This design comes from an exercise in tuning for small area on the open sky130 flow, not from production work. The RTL was checked by simulation tests, not by an equivalence proof against the original design. Not every run is shown, and edits may drop behaviour that the tests do not exercise.

==> flow/design.v <==
module sine_quarter (x, z);
	input [5:0] x;
	output [10:0] z;
	wire n18, n19, n20, n21, n22, n23, n24,
	n25, n26, n27, n28, n29, n30, n31, n32,
	n33, n34, n35, n36, n37, n38, n39, n40,
	n41, n42, n43, n44, n45, n46, n47, n48,
	n49, n50, n51, n52, n53, n54, n55, n56,
	n57, n58, n59, n60, n61, n62, n63, n64,
	n65, n66, n67, n68, n69, n70, n71, n72,
	n73, n74, n75, n76, n77, n78, n79, n80,
	n81, n82, n83, n84, n85, n86, n87, n88,
	n89, n90, n91, n92, n93, n95, n96, n97,
	n98, n99, n100, n101, n102, n103, n104,
	n105, n106, n107, n108, n109, n110, n111,
	n112, n113, n114, n115, n116, n117, n118,
	n120, n121, n122, n123, n124, n125, n126,
	n127, n128, n129, n130, n131, n133, n134,
	n135, n136, n137, n138, n139, n140, n141,
	n142, n143, n145, n146, n147, n148, n149,
	n150, n151, n152, n153, n155, n157, n158,
	n159, n160, n161, n163, n164, n165, n166,
	n167, n168, n169, n170, n171, n172, n173,
	n174, n175, n177, n178, n179, n180, n181,
	n183, n184, n185, n187, n188;
	assign n18 = x[5] & ~x[4];
	assign n19 = x[3] & x[4];
	assign n20 = ~x[5] & n19;
	assign n21 = ~n18 & ~n20;
	assign n22 = x[1] & x[0];
	assign n23 = x[3] & ~x[4];
	assign n24 = n22 & ~n23;
	assign n25 = x[2] & ~n24;
	assign n26 = ~n21 & n25;
	assign n27 = ~x[3] & ~x[0];
	assign n28 = x[1] & x[2];
	assign n29 = ~n27 & n28;
	assign n30 = ~n26 & ~n29;
	assign n31 = ~x[3] & ~n30;
	assign n32 = ~x[1] & x[2];
	assign n33 = ~x[5] & ~n32;
	assign n34 = ~x[0] & ~n33;
	assign n35 = ~x[4] & ~x[0];
	assign n36 = x[1] & n35;
	assign n37 = x[4] & x[0];
	assign n38 = n28 & n37;
	assign n39 = ~n36 & ~n38;
	assign n40 = ~n34 & n39;
	assign n41 = n31 & n40;
	assign n42 = ~x[3] & x[4];
	assign n43 = ~x[1] & ~x[0];
	assign n44 = ~n42 & ~n43;
	assign n45 = ~n32 & ~n44;
	assign n46 = x[5] & ~n45;
	assign n47 = x[5] & n42;
	assign n48 = ~x[1] & n47;
	assign n49 = ~x[3] & ~x[5];
	assign n50 = ~n48 & ~n49;
	assign n51 = ~x[1] & ~x[2];
	assign n52 = ~n50 & n51;
	assign n53 = ~x[5] & ~n36;
	assign n54 = ~n52 & n53;
	assign n55 = ~n46 & ~n54;
	assign n56 = x[1] & ~x[2];
	assign n57 = x[0] & n56;
	assign n58 = ~n32 & ~n57;
	assign n59 = x[3] & ~n58;
	assign n60 = ~n26 & n59;
	assign n61 = ~n21 & n22;
	assign n62 = ~x[2] & n20;
	assign n63 = ~x[0] & n62;
	assign n64 = ~n61 & ~n63;
	assign n65 = ~n60 & n64;
	assign n66 = ~n55 & n65;
	assign n67 = ~n41 & n66;
	assign n68 = x[3] & x[5];
	assign n69 = x[4] & ~x[0];
	assign n70 = n56 & n69;
	assign n71 = ~x[4] & n28;
	assign n72 = ~n70 & ~n71;
	assign n73 = n67 & ~n72;
	assign n74 = ~n49 & ~n68;
	assign n75 = x[2] & ~n74;
	assign n76 = ~x[2] & ~n22;
	assign n77 = n74 & n76;
	assign n78 = ~x[4] & ~n77;
	assign n79 = ~n75 & n78;
	assign n80 = n32 & ~n79;
	assign n81 = x[3] & n56;
	assign n82 = ~n52 & ~n81;
	assign n83 = ~n80 & n82;
	assign n84 = x[0] & ~n83;
	assign n85 = x[4] & n46;
	assign n86 = ~n18 & ~n48;
	assign n87 = n27 & ~n86;
	assign n88 = ~n21 & n45;
	assign n89 = ~n87 & ~n88;
	assign n90 = ~n85 & n89;
	assign n91 = ~n84 & n90;
	assign n92 = ~n73 & n91;
	assign n93 = n68 & n92;
	assign z[0] = n67 & ~n93;
	assign n95 = ~x[2] & n68;
	assign n96 = ~n23 & ~n95;
	assign n97 = x[0] & ~n96;
	assign n98 = ~n28 & n79;
	assign n99 = n97 & ~n98;
	assign n100 = x[2] & ~x[5];
	assign n101 = x[0] & n100;
	assign n102 = ~n56 & ~n101;
	assign n103 = n19 & ~n102;
	assign n104 = ~n19 & ~n56;
	assign n105 = x[4] & ~n28;
	assign n106 = n104 & ~n105;
	assign n107 = ~n32 & n34;
	assign n108 = ~n106 & n107;
	assign n109 = ~n103 & ~n108;
	assign n110 = ~x[5] & ~n56;
	assign n111 = ~x[4] & ~n32;
	assign n112 = ~n110 & ~n111;
	assign n113 = n27 & ~n112;
	assign n114 = ~n28 & ~n51;
	assign n115 = ~x[3] & n37;
	assign n116 = n114 & n115;
	assign n117 = ~n113 & ~n116;
	assign n118 = n109 & n117;
	assign z[1] = ~n99 & n118;
	assign n120 = ~n38 & ~n48;
	assign n121 = n18 & ~n51;
	assign n122 = ~n29 & n121;
	assign n123 = x[1] & ~x[5];
	assign n124 = ~n23 & ~n42;
	assign n125 = n123 & n124;
	assign n126 = ~n122 & ~n125;
	assign n127 = n120 & n126;
	assign n128 = ~n27 & n104;
	assign n129 = n45 & n128;
	assign n130 = n69 & n75;
	assign n131 = ~n129 & ~n130;
	assign z[2] = ~n127 | ~n131;
	assign n133 = n23 & n55;
	assign n134 = n69 & ~n123;
	assign n135 = n109 & n134;
	assign n136 = ~n38 & ~n79;
	assign n137 = ~x[5] & ~n136;
	assign n138 = n42 & n101;
	assign n139 = ~n48 & ~n138;
	assign n140 = ~n63 & n139;
	assign n141 = ~n97 & n140;
	assign n142 = ~n137 & n141;
	assign n143 = ~n135 & n142;
	assign z[3] = ~n133 & n143;
	assign n145 = ~n18 & ~n97;
	assign n146 = x[1] & n68;
	assign n147 = ~n145 & ~n146;
	assign n148 = ~x[3] & ~n40;
	assign n149 = n20 & n22;
	assign n150 = n35 & n51;
	assign n151 = ~n70 & ~n150;
	assign n152 = ~n149 & n151;
	assign n153 = ~n148 & n152;
	assign z[4] = ~n147 & n153;
	assign n155 = n36 & ~n67;
	assign z[5] = ~n92 | n155;
	assign n157 = ~n35 & ~n49;
	assign n158 = ~n114 & ~n157;
	assign n159 = ~n31 & n158;
	assign n160 = ~x[3] & ~n28;
	assign n161 = x[4] & ~n160;
	assign z[10] = x[5] | n161;
	assign n163 = n56 & ~z[10];
	assign n164 = n20 & ~n56;
	assign n165 = n23 & n32;
	assign n166 = ~n164 & ~n165;
	assign n167 = ~n163 & n166;
	assign n168 = x[0] & ~n167;
	assign n169 = ~x[3] & n22;
	assign n170 = ~n43 & ~n169;
	assign n171 = n18 & ~n170;
	assign n172 = ~n47 & ~n164;
	assign n173 = n114 & ~n172;
	assign n174 = ~n171 & ~n173;
	assign n175 = ~n168 & n174;
	assign z[6] = ~n159 & n175;
	assign n177 = n57 & n147;
	assign n178 = n43 & ~n167;
	assign n179 = ~n50 & n58;
	assign n180 = ~n26 & ~n179;
	assign n181 = ~n178 & n180;
	assign z[7] = ~n177 & n181;
	assign n183 = n49 & ~n71;
	assign n184 = ~n105 & n183;
	assign n185 = ~n62 & ~n184;
	assign z[8] = ~n79 & n185;
	assign n187 = ~n42 & ~n68;
	assign n188 = ~n79 & n187;
	assign z[9] = ~n184 & ~n188;
endmodule
module phase_carry (x, z);
	input [7:0] x;
	output [11:0] z;
	wire n21, n22, n23, n24, n25, n26, n27,
	n28, n29, n30, n31, n32, n33, n34, n35,
	n36, n37, n38, n39, n40, n41, n42, n43,
	n44, n45, n46, n47, n48, n49, n50, n51,
	n52, n53, n54, n55, n56, n57, n59, n60,
	n61, n62, n63, n64, n65, n66, n67, n68,
	n69, n70, n71, n72, n73, n74, n75, n76,
	n77, n78, n79, n80, n81, n82, n83, n84,
	n85, n86, n87, n88, n89, n90, n91, n92,
	n93, n94, n95, n96, n97, n98, n99,
	n100, n101, n102, n103, n104, n105, n106,
	n107, n108, n109, n111, n112, n113, n114,
	n115, n116, n117, n118, n119, n120, n121,
	n122, n123, n124, n125, n126, n127, n128,
	n129, n130, n131, n132, n133, n134, n135,
	n136, n137, n138, n139, n140, n141, n142,
	n143, n144, n147, n148, n149, n150, n151,
	n152, n153, n154, n155, n156, n158, n159,
	n160, n161, n162, n163, n164, n165, n166,
	n167, n168, n169, n170, n171, n173, n174,
	n175, n176, n177, n178, n179, n180, n181,
	n182, n183, n184, n185, n187, n188, n189,
	n190, n191, n192, n193, n194, n195, n196,
	n198, n200, n201, n202, n203, n204, n206,
	n207, n208, n209, n210, n211, n212, n213,
	n214;
	assign n21 = x[3] & ~x[6];
	assign n22 = ~x[3] & x[6];
	assign n23 = ~n21 & ~n22;
	assign n24 = ~x[2] & ~x[5];
	assign n25 = x[2] & x[5];
	assign n26 = ~n24 & ~n25;
	assign n27 = ~n23 & n26;
	assign n28 = ~x[2] & ~x[6];
	assign n29 = x[2] & x[6];
	assign n30 = ~n28 & ~n29;
	assign n31 = ~x[0] & x[5];
	assign n32 = x[0] & ~x[5];
	assign n33 = ~n31 & ~n32;
	assign n34 = x[0] & ~x[4];
	assign n35 = ~x[0] & x[4];
	assign n36 = ~n34 & ~n35;
	assign n37 = n33 & ~n36;
	assign n38 = ~x[1] & ~x[4];
	assign n39 = x[1] & x[4];
	assign n40 = ~n38 & ~n39;
	assign n41 = ~n33 & n40;
	assign n42 = ~x[1] & ~x[6];
	assign n43 = x[1] & x[6];
	assign n44 = ~n42 & ~n43;
	assign n45 = ~x[0] & ~x[6];
	assign n46 = x[0] & x[1];
	assign n47 = ~n45 & ~n46;
	assign n48 = ~n44 & n47;
	assign n49 = ~n41 & n48;
	assign n50 = ~n37 & ~n49;
	assign n51 = ~n30 & n50;
	assign n52 = ~x[0] & ~x[3];
	assign n53 = x[0] & x[3];
	assign n54 = ~n52 & ~n53;
	assign n55 = n40 & n54;
	assign n56 = ~x[2] & n38;
	assign n57 = n52 & n56;
	assign z[11] = ~n55 & ~n57;
	assign n59 = ~n51 & z[11];
	assign n60 = ~x[5] & ~n39;
	assign n61 = x[5] & ~n38;
	assign n62 = ~n60 & ~n61;
	assign n63 = ~n33 & ~n62;
	assign n64 = x[3] & x[5];
	assign n65 = ~x[3] & ~x[5];
	assign n66 = ~n64 & ~n65;
	assign n67 = ~x[3] & ~x[4];
	assign n68 = x[3] & x[4];
	assign n69 = ~n67 & ~n68;
	assign n70 = ~n66 & n69;
	assign n71 = x[1] & ~x[3];
	assign n72 = x[4] & x[6];
	assign n73 = ~n71 & n72;
	assign n74 = ~x[1] & x[3];
	assign n75 = ~x[4] & ~x[6];
	assign n76 = ~n74 & n75;
	assign n77 = ~n73 & ~n76;
	assign n78 = ~n70 & ~n77;
	assign n79 = n63 & n78;
	assign n80 = n44 & n69;
	assign n81 = n62 & n80;
	assign n82 = n33 & n77;
	assign n83 = ~n71 & ~n74;
	assign n84 = ~n66 & ~n83;
	assign n85 = n41 & n84;
	assign n86 = ~n82 & ~n85;
	assign n87 = ~n81 & n86;
	assign n88 = ~n79 & n87;
	assign n89 = ~n59 & ~n88;
	assign n90 = n66 & n69;
	assign n91 = n71 & n90;
	assign n92 = ~x[5] & n38;
	assign n93 = ~n30 & ~n92;
	assign n94 = x[3] & n92;
	assign n95 = ~n93 & ~n94;
	assign n96 = ~n91 & n95;
	assign n97 = ~n89 & n96;
	assign n98 = n27 & ~n97;
	assign n99 = x[6] & ~n74;
	assign n100 = x[5] & ~n42;
	assign n101 = ~n99 & ~n100;
	assign n102 = x[2] & ~n21;
	assign n103 = ~n101 & n102;
	assign n104 = ~x[2] & n101;
	assign n105 = ~n36 & ~n104;
	assign n106 = ~n103 & n105;
	assign n107 = ~n98 & n106;
	assign n108 = n36 & ~n96;
	assign n109 = ~n89 & n108;
	assign z[3] = n107 | n109;
	assign n111 = ~n51 & ~n62;
	assign n112 = n30 & ~n69;
	assign n113 = ~n50 & ~n112;
	assign n114 = n62 & ~n113;
	assign n115 = ~n111 & ~n114;
	assign n116 = z[3] & n115;
	assign n117 = ~x[2] & ~n70;
	assign n118 = x[2] & n70;
	assign n119 = ~n117 & ~n118;
	assign n120 = n43 & ~n119;
	assign n121 = n42 & n119;
	assign n122 = ~n26 & n69;
	assign n123 = n26 & ~n90;
	assign n124 = ~n122 & ~n123;
	assign n125 = ~n121 & ~n124;
	assign n126 = ~n120 & n125;
	assign n127 = ~n66 & ~n126;
	assign n128 = n51 & ~n127;
	assign n129 = ~n36 & ~n40;
	assign n130 = ~n55 & ~n129;
	assign n131 = n50 & ~n130;
	assign n132 = n33 & ~n55;
	assign n133 = ~n69 & ~n132;
	assign n134 = ~n131 & ~n133;
	assign n135 = ~n41 & ~n134;
	assign n136 = ~n128 & ~n135;
	assign n137 = ~n116 & n136;
	assign n138 = n54 & ~n62;
	assign n139 = ~n27 & ~n138;
	assign n140 = n137 & ~n139;
	assign n141 = ~n27 & ~n137;
	assign n142 = ~n44 & ~n70;
	assign n143 = ~n80 & ~n142;
	assign n144 = ~n141 & ~n143;
	assign z[0] = n140 | ~n144;
	assign z[1] = n46 & n116;
	assign n147 = ~n30 & ~n129;
	assign n148 = ~n63 & n147;
	assign n149 = ~z[0] & ~n148;
	assign n150 = x[2] & ~x[7];
	assign n151 = ~x[2] & x[7];
	assign n152 = ~n150 & ~n151;
	assign n153 = ~n88 & ~n152;
	assign n154 = n88 & n152;
	assign n155 = ~n153 & ~n154;
	assign n156 = ~z[1] & ~n155;
	assign z[4] = n149 | ~n156;
	assign n158 = n27 & z[4];
	assign n159 = x[6] & ~n65;
	assign n160 = ~n64 & ~n159;
	assign n161 = ~x[0] & ~x[7];
	assign n162 = x[0] & x[7];
	assign n163 = ~n161 & ~n162;
	assign n164 = x[4] & ~n163;
	assign n165 = ~x[4] & n163;
	assign n166 = ~n164 & ~n165;
	assign n167 = n160 & n166;
	assign n168 = ~n160 & ~n166;
	assign n169 = ~n27 & ~n168;
	assign n170 = ~n167 & n169;
	assign n171 = ~z[1] & ~n170;
	assign z[2] = n158 | ~n171;
	assign n173 = x[1] & ~n31;
	assign n174 = n30 & ~n173;
	assign n175 = ~x[3] & ~x[7];
	assign n176 = x[3] & x[7];
	assign n177 = ~n175 & ~n176;
	assign n178 = ~x[1] & ~n32;
	assign n179 = ~n177 & ~n178;
	assign n180 = n174 & n179;
	assign n181 = ~n44 & ~n177;
	assign n182 = n44 & n177;
	assign n183 = ~n181 & ~n182;
	assign n184 = n148 & ~n183;
	assign n185 = z[0] & n184;
	assign z[5] = n180 | n185;
	assign n187 = ~n30 & ~n62;
	assign n188 = n113 & ~n187;
	assign n189 = ~n84 & n188;
	assign n190 = ~n45 & n119;
	assign n191 = x[0] & x[6];
	assign n192 = ~n119 & ~n191;
	assign n193 = ~n190 & ~n192;
	assign n194 = n84 & ~n188;
	assign n195 = n193 & n194;
	assign n196 = ~n189 & ~n195;
	assign z[6] = z[1] | ~n196;
	assign n198 = ~n30 & n135;
	assign z[8] = ~n137 & ~n198;
	assign n200 = x[1] & n64;
	assign n201 = n124 & n200;
	assign n202 = n26 & ~n129;
	assign n203 = ~n26 & ~n130;
	assign n204 = ~n202 & ~n203;
	assign z[9] = n201 | ~n204;
	assign n206 = x[7] & ~n43;
	assign n207 = ~x[7] & ~n42;
	assign n208 = ~n206 & ~n207;
	assign n209 = n124 & n208;
	assign n210 = ~n116 & n209;
	assign n211 = n126 & ~n163;
	assign n212 = n126 & ~n193;
	assign n213 = n163 & ~n212;
	assign n214 = ~n211 & ~n213;
	assign z[10] = ~n210 & n214;
	assign z[7] = z[2];
endmodule
module audio_generator_12b_unsigned (Clock, nStart, Select, Out);
	input Clock, nStart;
	input [11:0] Select;
	output reg [11:0] Out;
	reg run;
	always @(posedge Clock, negedge nStart)
		if (!nStart) run <= 1'b0;
		else run <= 1'b1;
	reg [7:0] e;
	wire [7:0] e_next;
	always @(posedge Clock) e <= e_next;
	wire [11:0] cy;
	phase_carry pc (e, cy);
	reg [11:0] d0;	 
	reg h0, u0;	 
	reg [5:0] j0;	 
	wire [11:0] d0_next;
	wire h0_next, u0_next;
	wire [5:0] j0_next;
	always @(posedge Clock) begin
		d0 <= d0_next;
		h0 <= h0_next;
		u0 <= u0_next;
		j0 <= j0_next;
	end
	wire [11:0] op0;
	wire cr0;
	tone_term t0 (Select[0], h0, u0, j0, op0, cr0);
	reg [11:0] d1;	 
	reg h1, u1;	 
	reg [5:0] j1;	 
	wire [11:0] d1_next;
	wire h1_next, u1_next;
	wire [5:0] j1_next;
	always @(posedge Clock) begin
		d1 <= d1_next;
		h1 <= h1_next;
		u1 <= u1_next;
		j1 <= j1_next;
	end
	wire [11:0] op1;
	wire cr1;
	tone_term t1 (Select[1], h1, u1, j1, op1, cr1);
	reg [11:0] d2;	 
	reg h2, u2;	 
	reg [5:0] j2;	 
	wire [11:0] d2_next;
	wire h2_next, u2_next;
	wire [5:0] j2_next;
	always @(posedge Clock) begin
		d2 <= d2_next;
		h2 <= h2_next;
		u2 <= u2_next;
		j2 <= j2_next;
	end
	wire [11:0] op2;
	wire cr2;
	tone_term t2 (Select[2], h2, u2, j2, op2, cr2);
	reg [11:0] d3;	 
	reg h3, u3;	 
	reg [5:0] j3;	 
	wire [11:0] d3_next;
	wire h3_next, u3_next;
	wire [5:0] j3_next;
	always @(posedge Clock) begin
		d3 <= d3_next;
		h3 <= h3_next;
		u3 <= u3_next;
		j3 <= j3_next;
	end
	wire [11:0] op3;
	wire cr3;
	tone_term t3 (Select[3], h3, u3, j3, op3, cr3);
	reg [11:0] d4;	 
	reg h4, u4;	 
	reg [5:0] j4;	 
	wire [11:0] d4_next;
	wire h4_next, u4_next;
	wire [5:0] j4_next;
	always @(posedge Clock) begin
		d4 <= d4_next;
		h4 <= h4_next;
		u4 <= u4_next;
		j4 <= j4_next;
	end
	wire [11:0] op4;
	wire cr4;
	tone_term t4 (Select[4], h4, u4, j4, op4, cr4);
	reg [11:0] d5;	 
	reg h5, u5;	 
	reg [5:0] j5;	 
	wire [11:0] d5_next;
	wire h5_next, u5_next;
	wire [5:0] j5_next;
	always @(posedge Clock) begin
		d5 <= d5_next;
		h5 <= h5_next;
		u5 <= u5_next;
		j5 <= j5_next;
	end
	wire [11:0] op5;
	wire cr5;
	tone_term t5 (Select[5], h5, u5, j5, op5, cr5);
	reg [11:0] d6;	 
	reg h6, u6;	 
	reg [5:0] j6;	 
	wire [11:0] d6_next;
	wire h6_next, u6_next;
	wire [5:0] j6_next;
	always @(posedge Clock) begin
		d6 <= d6_next;
		h6 <= h6_next;
		u6 <= u6_next;
		j6 <= j6_next;
	end
	wire [11:0] op6;
	wire cr6;
	tone_term t6 (Select[6], h6, u6, j6, op6, cr6);
	reg [11:0] d7;	 
	reg h7, u7;	 
	reg [5:0] j7;	 
	wire [11:0] d7_next;
	wire h7_next, u7_next;
	wire [5:0] j7_next;
	always @(posedge Clock) begin
		d7 <= d7_next;
		h7 <= h7_next;
		u7 <= u7_next;
		j7 <= j7_next;
	end
	wire [11:0] op7;
	wire cr7;
	tone_term t7 (Select[7], h7, u7, j7, op7, cr7);
	reg [11:0] d8;	 
	reg h8, u8;	 
	reg [5:0] j8;	 
	wire [11:0] d8_next;
	wire h8_next, u8_next;
	wire [5:0] j8_next;
	always @(posedge Clock) begin
		d8 <= d8_next;
		h8 <= h8_next;
		u8 <= u8_next;
		j8 <= j8_next;
	end
	wire [11:0] op8;
	wire cr8;
	tone_term t8 (Select[8], h8, u8, j8, op8, cr8);
	reg [11:0] d9;	 
	reg h9, u9;	 
	reg [5:0] j9;	 
	wire [11:0] d9_next;
	wire h9_next, u9_next;
	wire [5:0] j9_next;
	always @(posedge Clock) begin
		d9 <= d9_next;
		h9 <= h9_next;
		u9 <= u9_next;
		j9 <= j9_next;
	end
	wire [11:0] op9;
	wire cr9;
	tone_term t9 (Select[9], h9, u9, j9, op9, cr9);
	reg [11:0] d10;	 
	reg h10, u10;	 
	reg [5:0] j10;	 
	wire [11:0] d10_next;
	wire h10_next, u10_next;
	wire [5:0] j10_next;
	always @(posedge Clock) begin
		d10 <= d10_next;
		h10 <= h10_next;
		u10 <= u10_next;
		j10 <= j10_next;
	end
	wire [11:0] op10;
	wire cr10;
	tone_term t10 (Select[10], h10, u10, j10, op10, cr10);
	reg [11:0] d11;	 
	reg h11, u11;	 
	reg [5:0] j11;	 
	wire [11:0] d11_next;
	wire h11_next, u11_next;
	wire [5:0] j11_next;
	always @(posedge Clock) begin
		d11 <= d11_next;
		h11 <= h11_next;
		u11 <= u11_next;
		j11 <= j11_next;
	end
	wire [11:0] op11;
	wire cr11;
	tone_term t11 (Select[11], h11, u11, j11, op11, cr11);
	wire [12:0] mix;
	wire m0, m1, m2, m3, m4, m5, m6, m7, m8, m9, m10, m11, m12, m13, m14, m15;
	wire m16, m17, m18, m19, m20, m21, m22, m23, m24, m25, m26, m27, m28, m29, m30, m31;
	wire m32, m33, m34, m35, m36, m37, m38, m39, m40, m41, m42, m43, m44, m45, m46, m47;
	wire m48, m49, m50, m51, m52, m53, m54, m55, m56, m57, m58, m59, m60, m61, m62, m63;
	wire m64, m65, m66, m67, m68, m69, m70, m71, m72, m73, m74, m75, m76, m77, m78, m79;
	wire m80, m81, m82, m83, m84, m85, m86, m87, m88, m89, m90, m91, m92, m93, m94, m95;
	wire m96, m97, m98, m99, m100, m101, m102, m103, m104, m105, m106, m107, m108, m109, m110, m111;
	wire m112, m113, m114, m115, m116, m117, m118, m119, m120, m121, m122, m123, m124, m125, m126, m127;
	wire m128, m129, m130, m131, m132, m133, m134, m135, m136, m137, m138, m139, m140, m141, m142, m143;
	wire m144, m145, m146, m147, m148, m149, m150, m151, m152, m153, m154, m155, m156, m157, m158, m159;
	wire m160, m161, m162, m163, m164, m165, m166, m167, m168, m169, m170, m171, m172, m173, m174, m175;
	wire m176, m177, m178, m179, m180, m181, m182, m183, m184, m185, m186, m187, m188, m189, m190, m191;
	wire m192, m193, m194, m195, m196, m197, m198, m199, m200, m201, m202, m203, m204, m205, m206, m207;
	wire m208, m209, m210, m211, m212, m213, m214, m215, m216, m217, m218, m219, m220, m221, m222, m223;
	wire m224, m225, m226, m227, m228, m229, m230, m231, m232, m233, m234, m235, m236, m237, m238, m239;
	wire m240, m241, m242, m243, m244, m245, m246, m247, m248, m249, m250, m251, m252, m253, m254, m255;
	wire m256, m257, m258, m259, m260, m261, m262, m263, m264, m265, m266, m267, m268, m269, m270, m271;
	wire m272, m273, m274, m275, m276, m277, m278, m279, m280, m281, m282, m283, m284, m285, m286, m287;
	wire m288, m289, m290, m291, m292, m293, m294, m295, m296, m297, m298, m299, m300, m301, m302, m303;
	wire m304, m305, m306, m307, m308, m309, m310, m311, m312, m313, m314, m315, m316, m317, m318, m319;
	wire m320, m321, m322, m323, m324, m325, m326, m327, m328, m329, m330, m331, m332, m333, m334, m335;
	wire m336, m337, m338, m339, m340, m341, m342, m343, m344, m345, m346, m347, m348, m349, m350, m351;
	wire m352, m353, m354, m355, m356, m357, m358, m359, m360, m361, m362, m363, m364, m365, m366, m367;
	wire m368, m369, m370, m371, m372, m373, m374, m375, m376, m377, m378, m379, m380, m381, m382, m383;
	wire m384, m385, m386, m387, m388, m389, m390, m391, m392, m393, m394, m395, m396, m397, m398, m399;
	wire m400, m401, m402, m403, m404, m405, m406, m407, m408, m409, m410, m411, m412, m413, m414, m415;
	wire m416, m417, m418, m419, m420, m421, m422, m423, m424, m425, m426, m427, m428, m429, m430, m431;
	wire m432, m433, m434, m435, m436, m437, m438, m439, m440, m441, m442, m443, m444, m445, m446, m447;
	wire m448, m449, m450, m451, m452, m453, m454, m455, m456, m457, m458, m459, m460, m461, m462, m463;
	wire m464, m465, m466, m467, m468, m469, m470, m471, m472, m473, m474, m475, m476, m477, m478, m479;
	wire m480, m481, m482, m483, m484, m485, m486, m487, m488, m489, m490, m491, m492, m493, m494, m495;
	wire m496, m497, m498, m499, m500, m501, m502, m503, m504, m505, m506, m507, m508, m509, m510, m511;
	wire m512, m513, m514, m515, m516, m517, m518, m519, m520, m521, m522, m523, m524, m525, m526, m527;
	assign e_next[0] = run & (e[0] ^ 1'b1);
	assign e_next[1] = run & (e[1] ^ e[0]);
	assign m0 = e[1] & e[0];
	assign e_next[2] = run & (e[2] ^ m0);
	assign m1 = e[2] & m0;
	assign e_next[3] = run & (e[3] ^ m1);
	assign m2 = e[3] & m1;
	assign e_next[4] = run & (e[4] ^ m2);
	assign m3 = e[4] & m2;
	assign e_next[5] = run & (e[5] ^ m3);
	assign m4 = e[5] & m3;
	assign e_next[6] = run & (e[6] ^ m4);
	assign m5 = e[6] & m4;
	assign e_next[7] = run & (e[7] ^ m5);
	assign d0_next[0] = run & ~(d0[0] ^ cy[0]);
	assign m6 = d0[0] | cy[0];
	assign d0_next[1] = ~(run & ~(~d0[1] ^ m6));
	assign m7 = ~d0[1] | m6;
	assign d0_next[2] = run & ~(d0[2] ^ m7);
	assign m8 = d0[2] | m7;
	assign d0_next[3] = ~(run & (~d0[3] ^ m8));
	assign m9 = ~d0[3] & m8;
	assign d0_next[4] = run & ~(d0[4] ^ m9);
	assign m10 = d0[4] | m9;
	assign d0_next[5] = ~(run & (~d0[5] ^ m10));
	assign m11 = ~d0[5] & m10;
	assign d0_next[6] = run & ~(d0[6] ^ m11);
	assign m12 = d0[6] | m11;
	assign d0_next[7] = ~(run & (~d0[7] ^ m12));
	assign m13 = ~d0[7] & m12;
	assign d0_next[8] = run & (d0[8] ^ m13);
	assign m14 = d0[8] & m13;
	assign d0_next[9] = ~(run & (~d0[9] ^ m14));
	assign m15 = ~d0[9] & m14;
	assign d0_next[10] = run & (d0[10] ^ m15);
	assign m16 = d0[10] & m15;
	assign d0_next[11] = ~(run & (~d0[11] ^ m16));
	assign m17 = ~d0[11] & m16;
	assign j0_next[0] = run & (j0[0] ^ m17);
	assign m18 = m17 & (j0[0] ^ u0);
	assign j0_next[1] = run & (j0[1] ^ m18);
	assign m19 = m18 & (j0[1] ^ u0);
	assign j0_next[2] = run & (j0[2] ^ m19);
	assign m20 = m19 & (j0[2] ^ u0);
	assign j0_next[3] = run & (j0[3] ^ m20);
	assign m21 = m20 & (j0[3] ^ u0);
	assign j0_next[4] = run & (j0[4] ^ m21);
	assign m22 = m21 & (j0[4] ^ u0);
	assign j0_next[5] = run & (j0[5] ^ m22);
	assign m23 = m17 & ~u0 & (&j0);
	assign m24 = m17 & u0 & (j0 == 6'd1);
	assign u0_next = run & (u0 ^ (m23 | m24));
	assign h0_next = run & (h0 ^ m24);
	assign d1_next[0] = run & ~(d1[0] ^ cy[1]);
	assign m25 = d1[0] | cy[1];
	assign d1_next[1] = ~(run & (~d1[1] ^ m25));
	assign m26 = ~d1[1] & m25;
	assign d1_next[2] = run & ~(d1[2] ^ m26);
	assign m27 = d1[2] | m26;
	assign d1_next[3] = ~(run & ~(~d1[3] ^ m27));
	assign m28 = ~d1[3] | m27;
	assign d1_next[4] = run & ~(d1[4] ^ m28);
	assign m29 = d1[4] | m28;
	assign d1_next[5] = ~(run & (~d1[5] ^ m29));
	assign m30 = ~d1[5] & m29;
	assign d1_next[6] = run & ~(d1[6] ^ m30);
	assign m31 = d1[6] | m30;
	assign d1_next[7] = ~(run & (~d1[7] ^ m31));
	assign m32 = ~d1[7] & m31;
	assign d1_next[8] = run & (d1[8] ^ m32);
	assign m33 = d1[8] & m32;
	assign d1_next[9] = ~(run & (~d1[9] ^ m33));
	assign m34 = ~d1[9] & m33;
	assign d1_next[10] = run & (d1[10] ^ m34);
	assign m35 = d1[10] & m34;
	assign d1_next[11] = ~(run & (~d1[11] ^ m35));
	assign m36 = ~d1[11] & m35;
	assign j1_next[0] = run & (j1[0] ^ m36);
	assign m37 = m36 & (j1[0] ^ u1);
	assign j1_next[1] = run & (j1[1] ^ m37);
	assign m38 = m37 & (j1[1] ^ u1);
	assign j1_next[2] = run & (j1[2] ^ m38);
	assign m39 = m38 & (j1[2] ^ u1);
	assign j1_next[3] = run & (j1[3] ^ m39);
	assign m40 = m39 & (j1[3] ^ u1);
	assign j1_next[4] = run & (j1[4] ^ m40);
	assign m41 = m40 & (j1[4] ^ u1);
	assign j1_next[5] = run & (j1[5] ^ m41);
	assign m42 = m36 & ~u1 & (&j1);
	assign m43 = m36 & u1 & (j1 == 6'd1);
	assign u1_next = run & (u1 ^ (m42 | m43));
	assign h1_next = run & (h1 ^ m43);
	assign d2_next[0] = run & (d2[0] ^ cy[2]);
	assign m44 = d2[0] & cy[2];
	assign d2_next[1] = ~(run & ~(~d2[1] ^ m44));
	assign m45 = ~d2[1] | m44;
	assign d2_next[2] = run & (d2[2] ^ m45);
	assign m46 = d2[2] & m45;
	assign d2_next[3] = ~(run & (~d2[3] ^ m46));
	assign m47 = ~d2[3] & m46;
	assign d2_next[4] = run & (d2[4] ^ m47);
	assign m48 = d2[4] & m47;
	assign d2_next[5] = ~(run & ~(~d2[5] ^ m48));
	assign m49 = ~d2[5] | m48;
	assign d2_next[6] = run & ~(d2[6] ^ m49);
	assign m50 = d2[6] | m49;
	assign d2_next[7] = ~(run & (~d2[7] ^ m50));
	assign m51 = ~d2[7] & m50;
	assign d2_next[8] = run & (d2[8] ^ m51);
	assign m52 = d2[8] & m51;
	assign d2_next[9] = ~(run & (~d2[9] ^ m52));
	assign m53 = ~d2[9] & m52;
	assign d2_next[10] = run & (d2[10] ^ m53);
	assign m54 = d2[10] & m53;
	assign d2_next[11] = ~(run & (~d2[11] ^ m54));
	assign m55 = ~d2[11] & m54;
	assign j2_next[0] = run & (j2[0] ^ m55);
	assign m56 = m55 & (j2[0] ^ u2);
	assign j2_next[1] = run & (j2[1] ^ m56);
	assign m57 = m56 & (j2[1] ^ u2);
	assign j2_next[2] = run & (j2[2] ^ m57);
	assign m58 = m57 & (j2[2] ^ u2);
	assign j2_next[3] = run & (j2[3] ^ m58);
	assign m59 = m58 & (j2[3] ^ u2);
	assign j2_next[4] = run & (j2[4] ^ m59);
	assign m60 = m59 & (j2[4] ^ u2);
	assign j2_next[5] = run & (j2[5] ^ m60);
	assign m61 = m55 & ~u2 & (&j2);
	assign m62 = m55 & u2 & (j2 == 6'd1);
	assign u2_next = run & (u2 ^ (m61 | m62));
	assign h2_next = run & (h2 ^ m62);
	assign d3_next[0] = run & (d3[0] ^ cy[3]);
	assign m63 = d3[0] & cy[3];
	assign d3_next[1] = ~(run & (~d3[1] ^ m63));
	assign m64 = ~d3[1] & m63;
	assign d3_next[2] = run & (d3[2] ^ m64);
	assign m65 = d3[2] & m64;
	assign d3_next[3] = ~(run & ~(~d3[3] ^ m65));
	assign m66 = ~d3[3] | m65;
	assign d3_next[4] = run & (d3[4] ^ m66);
	assign m67 = d3[4] & m66;
	assign d3_next[5] = ~(run & ~(~d3[5] ^ m67));
	assign m68 = ~d3[5] | m67;
	assign d3_next[6] = run & ~(d3[6] ^ m68);
	assign m69 = d3[6] | m68;
	assign d3_next[7] = ~(run & (~d3[7] ^ m69));
	assign m70 = ~d3[7] & m69;
	assign d3_next[8] = run & (d3[8] ^ m70);
	assign m71 = d3[8] & m70;
	assign d3_next[9] = ~(run & (~d3[9] ^ m71));
	assign m72 = ~d3[9] & m71;
	assign d3_next[10] = run & (d3[10] ^ m72);
	assign m73 = d3[10] & m72;
	assign d3_next[11] = ~(run & (~d3[11] ^ m73));
	assign m74 = ~d3[11] & m73;
	assign j3_next[0] = run & (j3[0] ^ m74);
	assign m75 = m74 & (j3[0] ^ u3);
	assign j3_next[1] = run & (j3[1] ^ m75);
	assign m76 = m75 & (j3[1] ^ u3);
	assign j3_next[2] = run & (j3[2] ^ m76);
	assign m77 = m76 & (j3[2] ^ u3);
	assign j3_next[3] = run & (j3[3] ^ m77);
	assign m78 = m77 & (j3[3] ^ u3);
	assign j3_next[4] = run & (j3[4] ^ m78);
	assign m79 = m78 & (j3[4] ^ u3);
	assign j3_next[5] = run & (j3[5] ^ m79);
	assign m80 = m74 & ~u3 & (&j3);
	assign m81 = m74 & u3 & (j3 == 6'd1);
	assign u3_next = run & (u3 ^ (m80 | m81));
	assign h3_next = run & (h3 ^ m81);
	assign d4_next[0] = run & (d4[0] ^ cy[4]);
	assign m82 = d4[0] & cy[4];
	assign d4_next[1] = ~(run & ~(~d4[1] ^ m82));
	assign m83 = ~d4[1] | m82;
	assign d4_next[2] = run & ~(d4[2] ^ m83);
	assign m84 = d4[2] | m83;
	assign d4_next[3] = ~(run & ~(~d4[3] ^ m84));
	assign m85 = ~d4[3] | m84;
	assign d4_next[4] = run & (d4[4] ^ m85);
	assign m86 = d4[4] & m85;
	assign d4_next[5] = ~(run & ~(~d4[5] ^ m86));
	assign m87 = ~d4[5] | m86;
	assign d4_next[6] = run & ~(d4[6] ^ m87);
	assign m88 = d4[6] | m87;
	assign d4_next[7] = ~(run & (~d4[7] ^ m88));
	assign m89 = ~d4[7] & m88;
	assign d4_next[8] = run & (d4[8] ^ m89);
	assign m90 = d4[8] & m89;
	assign d4_next[9] = ~(run & (~d4[9] ^ m90));
	assign m91 = ~d4[9] & m90;
	assign d4_next[10] = run & (d4[10] ^ m91);
	assign m92 = d4[10] & m91;
	assign d4_next[11] = ~(run & (~d4[11] ^ m92));
	assign m93 = ~d4[11] & m92;
	assign j4_next[0] = run & (j4[0] ^ m93);
	assign m94 = m93 & (j4[0] ^ u4);
	assign j4_next[1] = run & (j4[1] ^ m94);
	assign m95 = m94 & (j4[1] ^ u4);
	assign j4_next[2] = run & (j4[2] ^ m95);
	assign m96 = m95 & (j4[2] ^ u4);
	assign j4_next[3] = run & (j4[3] ^ m96);
	assign m97 = m96 & (j4[3] ^ u4);
	assign j4_next[4] = run & (j4[4] ^ m97);
	assign m98 = m97 & (j4[4] ^ u4);
	assign j4_next[5] = run & (j4[5] ^ m98);
	assign m99 = m93 & ~u4 & (&j4);
	assign m100 = m93 & u4 & (j4 == 6'd1);
	assign u4_next = run & (u4 ^ (m99 | m100));
	assign h4_next = run & (h4 ^ m100);
	assign d5_next[0] = run & ~(d5[0] ^ cy[5]);
	assign m101 = d5[0] | cy[5];
	assign d5_next[1] = ~(run & (~d5[1] ^ m101));
	assign m102 = ~d5[1] & m101;
	assign d5_next[2] = run & ~(d5[2] ^ m102);
	assign m103 = d5[2] | m102;
	assign d5_next[3] = ~(run & (~d5[3] ^ m103));
	assign m104 = ~d5[3] & m103;
	assign d5_next[4] = run & ~(d5[4] ^ m104);
	assign m105 = d5[4] | m104;
	assign d5_next[5] = ~(run & ~(~d5[5] ^ m105));
	assign m106 = ~d5[5] | m105;
	assign d5_next[6] = run & ~(d5[6] ^ m106);
	assign m107 = d5[6] | m106;
	assign d5_next[7] = ~(run & (~d5[7] ^ m107));
	assign m108 = ~d5[7] & m107;
	assign d5_next[8] = run & (d5[8] ^ m108);
	assign m109 = d5[8] & m108;
	assign d5_next[9] = ~(run & (~d5[9] ^ m109));
	assign m110 = ~d5[9] & m109;
	assign d5_next[10] = run & (d5[10] ^ m110);
	assign m111 = d5[10] & m110;
	assign d5_next[11] = ~(run & (~d5[11] ^ m111));
	assign m112 = ~d5[11] & m111;
	assign j5_next[0] = run & (j5[0] ^ m112);
	assign m113 = m112 & (j5[0] ^ u5);
	assign j5_next[1] = run & (j5[1] ^ m113);
	assign m114 = m113 & (j5[1] ^ u5);
	assign j5_next[2] = run & (j5[2] ^ m114);
	assign m115 = m114 & (j5[2] ^ u5);
	assign j5_next[3] = run & (j5[3] ^ m115);
	assign m116 = m115 & (j5[3] ^ u5);
	assign j5_next[4] = run & (j5[4] ^ m116);
	assign m117 = m116 & (j5[4] ^ u5);
	assign j5_next[5] = run & (j5[5] ^ m117);
	assign m118 = m112 & ~u5 & (&j5);
	assign m119 = m112 & u5 & (j5 == 6'd1);
	assign u5_next = run & (u5 ^ (m118 | m119));
	assign h5_next = run & (h5 ^ m119);
	assign d6_next[0] = run & (d6[0] ^ cy[6]);
	assign m120 = d6[0] & cy[6];
	assign d6_next[1] = ~(run & (~d6[1] ^ m120));
	assign m121 = ~d6[1] & m120;
	assign d6_next[2] = run & ~(d6[2] ^ m121);
	assign m122 = d6[2] | m121;
	assign d6_next[3] = ~(run & ~(~d6[3] ^ m122));
	assign m123 = ~d6[3] | m122;
	assign d6_next[4] = run & ~(d6[4] ^ m123);
	assign m124 = d6[4] | m123;
	assign d6_next[5] = ~(run & ~(~d6[5] ^ m124));
	assign m125 = ~d6[5] | m124;
	assign d6_next[6] = run & ~(d6[6] ^ m125);
	assign m126 = d6[6] | m125;
	assign d6_next[7] = ~(run & (~d6[7] ^ m126));
	assign m127 = ~d6[7] & m126;
	assign d6_next[8] = run & (d6[8] ^ m127);
	assign m128 = d6[8] & m127;
	assign d6_next[9] = ~(run & (~d6[9] ^ m128));
	assign m129 = ~d6[9] & m128;
	assign d6_next[10] = run & (d6[10] ^ m129);
	assign m130 = d6[10] & m129;
	assign d6_next[11] = ~(run & (~d6[11] ^ m130));
	assign m131 = ~d6[11] & m130;
	assign j6_next[0] = run & (j6[0] ^ m131);
	assign m132 = m131 & (j6[0] ^ u6);
	assign j6_next[1] = run & (j6[1] ^ m132);
	assign m133 = m132 & (j6[1] ^ u6);
	assign j6_next[2] = run & (j6[2] ^ m133);
	assign m134 = m133 & (j6[2] ^ u6);
	assign j6_next[3] = run & (j6[3] ^ m134);
	assign m135 = m134 & (j6[3] ^ u6);
	assign j6_next[4] = run & (j6[4] ^ m135);
	assign m136 = m135 & (j6[4] ^ u6);
	assign j6_next[5] = run & (j6[5] ^ m136);
	assign m137 = m131 & ~u6 & (&j6);
	assign m138 = m131 & u6 & (j6 == 6'd1);
	assign u6_next = run & (u6 ^ (m137 | m138));
	assign h6_next = run & (h6 ^ m138);
	assign d7_next[0] = run & ~(d7[0] ^ cy[7]);
	assign m139 = d7[0] | cy[7];
	assign d7_next[1] = ~(run & ~(~d7[1] ^ m139));
	assign m140 = ~d7[1] | m139;
	assign d7_next[2] = run & (d7[2] ^ m140);
	assign m141 = d7[2] & m140;
	assign d7_next[3] = ~(run & (~d7[3] ^ m141));
	assign m142 = ~d7[3] & m141;
	assign d7_next[4] = run & (d7[4] ^ m142);
	assign m143 = d7[4] & m142;
	assign d7_next[5] = ~(run & (~d7[5] ^ m143));
	assign m144 = ~d7[5] & m143;
	assign d7_next[6] = run & (d7[6] ^ m144);
	assign m145 = d7[6] & m144;
	assign d7_next[7] = ~(run & ~(~d7[7] ^ m145));
	assign m146 = ~d7[7] | m145;
	assign d7_next[8] = run & (d7[8] ^ m146);
	assign m147 = d7[8] & m146;
	assign d7_next[9] = ~(run & (~d7[9] ^ m147));
	assign m148 = ~d7[9] & m147;
	assign d7_next[10] = run & (d7[10] ^ m148);
	assign m149 = d7[10] & m148;
	assign d7_next[11] = ~(run & (~d7[11] ^ m149));
	assign m150 = ~d7[11] & m149;
	assign j7_next[0] = run & (j7[0] ^ m150);
	assign m151 = m150 & (j7[0] ^ u7);
	assign j7_next[1] = run & (j7[1] ^ m151);
	assign m152 = m151 & (j7[1] ^ u7);
	assign j7_next[2] = run & (j7[2] ^ m152);
	assign m153 = m152 & (j7[2] ^ u7);
	assign j7_next[3] = run & (j7[3] ^ m153);
	assign m154 = m153 & (j7[3] ^ u7);
	assign j7_next[4] = run & (j7[4] ^ m154);
	assign m155 = m154 & (j7[4] ^ u7);
	assign j7_next[5] = run & (j7[5] ^ m155);
	assign m156 = m150 & ~u7 & (&j7);
	assign m157 = m150 & u7 & (j7 == 6'd1);
	assign u7_next = run & (u7 ^ (m156 | m157));
	assign h7_next = run & (h7 ^ m157);
	assign d8_next[0] = run & ~(d8[0] ^ cy[8]);
	assign m158 = d8[0] | cy[8];
	assign d8_next[1] = ~(run & ~(~d8[1] ^ m158));
	assign m159 = ~d8[1] | m158;
	assign d8_next[2] = run & (d8[2] ^ m159);
	assign m160 = d8[2] & m159;
	assign d8_next[3] = ~(run & ~(~d8[3] ^ m160));
	assign m161 = ~d8[3] | m160;
	assign d8_next[4] = run & (d8[4] ^ m161);
	assign m162 = d8[4] & m161;
	assign d8_next[5] = ~(run & (~d8[5] ^ m162));
	assign m163 = ~d8[5] & m162;
	assign d8_next[6] = run & (d8[6] ^ m163);
	assign m164 = d8[6] & m163;
	assign d8_next[7] = ~(run & ~(~d8[7] ^ m164));
	assign m165 = ~d8[7] | m164;
	assign d8_next[8] = run & (d8[8] ^ m165);
	assign m166 = d8[8] & m165;
	assign d8_next[9] = ~(run & (~d8[9] ^ m166));
	assign m167 = ~d8[9] & m166;
	assign d8_next[10] = run & (d8[10] ^ m167);
	assign m168 = d8[10] & m167;
	assign d8_next[11] = ~(run & (~d8[11] ^ m168));
	assign m169 = ~d8[11] & m168;
	assign j8_next[0] = run & (j8[0] ^ m169);
	assign m170 = m169 & (j8[0] ^ u8);
	assign j8_next[1] = run & (j8[1] ^ m170);
	assign m171 = m170 & (j8[1] ^ u8);
	assign j8_next[2] = run & (j8[2] ^ m171);
	assign m172 = m171 & (j8[2] ^ u8);
	assign j8_next[3] = run & (j8[3] ^ m172);
	assign m173 = m172 & (j8[3] ^ u8);
	assign j8_next[4] = run & (j8[4] ^ m173);
	assign m174 = m173 & (j8[4] ^ u8);
	assign j8_next[5] = run & (j8[5] ^ m174);
	assign m175 = m169 & ~u8 & (&j8);
	assign m176 = m169 & u8 & (j8 == 6'd1);
	assign u8_next = run & (u8 ^ (m175 | m176));
	assign h8_next = run & (h8 ^ m176);
	assign d9_next[0] = run & ~(d9[0] ^ cy[9]);
	assign m177 = d9[0] | cy[9];
	assign d9_next[1] = ~(run & ~(~d9[1] ^ m177));
	assign m178 = ~d9[1] | m177;
	assign d9_next[2] = run & (d9[2] ^ m178);
	assign m179 = d9[2] & m178;
	assign d9_next[3] = ~(run & (~d9[3] ^ m179));
	assign m180 = ~d9[3] & m179;
	assign d9_next[4] = run & ~(d9[4] ^ m180);
	assign m181 = d9[4] | m180;
	assign d9_next[5] = ~(run & (~d9[5] ^ m181));
	assign m182 = ~d9[5] & m181;
	assign d9_next[6] = run & (d9[6] ^ m182);
	assign m183 = d9[6] & m182;
	assign d9_next[7] = ~(run & ~(~d9[7] ^ m183));
	assign m184 = ~d9[7] | m183;
	assign d9_next[8] = run & (d9[8] ^ m184);
	assign m185 = d9[8] & m184;
	assign d9_next[9] = ~(run & (~d9[9] ^ m185));
	assign m186 = ~d9[9] & m185;
	assign d9_next[10] = run & (d9[10] ^ m186);
	assign m187 = d9[10] & m186;
	assign d9_next[11] = ~(run & (~d9[11] ^ m187));
	assign m188 = ~d9[11] & m187;
	assign j9_next[0] = run & (j9[0] ^ m188);
	assign m189 = m188 & (j9[0] ^ u9);
	assign j9_next[1] = run & (j9[1] ^ m189);
	assign m190 = m189 & (j9[1] ^ u9);
	assign j9_next[2] = run & (j9[2] ^ m190);
	assign m191 = m190 & (j9[2] ^ u9);
	assign j9_next[3] = run & (j9[3] ^ m191);
	assign m192 = m191 & (j9[3] ^ u9);
	assign j9_next[4] = run & (j9[4] ^ m192);
	assign m193 = m192 & (j9[4] ^ u9);
	assign j9_next[5] = run & (j9[5] ^ m193);
	assign m194 = m188 & ~u9 & (&j9);
	assign m195 = m188 & u9 & (j9 == 6'd1);
	assign u9_next = run & (u9 ^ (m194 | m195));
	assign h9_next = run & (h9 ^ m195);
	assign d10_next[0] = run & (d10[0] ^ cy[10]);
	assign m196 = d10[0] & cy[10];
	assign d10_next[1] = ~(run & (~d10[1] ^ m196));
	assign m197 = ~d10[1] & m196;
	assign d10_next[2] = run & ~(d10[2] ^ m197);
	assign m198 = d10[2] | m197;
	assign d10_next[3] = ~(run & ~(~d10[3] ^ m198));
	assign m199 = ~d10[3] | m198;
	assign d10_next[4] = run & ~(d10[4] ^ m199);
	assign m200 = d10[4] | m199;
	assign d10_next[5] = ~(run & (~d10[5] ^ m200));
	assign m201 = ~d10[5] & m200;
	assign d10_next[6] = run & (d10[6] ^ m201);
	assign m202 = d10[6] & m201;
	assign d10_next[7] = ~(run & ~(~d10[7] ^ m202));
	assign m203 = ~d10[7] | m202;
	assign d10_next[8] = run & (d10[8] ^ m203);
	assign m204 = d10[8] & m203;
	assign d10_next[9] = ~(run & (~d10[9] ^ m204));
	assign m205 = ~d10[9] & m204;
	assign d10_next[10] = run & (d10[10] ^ m205);
	assign m206 = d10[10] & m205;
	assign d10_next[11] = ~(run & (~d10[11] ^ m206));
	assign m207 = ~d10[11] & m206;
	assign j10_next[0] = run & (j10[0] ^ m207);
	assign m208 = m207 & (j10[0] ^ u10);
	assign j10_next[1] = run & (j10[1] ^ m208);
	assign m209 = m208 & (j10[1] ^ u10);
	assign j10_next[2] = run & (j10[2] ^ m209);
	assign m210 = m209 & (j10[2] ^ u10);
	assign j10_next[3] = run & (j10[3] ^ m210);
	assign m211 = m210 & (j10[3] ^ u10);
	assign j10_next[4] = run & (j10[4] ^ m211);
	assign m212 = m211 & (j10[4] ^ u10);
	assign j10_next[5] = run & (j10[5] ^ m212);
	assign m213 = m207 & ~u10 & (&j10);
	assign m214 = m207 & u10 & (j10 == 6'd1);
	assign u10_next = run & (u10 ^ (m213 | m214));
	assign h10_next = run & (h10 ^ m214);
	assign d11_next[0] = run & ~(d11[0] ^ cy[11]);
	assign m215 = d11[0] | cy[11];
	assign d11_next[1] = ~(run & (~d11[1] ^ m215));
	assign m216 = ~d11[1] & m215;
	assign d11_next[2] = run & ~(d11[2] ^ m216);
	assign m217 = d11[2] | m216;
	assign d11_next[3] = ~(run & (~d11[3] ^ m217));
	assign m218 = ~d11[3] & m217;
	assign d11_next[4] = run & (d11[4] ^ m218);
	assign m219 = d11[4] & m218;
	assign d11_next[5] = ~(run & ~(~d11[5] ^ m219));
	assign m220 = ~d11[5] | m219;
	assign d11_next[6] = run & (d11[6] ^ m220);
	assign m221 = d11[6] & m220;
	assign d11_next[7] = ~(run & ~(~d11[7] ^ m221));
	assign m222 = ~d11[7] | m221;
	assign d11_next[8] = run & (d11[8] ^ m222);
	assign m223 = d11[8] & m222;
	assign d11_next[9] = ~(run & (~d11[9] ^ m223));
	assign m224 = ~d11[9] & m223;
	assign d11_next[10] = run & (d11[10] ^ m224);
	assign m225 = d11[10] & m224;
	assign d11_next[11] = ~(run & (~d11[11] ^ m225));
	assign m226 = ~d11[11] & m225;
	assign j11_next[0] = run & (j11[0] ^ m226);
	assign m227 = m226 & (j11[0] ^ u11);
	assign j11_next[1] = run & (j11[1] ^ m227);
	assign m228 = m227 & (j11[1] ^ u11);
	assign j11_next[2] = run & (j11[2] ^ m228);
	assign m229 = m228 & (j11[2] ^ u11);
	assign j11_next[3] = run & (j11[3] ^ m229);
	assign m230 = m229 & (j11[3] ^ u11);
	assign j11_next[4] = run & (j11[4] ^ m230);
	assign m231 = m230 & (j11[4] ^ u11);
	assign j11_next[5] = run & (j11[5] ^ m231);
	assign m232 = m226 & ~u11 & (&j11);
	assign m233 = m226 & u11 & (j11 == 6'd1);
	assign u11_next = run & (u11 ^ (m232 | m233));
	assign h11_next = run & (h11 ^ m233);
	mix_fa fa0 (.A(op0[0]), .B(op1[0]), .CIN(op2[0]), .SUM(m234), .COUT(m235));
	mix_fa fa1 (.A(op3[0]), .B(op4[0]), .CIN(op5[0]), .SUM(m236), .COUT(m237));
	mix_fa fa2 (.A(op6[0]), .B(op7[0]), .CIN(op8[0]), .SUM(m238), .COUT(m239));
	mix_fa fa3 (.A(op9[0]), .B(op10[0]), .CIN(op11[0]), .SUM(m240), .COUT(m241));
	mix_fa fa4 (.A(~cr0), .B(~cr1), .CIN(~cr2), .SUM(m242), .COUT(m243));
	mix_fa fa5 (.A(~cr3), .B(~cr4), .CIN(~cr5), .SUM(m244), .COUT(m245));
	mix_fa fa6 (.A(~cr6), .B(~cr7), .CIN(~cr8), .SUM(m246), .COUT(m247));
	mix_fa fa7 (.A(~cr9), .B(~cr10), .CIN(~cr11), .SUM(m248), .COUT(m249));
	mix_fa fa8 (.A(m234), .B(m236), .CIN(m238), .SUM(m250), .COUT(m251));
	mix_fa fa9 (.A(m240), .B(m242), .CIN(m244), .SUM(m252), .COUT(m253));
	mix_fa fa10 (.A(m246), .B(m248), .CIN(m250), .SUM(m254), .COUT(m255));
	assign m256 = m252 ^ m254;
	assign m257 = m252 & m254;
	mix_fa fa11 (.A(op0[1]), .B(op1[1]), .CIN(op2[1]), .SUM(m258), .COUT(m259));
	mix_fa fa12 (.A(op3[1]), .B(op4[1]), .CIN(op5[1]), .SUM(m260), .COUT(m261));
	mix_fa fa13 (.A(op6[1]), .B(op7[1]), .CIN(op8[1]), .SUM(m262), .COUT(m263));
	mix_fa fa14 (.A(op9[1]), .B(op10[1]), .CIN(op11[1]), .SUM(m264), .COUT(m265));
	mix_fa fa15 (.A(m235), .B(m237), .CIN(m239), .SUM(m266), .COUT(m267));
	mix_fa fa16 (.A(m241), .B(m243), .CIN(m245), .SUM(m268), .COUT(m269));
	mix_fa fa17 (.A(m247), .B(m249), .CIN(m258), .SUM(m270), .COUT(m271));
	mix_fa fa18 (.A(m260), .B(m262), .CIN(m264), .SUM(m272), .COUT(m273));
	mix_fa fa19 (.A(m251), .B(m253), .CIN(m266), .SUM(m274), .COUT(m275));
	mix_fa fa20 (.A(m268), .B(m270), .CIN(m272), .SUM(m276), .COUT(m277));
	mix_fa fa21 (.A(m255), .B(m274), .CIN(m276), .SUM(m278), .COUT(m279));
	assign m280 = m257 ^ m278;
	assign m281 = m257 & m278;
	assign m282 = ~(op0[2] ^ op1[2]);
	assign m283 = op0[2] | op1[2];
	mix_fa fa22 (.A(op2[2]), .B(op3[2]), .CIN(op4[2]), .SUM(m284), .COUT(m285));
	mix_fa fa23 (.A(op5[2]), .B(op6[2]), .CIN(op7[2]), .SUM(m286), .COUT(m287));
	mix_fa fa24 (.A(op8[2]), .B(op9[2]), .CIN(op10[2]), .SUM(m288), .COUT(m289));
	mix_fa fa25 (.A(op11[2]), .B(m259), .CIN(m261), .SUM(m290), .COUT(m291));
	mix_fa fa26 (.A(m263), .B(m265), .CIN(m282), .SUM(m292), .COUT(m293));
	mix_fa fa27 (.A(m284), .B(m286), .CIN(m288), .SUM(m294), .COUT(m295));
	mix_fa fa28 (.A(m267), .B(m269), .CIN(m271), .SUM(m296), .COUT(m297));
	mix_fa fa29 (.A(m273), .B(m290), .CIN(m292), .SUM(m298), .COUT(m299));
	mix_fa fa30 (.A(m294), .B(m275), .CIN(m277), .SUM(m300), .COUT(m301));
	mix_fa fa31 (.A(m296), .B(m298), .CIN(m279), .SUM(m302), .COUT(m303));
	mix_fa fa32 (.A(m300), .B(m281), .CIN(m302), .SUM(m304), .COUT(m305));
	mix_fa fa33 (.A(op0[3]), .B(op1[3]), .CIN(op2[3]), .SUM(m306), .COUT(m307));
	mix_fa fa34 (.A(op3[3]), .B(op4[3]), .CIN(op5[3]), .SUM(m308), .COUT(m309));
	mix_fa fa35 (.A(op6[3]), .B(op7[3]), .CIN(op8[3]), .SUM(m310), .COUT(m311));
	mix_fa fa36 (.A(op9[3]), .B(op10[3]), .CIN(op11[3]), .SUM(m312), .COUT(m313));
	mix_fa fa37 (.A(m283), .B(m285), .CIN(m287), .SUM(m314), .COUT(m315));
	mix_fa fa38 (.A(m289), .B(m306), .CIN(m308), .SUM(m316), .COUT(m317));
	mix_fa fa39 (.A(m310), .B(m312), .CIN(m291), .SUM(m318), .COUT(m319));
	mix_fa fa40 (.A(m293), .B(m295), .CIN(m314), .SUM(m320), .COUT(m321));
	mix_fa fa41 (.A(m316), .B(m297), .CIN(m299), .SUM(m322), .COUT(m323));
	mix_fa fa42 (.A(m318), .B(m320), .CIN(m301), .SUM(m324), .COUT(m325));
	mix_fa fa43 (.A(m322), .B(m303), .CIN(m324), .SUM(m326), .COUT(m327));
	assign m328 = m305 ^ m326;
	assign m329 = m305 & m326;
	assign m330 = ~(op0[4] ^ op1[4]);
	assign m331 = op0[4] | op1[4];
	mix_fa fa44 (.A(op2[4]), .B(op3[4]), .CIN(op4[4]), .SUM(m332), .COUT(m333));
	mix_fa fa45 (.A(op5[4]), .B(op6[4]), .CIN(op7[4]), .SUM(m334), .COUT(m335));
	mix_fa fa46 (.A(op8[4]), .B(op9[4]), .CIN(op10[4]), .SUM(m336), .COUT(m337));
	mix_fa fa47 (.A(op11[4]), .B(m307), .CIN(m309), .SUM(m338), .COUT(m339));
	mix_fa fa48 (.A(m311), .B(m313), .CIN(m330), .SUM(m340), .COUT(m341));
	mix_fa fa49 (.A(m332), .B(m334), .CIN(m336), .SUM(m342), .COUT(m343));
	mix_fa fa50 (.A(m315), .B(m317), .CIN(m338), .SUM(m344), .COUT(m345));
	mix_fa fa51 (.A(m340), .B(m342), .CIN(m319), .SUM(m346), .COUT(m347));
	mix_fa fa52 (.A(m321), .B(m344), .CIN(m323), .SUM(m348), .COUT(m349));
	mix_fa fa53 (.A(m346), .B(m325), .CIN(m348), .SUM(m350), .COUT(m351));
	mix_fa fa54 (.A(m327), .B(m350), .CIN(m329), .SUM(m352), .COUT(m353));
	assign m354 = ~(op0[5] ^ op1[5]);
	assign m355 = op0[5] | op1[5];
	mix_fa fa55 (.A(op2[5]), .B(op3[5]), .CIN(op4[5]), .SUM(m356), .COUT(m357));
	mix_fa fa56 (.A(op5[5]), .B(op6[5]), .CIN(op7[5]), .SUM(m358), .COUT(m359));
	mix_fa fa57 (.A(op8[5]), .B(op9[5]), .CIN(op10[5]), .SUM(m360), .COUT(m361));
	mix_fa fa58 (.A(op11[5]), .B(m331), .CIN(m333), .SUM(m362), .COUT(m363));
	mix_fa fa59 (.A(m335), .B(m337), .CIN(m354), .SUM(m364), .COUT(m365));
	mix_fa fa60 (.A(m356), .B(m358), .CIN(m360), .SUM(m366), .COUT(m367));
	mix_fa fa61 (.A(m339), .B(m341), .CIN(m343), .SUM(m368), .COUT(m369));
	mix_fa fa62 (.A(m362), .B(m364), .CIN(m366), .SUM(m370), .COUT(m371));
	mix_fa fa63 (.A(m345), .B(m368), .CIN(m370), .SUM(m372), .COUT(m373));
	mix_fa fa64 (.A(m347), .B(m372), .CIN(m349), .SUM(m374), .COUT(m375));
	mix_fa fa65 (.A(m351), .B(m374), .CIN(m353), .SUM(m376), .COUT(m377));
	assign m378 = ~(op0[6] ^ op1[6]);
	assign m379 = op0[6] | op1[6];
	mix_fa fa66 (.A(op2[6]), .B(op3[6]), .CIN(op4[6]), .SUM(m380), .COUT(m381));
	mix_fa fa67 (.A(op5[6]), .B(op6[6]), .CIN(op7[6]), .SUM(m382), .COUT(m383));
	mix_fa fa68 (.A(op8[6]), .B(op9[6]), .CIN(op10[6]), .SUM(m384), .COUT(m385));
	mix_fa fa69 (.A(op11[6]), .B(m355), .CIN(m357), .SUM(m386), .COUT(m387));
	mix_fa fa70 (.A(m359), .B(m361), .CIN(m378), .SUM(m388), .COUT(m389));
	mix_fa fa71 (.A(m380), .B(m382), .CIN(m384), .SUM(m390), .COUT(m391));
	mix_fa fa72 (.A(m363), .B(m365), .CIN(m367), .SUM(m392), .COUT(m393));
	mix_fa fa73 (.A(m386), .B(m388), .CIN(m390), .SUM(m394), .COUT(m395));
	mix_fa fa74 (.A(m369), .B(m371), .CIN(m392), .SUM(m396), .COUT(m397));
	mix_fa fa75 (.A(m394), .B(m373), .CIN(m396), .SUM(m398), .COUT(m399));
	mix_fa fa76 (.A(m398), .B(m375), .CIN(m377), .SUM(m400), .COUT(m401));
	assign m402 = ~(op0[7] ^ op1[7]);
	assign m403 = op0[7] | op1[7];
	mix_fa fa77 (.A(op2[7]), .B(op3[7]), .CIN(op4[7]), .SUM(m404), .COUT(m405));
	mix_fa fa78 (.A(op5[7]), .B(op6[7]), .CIN(op7[7]), .SUM(m406), .COUT(m407));
	mix_fa fa79 (.A(op8[7]), .B(op9[7]), .CIN(op10[7]), .SUM(m408), .COUT(m409));
	mix_fa fa80 (.A(op11[7]), .B(m379), .CIN(m381), .SUM(m410), .COUT(m411));
	mix_fa fa81 (.A(m383), .B(m385), .CIN(m402), .SUM(m412), .COUT(m413));
	mix_fa fa82 (.A(m404), .B(m406), .CIN(m408), .SUM(m414), .COUT(m415));
	mix_fa fa83 (.A(m387), .B(m389), .CIN(m391), .SUM(m416), .COUT(m417));
	mix_fa fa84 (.A(m410), .B(m412), .CIN(m414), .SUM(m418), .COUT(m419));
	mix_fa fa85 (.A(m393), .B(m395), .CIN(m416), .SUM(m420), .COUT(m421));
	mix_fa fa86 (.A(m418), .B(m397), .CIN(m420), .SUM(m422), .COUT(m423));
	mix_fa fa87 (.A(m399), .B(m422), .CIN(m401), .SUM(m424), .COUT(m425));
	assign m426 = ~(op0[8] ^ op1[8]);
	assign m427 = op0[8] | op1[8];
	mix_fa fa88 (.A(op2[8]), .B(op3[8]), .CIN(op4[8]), .SUM(m428), .COUT(m429));
	mix_fa fa89 (.A(op5[8]), .B(op6[8]), .CIN(op7[8]), .SUM(m430), .COUT(m431));
	mix_fa fa90 (.A(op8[8]), .B(op9[8]), .CIN(op10[8]), .SUM(m432), .COUT(m433));
	mix_fa fa91 (.A(op11[8]), .B(m403), .CIN(m405), .SUM(m434), .COUT(m435));
	mix_fa fa92 (.A(m407), .B(m409), .CIN(m426), .SUM(m436), .COUT(m437));
	mix_fa fa93 (.A(m428), .B(m430), .CIN(m432), .SUM(m438), .COUT(m439));
	mix_fa fa94 (.A(m411), .B(m413), .CIN(m415), .SUM(m440), .COUT(m441));
	mix_fa fa95 (.A(m434), .B(m436), .CIN(m438), .SUM(m442), .COUT(m443));
	mix_fa fa96 (.A(m417), .B(m419), .CIN(m440), .SUM(m444), .COUT(m445));
	mix_fa fa97 (.A(m442), .B(m421), .CIN(m444), .SUM(m446), .COUT(m447));
	mix_fa fa98 (.A(m423), .B(m446), .CIN(m425), .SUM(m448), .COUT(m449));
	assign m450 = ~(op0[9] ^ op1[9]);
	assign m451 = op0[9] | op1[9];
	mix_fa fa99 (.A(op2[9]), .B(op3[9]), .CIN(op4[9]), .SUM(m452), .COUT(m453));
	mix_fa fa100 (.A(op5[9]), .B(op6[9]), .CIN(op7[9]), .SUM(m454), .COUT(m455));
	mix_fa fa101 (.A(op8[9]), .B(op9[9]), .CIN(op10[9]), .SUM(m456), .COUT(m457));
	mix_fa fa102 (.A(op11[9]), .B(m427), .CIN(m429), .SUM(m458), .COUT(m459));
	mix_fa fa103 (.A(m431), .B(m433), .CIN(m450), .SUM(m460), .COUT(m461));
	mix_fa fa104 (.A(m452), .B(m454), .CIN(m456), .SUM(m462), .COUT(m463));
	mix_fa fa105 (.A(m435), .B(m437), .CIN(m439), .SUM(m464), .COUT(m465));
	mix_fa fa106 (.A(m458), .B(m460), .CIN(m462), .SUM(m466), .COUT(m467));
	mix_fa fa107 (.A(m441), .B(m443), .CIN(m464), .SUM(m468), .COUT(m469));
	mix_fa fa108 (.A(m466), .B(m445), .CIN(m468), .SUM(m470), .COUT(m471));
	mix_fa fa109 (.A(m447), .B(m470), .CIN(m449), .SUM(m472), .COUT(m473));
	assign m474 = ~(op0[10] ^ op1[10]);
	assign m475 = op0[10] | op1[10];
	mix_fa fa110 (.A(op2[10]), .B(op3[10]), .CIN(op4[10]), .SUM(m476), .COUT(m477));
	mix_fa fa111 (.A(op5[10]), .B(op6[10]), .CIN(op7[10]), .SUM(m478), .COUT(m479));
	mix_fa fa112 (.A(op8[10]), .B(op9[10]), .CIN(op10[10]), .SUM(m480), .COUT(m481));
	mix_fa fa113 (.A(op11[10]), .B(m451), .CIN(m453), .SUM(m482), .COUT(m483));
	mix_fa fa114 (.A(m455), .B(m457), .CIN(m474), .SUM(m484), .COUT(m485));
	mix_fa fa115 (.A(m476), .B(m478), .CIN(m480), .SUM(m486), .COUT(m487));
	mix_fa fa116 (.A(m459), .B(m461), .CIN(m463), .SUM(m488), .COUT(m489));
	mix_fa fa117 (.A(m482), .B(m484), .CIN(m486), .SUM(m490), .COUT(m491));
	mix_fa fa118 (.A(m465), .B(m467), .CIN(m488), .SUM(m492), .COUT(m493));
	mix_fa fa119 (.A(m490), .B(m469), .CIN(m492), .SUM(m494), .COUT(m495));
	mix_fa fa120 (.A(m471), .B(m494), .CIN(m473), .SUM(m496), .COUT(m497));
	assign m498 = ~(op0[11] ^ op1[11]);
	assign m499 = op0[11] | op1[11];
	mix_fa fa121 (.A(op2[11]), .B(op3[11]), .CIN(op4[11]), .SUM(m500), .COUT(m501));
	mix_fa fa122 (.A(op5[11]), .B(op6[11]), .CIN(op7[11]), .SUM(m502), .COUT(m503));
	mix_fa fa123 (.A(op8[11]), .B(op9[11]), .CIN(op10[11]), .SUM(m504), .COUT(m505));
	mix_fa fa124 (.A(op11[11]), .B(m475), .CIN(m477), .SUM(m506), .COUT(m507));
	mix_fa fa125 (.A(m479), .B(m481), .CIN(m498), .SUM(m508), .COUT(m509));
	mix_fa fa126 (.A(m500), .B(m502), .CIN(m504), .SUM(m510), .COUT(m511));
	mix_fa fa127 (.A(m483), .B(m485), .CIN(m487), .SUM(m512), .COUT(m513));
	mix_fa fa128 (.A(m506), .B(m508), .CIN(m510), .SUM(m514), .COUT(m515));
	mix_fa fa129 (.A(m489), .B(m491), .CIN(m512), .SUM(m516), .COUT(m517));
	mix_fa fa130 (.A(m514), .B(m493), .CIN(m516), .SUM(m518), .COUT(m519));
	mix_fa fa131 (.A(m495), .B(m518), .CIN(m497), .SUM(m520), .COUT(m521));
	assign m522 = ~(m499 ^ m501);
	assign m523 = m503 ^ m505 ^ m507;
	assign m524 = m509 ^ m511 ^ m522;
	assign m525 = m513 ^ m515 ^ m523;
	assign m526 = m524 ^ m517 ^ m525;
	assign m527 = m519 ^ m526 ^ m521;
	assign mix[0] = m256;
	assign mix[1] = m280;
	assign mix[2] = m304;
	assign mix[3] = m328;
	assign mix[4] = m352;
	assign mix[5] = m376;
	assign mix[6] = m400;
	assign mix[7] = m424;
	assign mix[8] = m448;
	assign mix[9] = m472;
	assign mix[10] = m496;
	assign mix[11] = m520;
	assign mix[12] = m527;
	always @(posedge Clock) Out <= mix[12:1];
endmodule
module tone_term (sel, h_in, u_in, j_in, op, cr);
	input sel, h_in, u_in;
	input [5:0] j_in;
	output [11:0] op;
	output cr;
	wire h = h_in | !sel;
	wire u = u_in | !sel;
	wire [5:0] j = j_in & {6{sel}};
	wire z = !(|j);
	wire [10:0] c;
	sine_quarter q (j, c);
	wire f = z ? !u : h;
	wire s = !h & !z;
	assign op = {!s, c ^ {11{f}}};
	assign cr = !h & !(z & !u);
endmodule
module mix_fa (A, B, CIN, SUM, COUT);
	input A, B, CIN;
	output SUM, COUT;
	assign SUM = A ^ B ^ CIN;
	assign COUT = (A & B) | (A & CIN) | (B & CIN);
endmodule
==> flow/flow/run.sh <==
#!/bin/bash
# Own layout flow: the standard ORFS flow (standard.sh) with these changes.
# Synthesis (a copy of ORFS's synth.tcl, edited below):
#  - the mixer's full adders, module mix_fa in the RTL, are kept as a
#    hierarchy level and each instance becomes one sky130 fa_1 cell
#    (mix_fa has the fa_1 port names and function); Yosys's extract_fa is
#    not run;
#  - ABC maps the rest with the area-oriented script flow/abc_area.script.
#  Registers, flattening and renaming are as in the standard synthesis.
# Layout: the make variable assignments in flow/extra_args.txt (one per
# line) are passed to the standard flow (CTS and port buffer arguments).
# Each tool's output goes to orfs/logs as in the standard flow; make's
# output goes to flow_make.log here.
set -euo pipefail
W=$(pwd)
F=$W/flow
sed -e 's|^\(hierarchy -check -top \$::env(DESIGN_NAME)\)$|\1\nsetattr -mod -set keep_hierarchy 1 mix_fa|' \
    -e 's|^\( *\)extract_fa {\*}\[dont_use_extract_fa_args\]|\1chtype -map mix_fa sky130_fd_sc_hd__fa_1\n\1delete mix_fa|' \
    -e "s|^\( *\)log_cmd abc {\*}\$abc_args|\1log_cmd abc {*}[lreplace \$abc_args 1 1 $F/abc_area.script]|" \
    "$FLOW_HOME/scripts/synth.tcl" > "$W/synth_area.tcl"
grep -q "keep_hierarchy 1 mix_fa" "$W/synth_area.tcl"
grep -q "chtype -map mix_fa sky130_fd_sc_hd__fa_1" "$W/synth_area.tcl"
grep -q "abc_area.script" "$W/synth_area.tcl"
sed -e "s|source \$::env(SCRIPTS_DIR)/synth.tcl|source $W/synth_area.tcl|" "$W/synth_recipe.tcl" > "$W/synth_recipe_area.tcl"
grep -q "synth_area.tcl" "$W/synth_recipe_area.tcl"
sed -e "s|SYNTH_SCRIPT=[^ ]*|SYNTH_SCRIPT=$W/synth_recipe_area.tcl|" "$W/standard.sh" > "$W/standard_area.sh"
grep -q "synth_recipe_area.tcl" "$W/standard_area.sh"
ARGS=()
if [[ -f "$F/extra_args.txt" ]]; then
  while IFS= read -r line; do
    [[ -z "$line" || "$line" == \#* ]] && continue
    ARGS+=("$line")
  done < "$F/extra_args.txt"
fi
bash "$W/standard_area.sh" "${ARGS[@]}" finish > "$W/flow_make.log" 2>&1
==> flow/flow/abc_area.script <==
strash; dch; amap -m -C 2000 -F 3 -A 8; topo
==> flow/flow/extra_args.txt <==
CTS_ARGS=-sink_clustering_enable -repair_clock_nets -dont_use_dummy_load -buf_list sky130_fd_sc_hd__clkbuf_4 -sink_clustering_size 10 -sink_clustering_max_diameter 35
BUFFER_PORTS_ARGS=-buffer_cell sky130_fd_sc_hd__buf_1
==> flow/standard.sh <==
#!/bin/bash
# synth_recipe.tcl (not shown) runs the flow's synth.tcl, then flattens the netlist and writes it again
# the make line also repeats each setting of config.mk as NAME=value (left out here)
make -C /OpenROAD-flow-scripts/flow DESIGN_CONFIG=/design/flow/config.mk WORK_HOME=/design/flow/orfs CLKGATE_MAP_FILE= SYNTH_SCRIPT=/design/flow/synth_recipe.tcl "${@:-finish}"
==> flow/config.mk <==
export PLATFORM = sky130hd
export DESIGN_NAME = audio_generator_12b_unsigned
export DESIGN_NICKNAME = audio_generator_12b_unsigned
export VERILOG_FILES = /design/flow/design.v
export SDC_FILE = /design/flow/constraint.sdc
export NUM_CORES = 8
export LEC_CHECK = 0
export ABC_AREA = 1
export CAP_MARGIN = 10
export CORE_MARGIN = 2
export CORE_UTILIZATION = 60
export GPL_TIMING_DRIVEN = 0
export SLEW_MARGIN = 10
==> flow/constraint.sdc <==
create_clock -name core_clock -period 20.0 [get_ports {Clock}]
set_input_delay 4.0000 -clock core_clock [delete_from_list [all_inputs] [get_ports {Clock}]]
set_output_delay 4.0000 -clock core_clock [all_outputs]
set_load 0.01 [all_outputs]
**Run 1: routing congestion map**

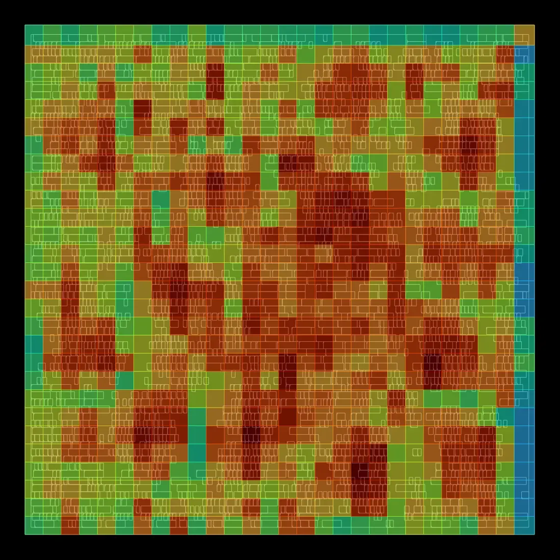
post-DR wirelength/cell: 18.6 um
met2 layer usage reported by global route: 0.582
GR Util met1: 0.467
final core utilization: 0.641
met3 demand-to-capacity share in global routing: 0.0945

**Run 1: a small window of the routed layout**

Region (85, 123) to (110, 148) um. Cells in grey, sequential cells in the stronger grey; small squares are vias.
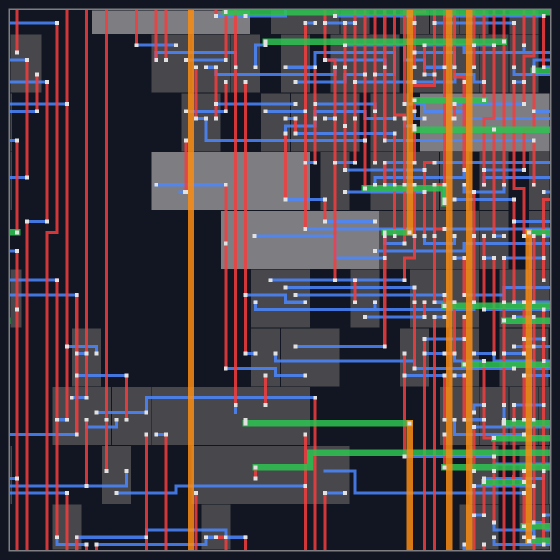
Key: orange = met4; red = met2; green = met3; blue = met1
51 logic cells have their middle in the window. Most frequent: nor2_1 (17), clkinv_1 (6), o21ai_0 (5). Netlist names of flops here include j7 (3). Sequential cells in the window: 3.

==> flow_metrics.tcl, run 1 <==
set metrics [dict create \
    run_status "complete, no violations" \
    synth_fp_nets 3382 \
    buffer_ports.inserted 25 \
    postSynth.topFlopCell "dfxtp_1" \
    num_vias 25259 \
    r2r-start "j10[4]$_DFF_P_" \
    synth_edf_count 0 \
    yosys-top-cells-area "dfxtp_1 24%, nor2_1 14%, fa_1 12%, clkinv_1 7.7%, a21oi_1 6.5%" \
    proportion_of_layout_cells_with_a_drive_suffix_above_1 0.0175 \
    wire_length_of_the_first_global_routing_pass_um 114000 \
    yosys_register_bits 261 \
    cts_resized 0 \
    post-route-period-util 0.693 \
    place.gp.congestion 1.12 \
    viasPerCell 6.68 \
    synthDominantCellAreaShare 0.240 \
    chipHeight_um 194 \
    worst_hold_startpoint "h1$_DFF_P_" \
    timing.final.hold_violations 0 \
    timing.critical_path.to_type "register" \
    ctsHoldBuffers 0 \
    clock_tree_from_tritoncts "done" \
    clock_sink_count 261 \
    cts_h_tree_lvls 2 \
    met2WireLength_um 30700 \
    grt_pass1_vias 23034 \
    synth_commonest_cells "795 x nor2_1, 445 x clkinv_1, 318 x nand2_1, 282 x a21oi_1, 266 x o21ai_0" \
    width_of_the_die_um 194 \
    netlist_cell_types 51 \
    crit_path_top_delay_cell "fa_1" \
    nNetsFinal 3465 \
    finalCriticalPeriod_ps 13860 \
    area_growth_syn_to_fin_pct 5.27 \
    core-area_um2 35600 \
    timing.final.setup_violations 0 \
    start_util 0.609 \
    fmax_mhz 72.2 \
    yosys_warnings 1 \
    layoutNonFillerInstCount 3782 \
    synth-seq-area-share 0.241 \
    globalRoute.totalOverflow 0 \
    row_count 69 \
    dp_hpwl_um 54600 \
    synthArstFlopShare 0.00383 \
    path_depth_of_the_worst_reg2reg_path 32 \
    grt_setup_unrepaired "false" \
    clk_transition_reported_paths_ps 100 \
    max-clock-path-buffers 3 \
    timing.critical_path.arrival_ps 14510 \
    dp.cells 3728 \
    sum_of_routed_wire_segments_on_met1_um 26900 \
    timing.critical_path.required_ps 20660 \
    globalRoute.busiestLayer "met2" \
    hold_class "register to register" \
    slew_headroom 0.212 \
    synthesis.area_um2 21700 \
    crit_path_frequent_cell "fa_1" \
    i_o_pin_cnt 26 \
    grt_use_total 0.364 \
    syn-instance-count 3236 \
    highest-signal-layer "met4" \
    setup_clock_skew_after_layout_ps 136 \
    critPathKind "input pin to register" \
    critPathLaunchType "input pin" \
    detail_route.wirelength_um 70300 \
    slew_viol_final 0 \
    maxCapViolCount 0 \
    antenna_left 0 \
    timing.hold.worst_path_depth 1 \
    drt_iter0_markers 3437 \
    detailroute.wirelength.met3_um 8650 \
    cpPeakStageDelay_ps 540 \
    drt_pass1_iterations 12 \
    crit_path_max_fanout 9 \
    cts_inserted_buffers 50 \
    fin_tns_setup_ps 0 \
    clkLatencyLatePin_ps 830 \
    worst-slew-pin-transition_ps 1170 \
    drc_errors 0 \
    die-area_um2 37600 \
    yosys.cell_count.top_type "nor2_1" \
    cts.repair_timing.setup_buffer_count 0 \
    antenna_violations_before_repair 4 \
    ctsRootBufferMaster "clkbuf_4" \
    critical_path.startpoint "Select[10]" \
    synth_area_leader_cell "dfxtp_1" \
    post_synth.cell_area_avg_um2 6.69 \
    grt_max_degree 86 \
]
**Run 1: logic cells by family**

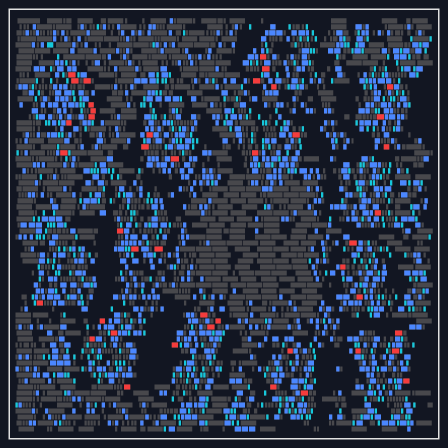
Key: red = AND-OR and OR-AND gates [cells 43, where all over the die]; cyan = inverters [cells 445, where all over the die]; blue = inverting AOI/OAI gates [cells 954, where all over the die]

==> run 1: kinds of logic after synthesis <==
logic type                 count (synthesis)  synth area share
buffers and inverters                    445            0.0771
DFF                                      261             0.241
AOI/OAI and AO/OA                        997             0.295
adders and majority gates                132             0.122
xor gates and xnor gates                   1          0.000404
other                                      1          0.000173
and+or+nand+nor                         1399             0.264
==> run 1: registers in the layout, summed over array words and instances (netlist names), 8 cells and up <==
signal and flops:
d8 12, d5 12, d0 12, d6 12, d7 12, d2 12, Out 12, e 8
d3 12, d1 12, d10 12, d9 12, d11 12, d4 12
==> run 1: final timing paths <==
check / endpoint / slack [ps]
worst min-delay path: h1$_DFF_P_ / 460
worst min register to register: h1$_DFF_P_ / 460
worst max-delay path: Out[11]$_DFF_P_ / 6140
worst max register to register: Out[11]$_DFF_P_ / 8990
max in group asynchronous: run$_DFF_PN0_ / 16980
min in group asynchronous: run$_DFF_PN0_ / 2910
==> run 1: through the flow <==
| step | hold slack (ps) | area [um2] | util | worst slack, ps |
|---|---|---|---|---|
| 2_1_floorplan | 427 | 21700 | - | 7460 |
| 3_3_place_gp | 445 | 22300 | 0.628 | 5660 |
| 3_5_place_dp | 452 | 22400 | 0.630 | 5730 |
| 4_1_cts | 467 | 22800 | 0.641 | 6590 |
| 5_1_grt | 488 | 22800 | 0.641 | 5930 |
| 6_report | 463 | 22800 | 0.641 | 6140 |
==> run 1: worst max-delay path: cells and delay by family <==
kind,cells,cell delay [ps]
AOI/OAI and AO/OA,9,2300
adders and majority gates,14,5990
buffers and inverters,5,920
and+or+nand+nor,5,1290
==> run 1: cell type report <==
cell class,instances,area [um2]
diodes,4,10.0
clock buffers,50,375
fillers,3154,12800
inverters,445,1680
multi-input cells,2530,14800
flip-flops and latches,261,5230
well taps,461,577
repair buffers,31,171
==> run 1: layout by cell type, fill, tap and decap left out, types with 42 or more instances in the layout <==
master,Yosys,layout
a211oi_1,56,56
a21oi_1,282,282
a221oi_1,58,58
clkbuf_4,0,50
clkinv_1,445,444
dfxtp_1,260,260
fa_1,132,132
nand2_1,318,318
nand3_1,42,42
nor2_1,795,795
nor3_1,171,171
o21ai_0,266,260
o221ai_1,84,84
o22ai_1,47,47
==> run 2: changes to the inputs <==
--- a/flow/config.mk
+++ b/flow/config.mk
@@ -11,3 +11,2 @@
 export CORE_UTILIZATION = 60
-export GPL_TIMING_DRIVEN = 0
 export SLEW_MARGIN = 10
**Run 2: logic cells by family**

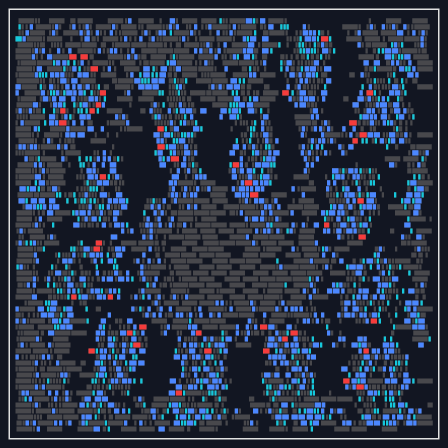
Key: cyan = inverters [cells 445, where all over the die]; blue = inverting AOI/OAI gates [cells 954, where all over the die]; red = AND-OR and OR-AND gates [cells 43, where all over the die]

**Run 2: cell density map**

19 x 19 tiles, from dark purple (low) to yellow (high), 0 to 100% covered.
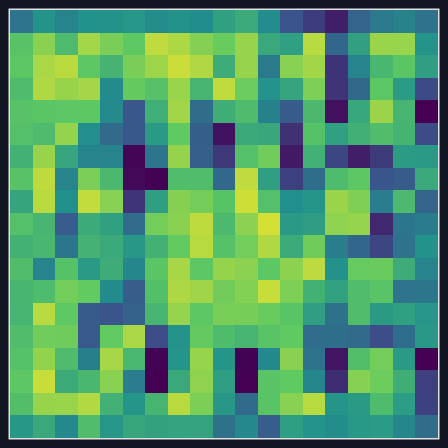
2.2% of the tiles are nearly empty. The mean over all tiles is 59%. The fullest tile reaches 93%. The densest ninth of the die: centre.

==> run 2 against run 1 <==
  * Still clean
  * Worst hold slack better by 1.6 ps
  * Routed wire length grew 2.5%
  * First-iteration DRC count decreased by 0.41%
  * Critical path depth increased by 1
  * Area after synthesis did not move
  * Global-route usage is 1.2 points higher
  * Die area did not move
  * Critical path type unchanged
==> flow_metrics.tcl, run 2 <==
set metrics [dict create \
    post-route-util 0.641 \
    num_vias 25286 \
    synth_top_family_by_area "compound AO/OA/AOI/OAI gates" \
    timing.final.setup_violations 0 \
    slew_headroom 0.209 \
    drc_errors 0 \
    cts_h_tree_lvls 2 \
    critPathKind "input pin to register" \
    finalCriticalPeriod_ps 13250 \
    postSynth.topFlopCell "dfxtp_1" \
    pre_cts_ws_ps 6160 \
    yosys_register_bits 261 \
    place.gp.congestion 1.08 \
    netlist_cell_types 51 \
    drt_iter0_markers 3423 \
    critPathLaunchType "input pin" \
    grt_max_degree 85 \
    timing.final.hold_violations 0 \
    timing.critical_path.to_type "register" \
    worst-slew-pin-transition_ps 1180 \
    crit_path_top_delay_cell "nor3_1" \
    synth-seq-area-share 0.241 \
    timing.critical_path.arrival_ps 13940 \
    synth_fp_nets 3382 \
    ctsRootBufferMaster "clkbuf_4" \
    synth-simple-area-share 0.264 \
    synth_mux_area_frac 0 \
    antenna_violations_before_repair 4 \
    clk_transition_reported_paths_ps 50 \
    i_o_pin_cnt 26 \
    fmax_mhz 75.5 \
    timing.critical_path.required_ps 20680 \
    nNetsFinal 3467 \
    wire_length_of_the_first_global_routing_pass_um 117000 \
    width_of_the_die_um 194 \
    maxCapViolCount 0 \
    synthDominantCellAreaShare 0.240 \
    synth_commonest_cells "795 x nor2_1, 445 x clkinv_1, 318 x nand2_1, 282 x a21oi_1, 266 x o21ai_0" \
    cpPeakStageDelay_ps 590 \
    post_synth.cell_area_avg_um2 6.69 \
    setup_clock_skew_after_layout_ps 108 \
    die-area_um2 37600 \
    final.setup.worst_slack_ps 6750 \
    fin_tns_setup_ps 0 \
    synthArstFlopShare 0.00383 \
    grt_pass1_vias 23438 \
    crit_path_frequent_cell "fa_1" \
    run_status "complete, no violations" \
    cts_resized 0 \
    core-area_um2 35600 \
    synth_area_leader_cell "dfxtp_1" \
    most-common-layout-cells "795 x nor2_1, 444 x clkinv_1, 318 x nand2_1, 282 x a21oi_1, 262 x o21ai_0" \
    cts_inserted_buffers 49 \
    area_growth_syn_to_fin_pct 5.18 \
    detail_route.wirelength_um 72100 \
    hold_class "register to register" \
    max-clock-path-buffers 3 \
    clkLatencyLatePin_ps 820 \
    start_util 0.609 \
    cts.repair_timing.setup_buffer_count 0 \
    buffer_ports.inserted 25 \
    globalRoute.totalOverflow 0 \
    ctsHoldBuffers 0 \
    yosys_warnings 1 \
    layout.cells.most_common "nor2_1" \
    chipHeight_um 194 \
    post-route-period-util 0.663 \
    crit_path_max_fanout 9 \
    clock_tree_from_tritoncts "done" \
    antenna_left 0 \
    grt_use_total 0.377 \
    row_count 69 \
    yosys.cell_count.top_type "nor2_1" \
    synthesis.area_um2 21700 \
    yosys-top-cells-area "dfxtp_1 24%, nor2_1 14%, fa_1 12%, clkinv_1 7.7%, a21oi_1 6.5%" \
    route.detailed.wl_per_inst_um 19.1 \
    synth_edf_count 0 \
    synth_compound_gate_area_share 0.295 \
    slew_viol_final 0 \
    grt_setup_unrepaired "false" \
    clock_sink_count 261 \
    viasPerCell 6.68 \
    dp_hpwl_um 55700 \
    syn-instance-count 3236 \
    drt_pass1_iterations 15 \
    post_synth_xor_area_fraction 0.000404 \
    proportion_of_layout_cells_with_a_drive_suffix_above_1 0.0181 \
    synth-adder-area-share 0.122 \
]
run 2: cell counts after synthesis:
Identical to the previous run, type by type.
run 2: metrics by stage:
stage	hold WS, ps	std cells	cell area (um2)
final	464	3783	22800
after CTS	465	3780	22800
after global placement	446	3731	22400
after global routing	490	3782	22800
after floorplan	427	3236	21700
after detailed placement	452	3731	22400
run 2: worst max-delay path, delay by kind of cell:
kind	cells	cell delay [ps]
adder cells (fa/ha/maj)	14	6080
AO/OA/AOI/OAI	9	1520
AND/OR/NAND/NOR	6	1420
buffers and inverters	5	930
run 2: cell families after synthesis:
| logic type | Yosys count |
|---|---|
| xor+xnor | 1 |
| other cells | 1 |
| compound gates | 997 |
| fa+ha+maj | 132 |
| flops | 261 |
| simple gates | 1399 |
| buf+inv | 445 |
run 2: metal layers:
layer / part of all wire / track usage / vias to the layer above
met2: 0.44 / 0.609 / 2007
li1: - / - / 11691
met1: 0.38 / 0.479 / 11069
met4: 0.066 / 0.183 / 0
met3: 0.12 / 0.0840 / 519
met5: 0 / 0 / -
run 2: final timing paths:
path                           startpoint         endpoint  slack [ps]  depth (start not counted)
hold / removal              d5[3]$_DFF_P_    d5[3]$_DFF_P_         460                          2
max in group asynchronous          nStart    run$_DFF_PN0_       16910                          1
setup / recovery               Select[10]  Out[11]$_DFF_P_        6750                         34
setup reg to reg           j10[4]$_DFF_P_  Out[11]$_DFF_P_        9640                         33
hold reg to reg             d5[3]$_DFF_P_    d5[3]$_DFF_P_         460                          2
min in group asynchronous          nStart    run$_DFF_PN0_        2960                          1
run 2: layout make-up:
type                    instances  area (um2)
inverters                     445        1680
diodes                          3        7.51
fillers                      3036       12800
repair buffers                 34         161
multi-input cells            2530       14800
flip-flops and latches        261        5230
well taps                     461         577
clock buffers                  49         368
==> run 3: changes to the inputs <==
==> flow/flow/extra_args.txt (replaced) <==
CTS_ARGS=-sink_clustering_enable -repair_clock_nets -dont_use_dummy_load -buf_list sky130_fd_sc_hd__clkbuf_2 -root_buf sky130_fd_sc_hd__clkbuf_4 -tree_buf sky130_fd_sc_hd__clkbuf_4 -sink_clustering_size 5 -sink_clustering_max_diameter 20
BUFFER_PORTS_ARGS=-buffer_cell sky130_fd_sc_hd__buf_1
**Run 3: routing congestion map**

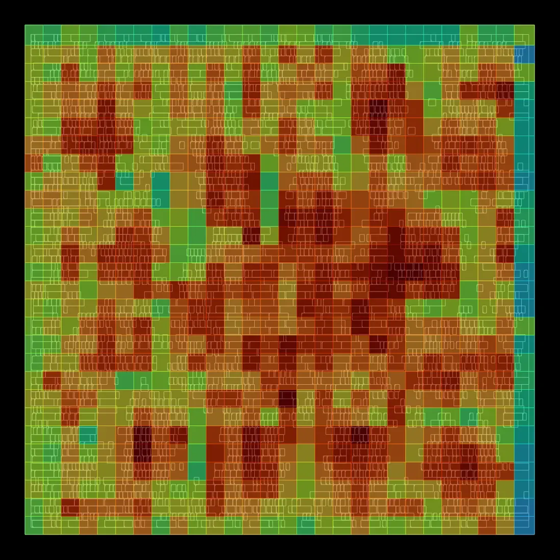
met3 demand-to-capacity share in global routing: 0.0871
final core utilization: 0.643
combined global-route utilization of all metal layers: 0.380
met2 layer usage reported by global route: 0.615
post-DR wirelength/cell: 19.0 um

**Run 3: a small window of the routed layout**

Region (85, 123) to (110, 148) um. Cells in grey, sequential cells in the stronger grey; small squares are vias.
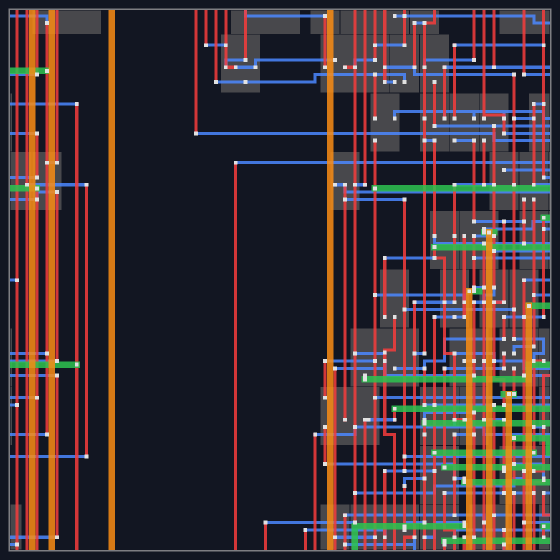
Key: red = met2; blue = met1; orange = met4; green = met3
33 logic cells have their middle in the window. Sequential cells in the window: 0. Most frequent: nor2_1 (12), clkinv_1 (7), nor3_1 (4).

==> run 3 against run 2 <==
  * Die area did not move
  * Setup slack got worse by 57 ps
  * Fmax shrank 0.43%
  * First-iteration DRC count grew 10%
  * Clock skew fell by 2.7 ps
  * Sequential share of layout area shrank 0.088 points
  * Routed wire length is 0.53% higher
  * Via count up 1.1%
  * Register-to-register slack got worse by 60 ps
  * Critical path type unchanged
  * Highest routed layer unchanged
==> flow_metrics.tcl, run 3 <==
set metrics [dict create \
    timing.critical_path.to_type "register" \
    timing.critical_path.required_ps 20650 \
    synth-adder-area-share 0.122 \
    dp.cells 3731 \
    globalRoute.totalOverflow 0 \
    start_util 0.609 \
    clkLatencyLatePin_ps 790 \
    ctsHoldBuffers 0 \
    clk_transition_reported_paths_ps 50 \
    synth-simple-area-share 0.264 \
    synth_edf_count 0 \
    synth_mux_area_frac 0 \
    num_vias 25567 \
    wire_length_of_the_first_global_routing_pass_um 118000 \
    drt_pass1_iterations 10 \
    hold_class "register to register" \
    crit_path_max_fanout 9 \
    path_depth_of_the_worst_reg2reg_path 33 \
    maxCapViolCount 0 \
    buffer_ports.inserted 25 \
    post_synth.cell_area_avg_um2 6.69 \
    yosys_register_bits 261 \
    post_synth_xor_area_fraction 0.000404 \
    postLayoutCellArea_um2 22900 \
    yosys_warnings 1 \
    fmax_mhz 75.1 \
    netlist_cell_types 51 \
    most-common-layout-cells "795 x nor2_1, 444 x clkinv_1, 318 x nand2_1, 282 x a21oi_1, 262 x o21ai_0" \
    die-area_um2 37600 \
    layout.cells.most_common "nor2_1" \
    synth_area_leader_cell "dfxtp_1" \
    yosys-top-cells-area "dfxtp_1 24%, nor2_1 14%, fa_1 12%, clkinv_1 7.7%, a21oi_1 6.5%" \
    max-clock-path-buffers 3 \
    width_of_the_die_um 194 \
    synth_top_family_by_area "compound AO/OA/AOI/OAI gates" \
    yosys.cell_count.top_type "nor2_1" \
    drt_iter0_markers 3779 \
    final.setup.worst_slack_ps 6690 \
    slew_headroom 0.206 \
    antenna_violations_before_repair 3 \
    synth_commonest_cells "795 x nor2_1, 445 x clkinv_1, 318 x nand2_1, 282 x a21oi_1, 266 x o21ai_0" \
    dp_hpwl_um 55700 \
    timing.hold.worst_path_depth 2 \
    timing.final.setup_violations 0 \
    i_o_pin_cnt 26 \
    crit_path_frequent_cell "fa_1" \
    layoutNonFillerInstCount 3821 \
    synthesis.area_um2 21700 \
    crit_path_top_delay_cell "nor3_1" \
    run_status "complete, no violations" \
    synthArstFlopShare 0.00383 \
    synthDominantCellAreaShare 0.240 \
    synth_fp_nets 3382 \
    area_growth_syn_to_fin_pct 5.59 \
    viasPerCell 6.69 \
    dpl_cell_area_um2 22400 \
    syn-instance-count 3236 \
    chipHeight_um 194 \
    cts.repair_timing.setup_buffer_count 0 \
    cts_h_tree_lvls 3 \
    grt_pass1_vias 23826 \
    finalCriticalPeriod_ps 13310 \
    post-route-period-util 0.665 \
    fin_tns_setup_ps 0 \
    timing.critical_path.arrival_ps 13960 \
    clock_tree_from_tritoncts "done" \
    nNetsFinal 3504 \
    synth-seq-area-share 0.241 \
    slew_viol_final 0 \
    pre_cts_ws_ps 6160 \
    critPathLaunchType "input pin" \
    cts_inserted_buffers 86 \
]
## run 3: cell families after synthesis
kind of cell | after synthesis
AOI/OAI and AO/OA | 997
xor gates and xnor gates | 1
other | 1
and+or+nand+nor | 1399
adders and majority gates | 132
DFF | 261
buffers and inverters | 445
## run 3: worst max-delay path, delay by kind of cell
kind,cells,cell delay [ps]
and+or+nand+nor,6,1430
buffers and inverters,5,900
AOI/OAI and AO/OA,9,1540
adders and majority gates,14,6080
## run 3: layout make-up
cell class / count / area [um2] / share of cell area
sequential: 261 / 5230 / 0.229
inverter: 445 / 1680 / 0.0733
tap: 461 / 577 / 0.0252
clock buffer: 86 / 453 / 0.0198
timing repair buffer: 34 / 161 / 0.00706
antenna: 4 / 10.0 / 0.000438
multi-input combinational: 2530 / 14800 / 0.645
## run 3: layer usage
| layer | vias up | share of wire | track usage |
|---|---|---|---|
| li1 | 11757 | - | - |
| met1 | 11227 | 0.37 | 0.477 |
| met2 | 2042 | 0.44 | 0.615 |
| met3 | 541 | 0.12 | 0.0871 |
| met4 | 0 | 0.065 | 0.191 |
| met5 | - | 0 | 0 |
## run 3: final timing paths
check	from	end	slack, ps
worst max-delay path	Select[10]	Out[11]$_DFF_P_	6690
worst min-delay path	d4[11]$_DFF_P_	d4[11]$_DFF_P_	470
worst max register to register	j10[4]$_DFF_P_	Out[11]$_DFF_P_	9580
worst min register to register	d4[11]$_DFF_P_	d4[11]$_DFF_P_	470
max in group asynchronous	nStart	run$_DFF_PN0_	16890
min in group asynchronous	nStart	run$_DFF_PN0_	2980
## Run 4: large edit since run 3, in outline
flow/design.v: 1332 -> 1355 lines; modules unchanged: 4
  audio_generator_12b_unsigned: edited, 886 -> 909 lines
==> flow/flow/extra_args.txt (replaced) <==
CTS_ARGS=-sink_clustering_enable -repair_clock_nets -dont_use_dummy_load -buf_list sky130_fd_sc_hd__clkbuf_4 -sink_clustering_size 10 -sink_clustering_max_diameter 35
BUFFER_PORTS_ARGS=-buffer_cell sky130_fd_sc_hd__buf_1
**Run 4: routing congestion map**

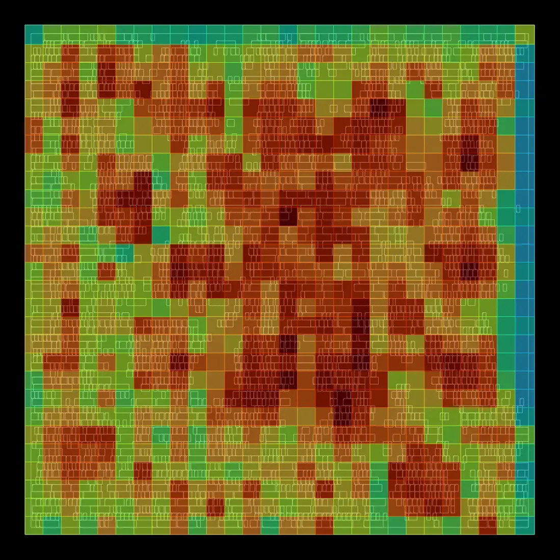
post-DR wirelength/cell: 17.8 um
met3 demand-to-capacity share in global routing: 0.0765
combined global-route utilization of all metal layers: 0.364

**Run 4: logic cells by family**

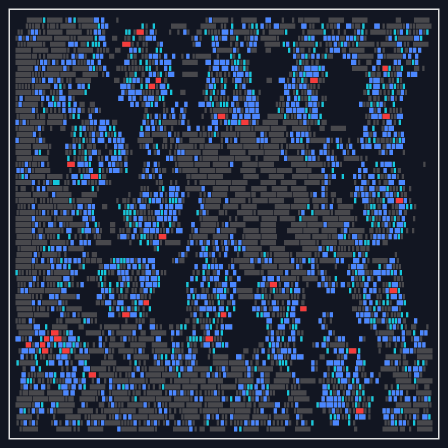
Key: red = AND-OR and OR-AND gates [cells 30, where all over the die]; cyan = inverters [cells 438, where all over the die]; blue = inverting AOI/OAI gates [cells 1,063, where all over the die]

==> run 4 against run 3 <==
  * Clock-buffer cell count shrank 41
  * Non-clock buffer count grew 26
  * Sequential share of layout area barely moved
  * Final cell count up 2.3%
  * Worst hold slack better by 1.5 ps
  * Critical endpoint unchanged
  * Clock skew grew 44 ps
  * Critical path depth rose by 7
  * Design area is essentially flat
==> flow_metrics.tcl, run 4 <==
set metrics [dict create \
    antenna_violations_before_repair 2 \
    buffer_ports.inserted 25 \
    finalCriticalPeriod_ps 14400 \
    post_synth_xor_area_fraction 0 \
    clkLatencyLatePin_ps 830 \
    cts_h_tree_lvls 2 \
    cts.repair_timing.setup_buffer_count 0 \
    synthesis.area_um2 21600 \
    global_route.usage.met2 0.600 \
    timing.critical_path.required_ps 20700 \
    post-route-period-util 0.720 \
    num_vias 25139 \
    yosys.cell_count.top_type "nor2_1" \
    viasPerCell 6.43 \
    cts_inserted_buffers 45 \
    sum_of_routed_wire_segments_on_met1_um 26700 \
    wire_length_of_the_first_global_routing_pass_um 115000 \
    r2r-start "u0$_DFF_P_" \
    detailroute.wirelength.met3_um 7340 \
    critPathLaunchType "input pin" \
    met1_usage 0.457 \
    yosys-top-cells-area "dfxtp_1 24%, nor2_1 14%, fa_1 12%, o21ai_0 10%, clkinv_1 7.6%" \
    synth_fp_nets 3482 \
    timing.hold.worst_path_depth 1 \
    synth-seq-area-share 0.242 \
    timing.critical_path.arrival_ps 15100 \
    width_of_the_die_um 194 \
    globalRoute.totalOverflow 0 \
    crit_path_top_delay_cell "a2111oi_0" \
    syn-instance-count 3336 \
    ctsHoldBuffers 0 \
    met2WireLength_um 31400 \
    worst_hold_startpoint "h5$_DFF_P_" \
    postLayoutCellArea_um2 22900 \
    synth_commonest_cells "803 x nor2_1, 451 x o21ai_0, 438 x clkinv_1, 399 x nand2_1, 303 x a21oi_1" \
    synth-adder-area-share 0.122 \
    area_growth_syn_to_fin_pct 5.97 \
    timing.final.setup_violations 0 \
    run_status "complete, no violations" \
    start_util 0.608 \
    i_o_pin_cnt 26 \
    crit_path_max_fanout 8 \
    clock_tree_from_tritoncts "done" \
]
==> run 4: cell types whose count changed in the layout (fill, tap and decap cells not counted), moves of 36 or more <==
cell,previous run,this run
o21ai_0,262,451
clkbuf_2,77,1
a221oi_1,58,7
clkbuf_4,9,45
o221ai_1,84,10
nand2_1,318,399
==> run 4: kinds of logic after synthesis <==
group                    count (synthesis)
AND/OR/NAND/NOR                       1410
AO/OA/AOI/OAI                         1093
buffers and inverters                  438
flip-flops                             261
adder cells (fa/ha/maj)                132
multiplexers                             1
other                                    1
==> run 4: worst max path at each step <==
| stage | start | end | depth (start not counted) |
|---|---|---|---|
| 2_1_floorplan | Select[10] | Out[11]$_DFF_P_ | 37 |
| 3_3_place_gp | Select[10] | Out[11]$_DFF_P_ | 38 |
| 3_5_place_dp | Select[9] | Out[11]$_DFF_P_ | 41 |
| 4_1_cts | Select[10] | Out[11]$_DFF_P_ | 41 |
| 5_1_grt | Select[10] | Out[11]$_DFF_P_ | 41 |
| 6_report | Select[10] | Out[11]$_DFF_P_ | 41 |
==> run 4: cell type report <==
type | instances | area, um2
multi-input cells | 2637 | 14700
fillers | 3035 | 12600
flip-flops and latches | 261 | 5230
inverters | 438 | 1650
well taps | 461 | 577
repair buffers | 60 | 354
clock buffers | 45 | 338
diodes | 5 | 12.5
==> run 4: worst max-delay path: cells and delay by family <==
family                     cells  cell delay [ps]
AOI/OAI and AO/OA             14             3170
adders and majority gates     14             6100
buffers and inverters          4              830
and+or+nand+nor                9             1000
==> run 4: stage by stage <==
step / std cells / setup WS [ps] / util / hold WS [ps]
finish: 3907 / 5600 / 0.645 / 467
global route: 3907 / 5160 / 0.645 / 487
CTS: 3901 / 6050 / 0.644 / 469
detailed placement: 3856 / 5210 / 0.635 / 452
global placement: 3856 / 5340 / 0.635 / 447
floorplan: 3336 / 6770 / - / 437

-- what the ideal ports hide --
In the flow no input, the clock included, has a driving cell. The finished layouts below were timed again as built, in two steps.
Step 1, drivers: a clkbuf_16 drives Clock and a buf_2 each remaining input, both assumed.
Step 2 moves the port delays by t, midway between the first and last clock arrival at a register: inputs arrive t later, outputs are due t later. That takes back most of the time a late clock gives input paths.
a / b / c = no drivers / after step 1 / after step 2; a / b = the first two.
| run | t (ns) | setup WS [ns] | worst hold slack (ns) | clock arrival spread, ns | slew at the worst register clock pin (ns) |
|---|---|---|---|---|---|
| run 1 | 0.827 | 6.145 / 6.175 / 5.348 | 0.463 / 0.463 / 0.463 | 0.150 / 0.149 | 0.10 / 0.10 |
| run 2 | 0.837 | 6.747 / 6.780 / 5.943 | 0.464 / 0.464 / 0.464 | 0.134 / 0.134 | 0.10 / 0.10 |
| run 3 | 0.795 | 6.690 / 6.720 / 5.925 | 0.465 / 0.465 / 0.465 | 0.117 / 0.117 | 0.10 / 0.10 |
| run 4 | 0.814 | 5.596 / 5.625 / 4.812 | 0.467 / 0.467 / 0.467 | 0.149 / 0.149 | 0.10 / 0.10 |
After both steps setup and hold are still met in every run listed. For run 2, which loses most, drivers alone change the setup slack by +0.033 ns; drivers and shift together by -0.804 ns.
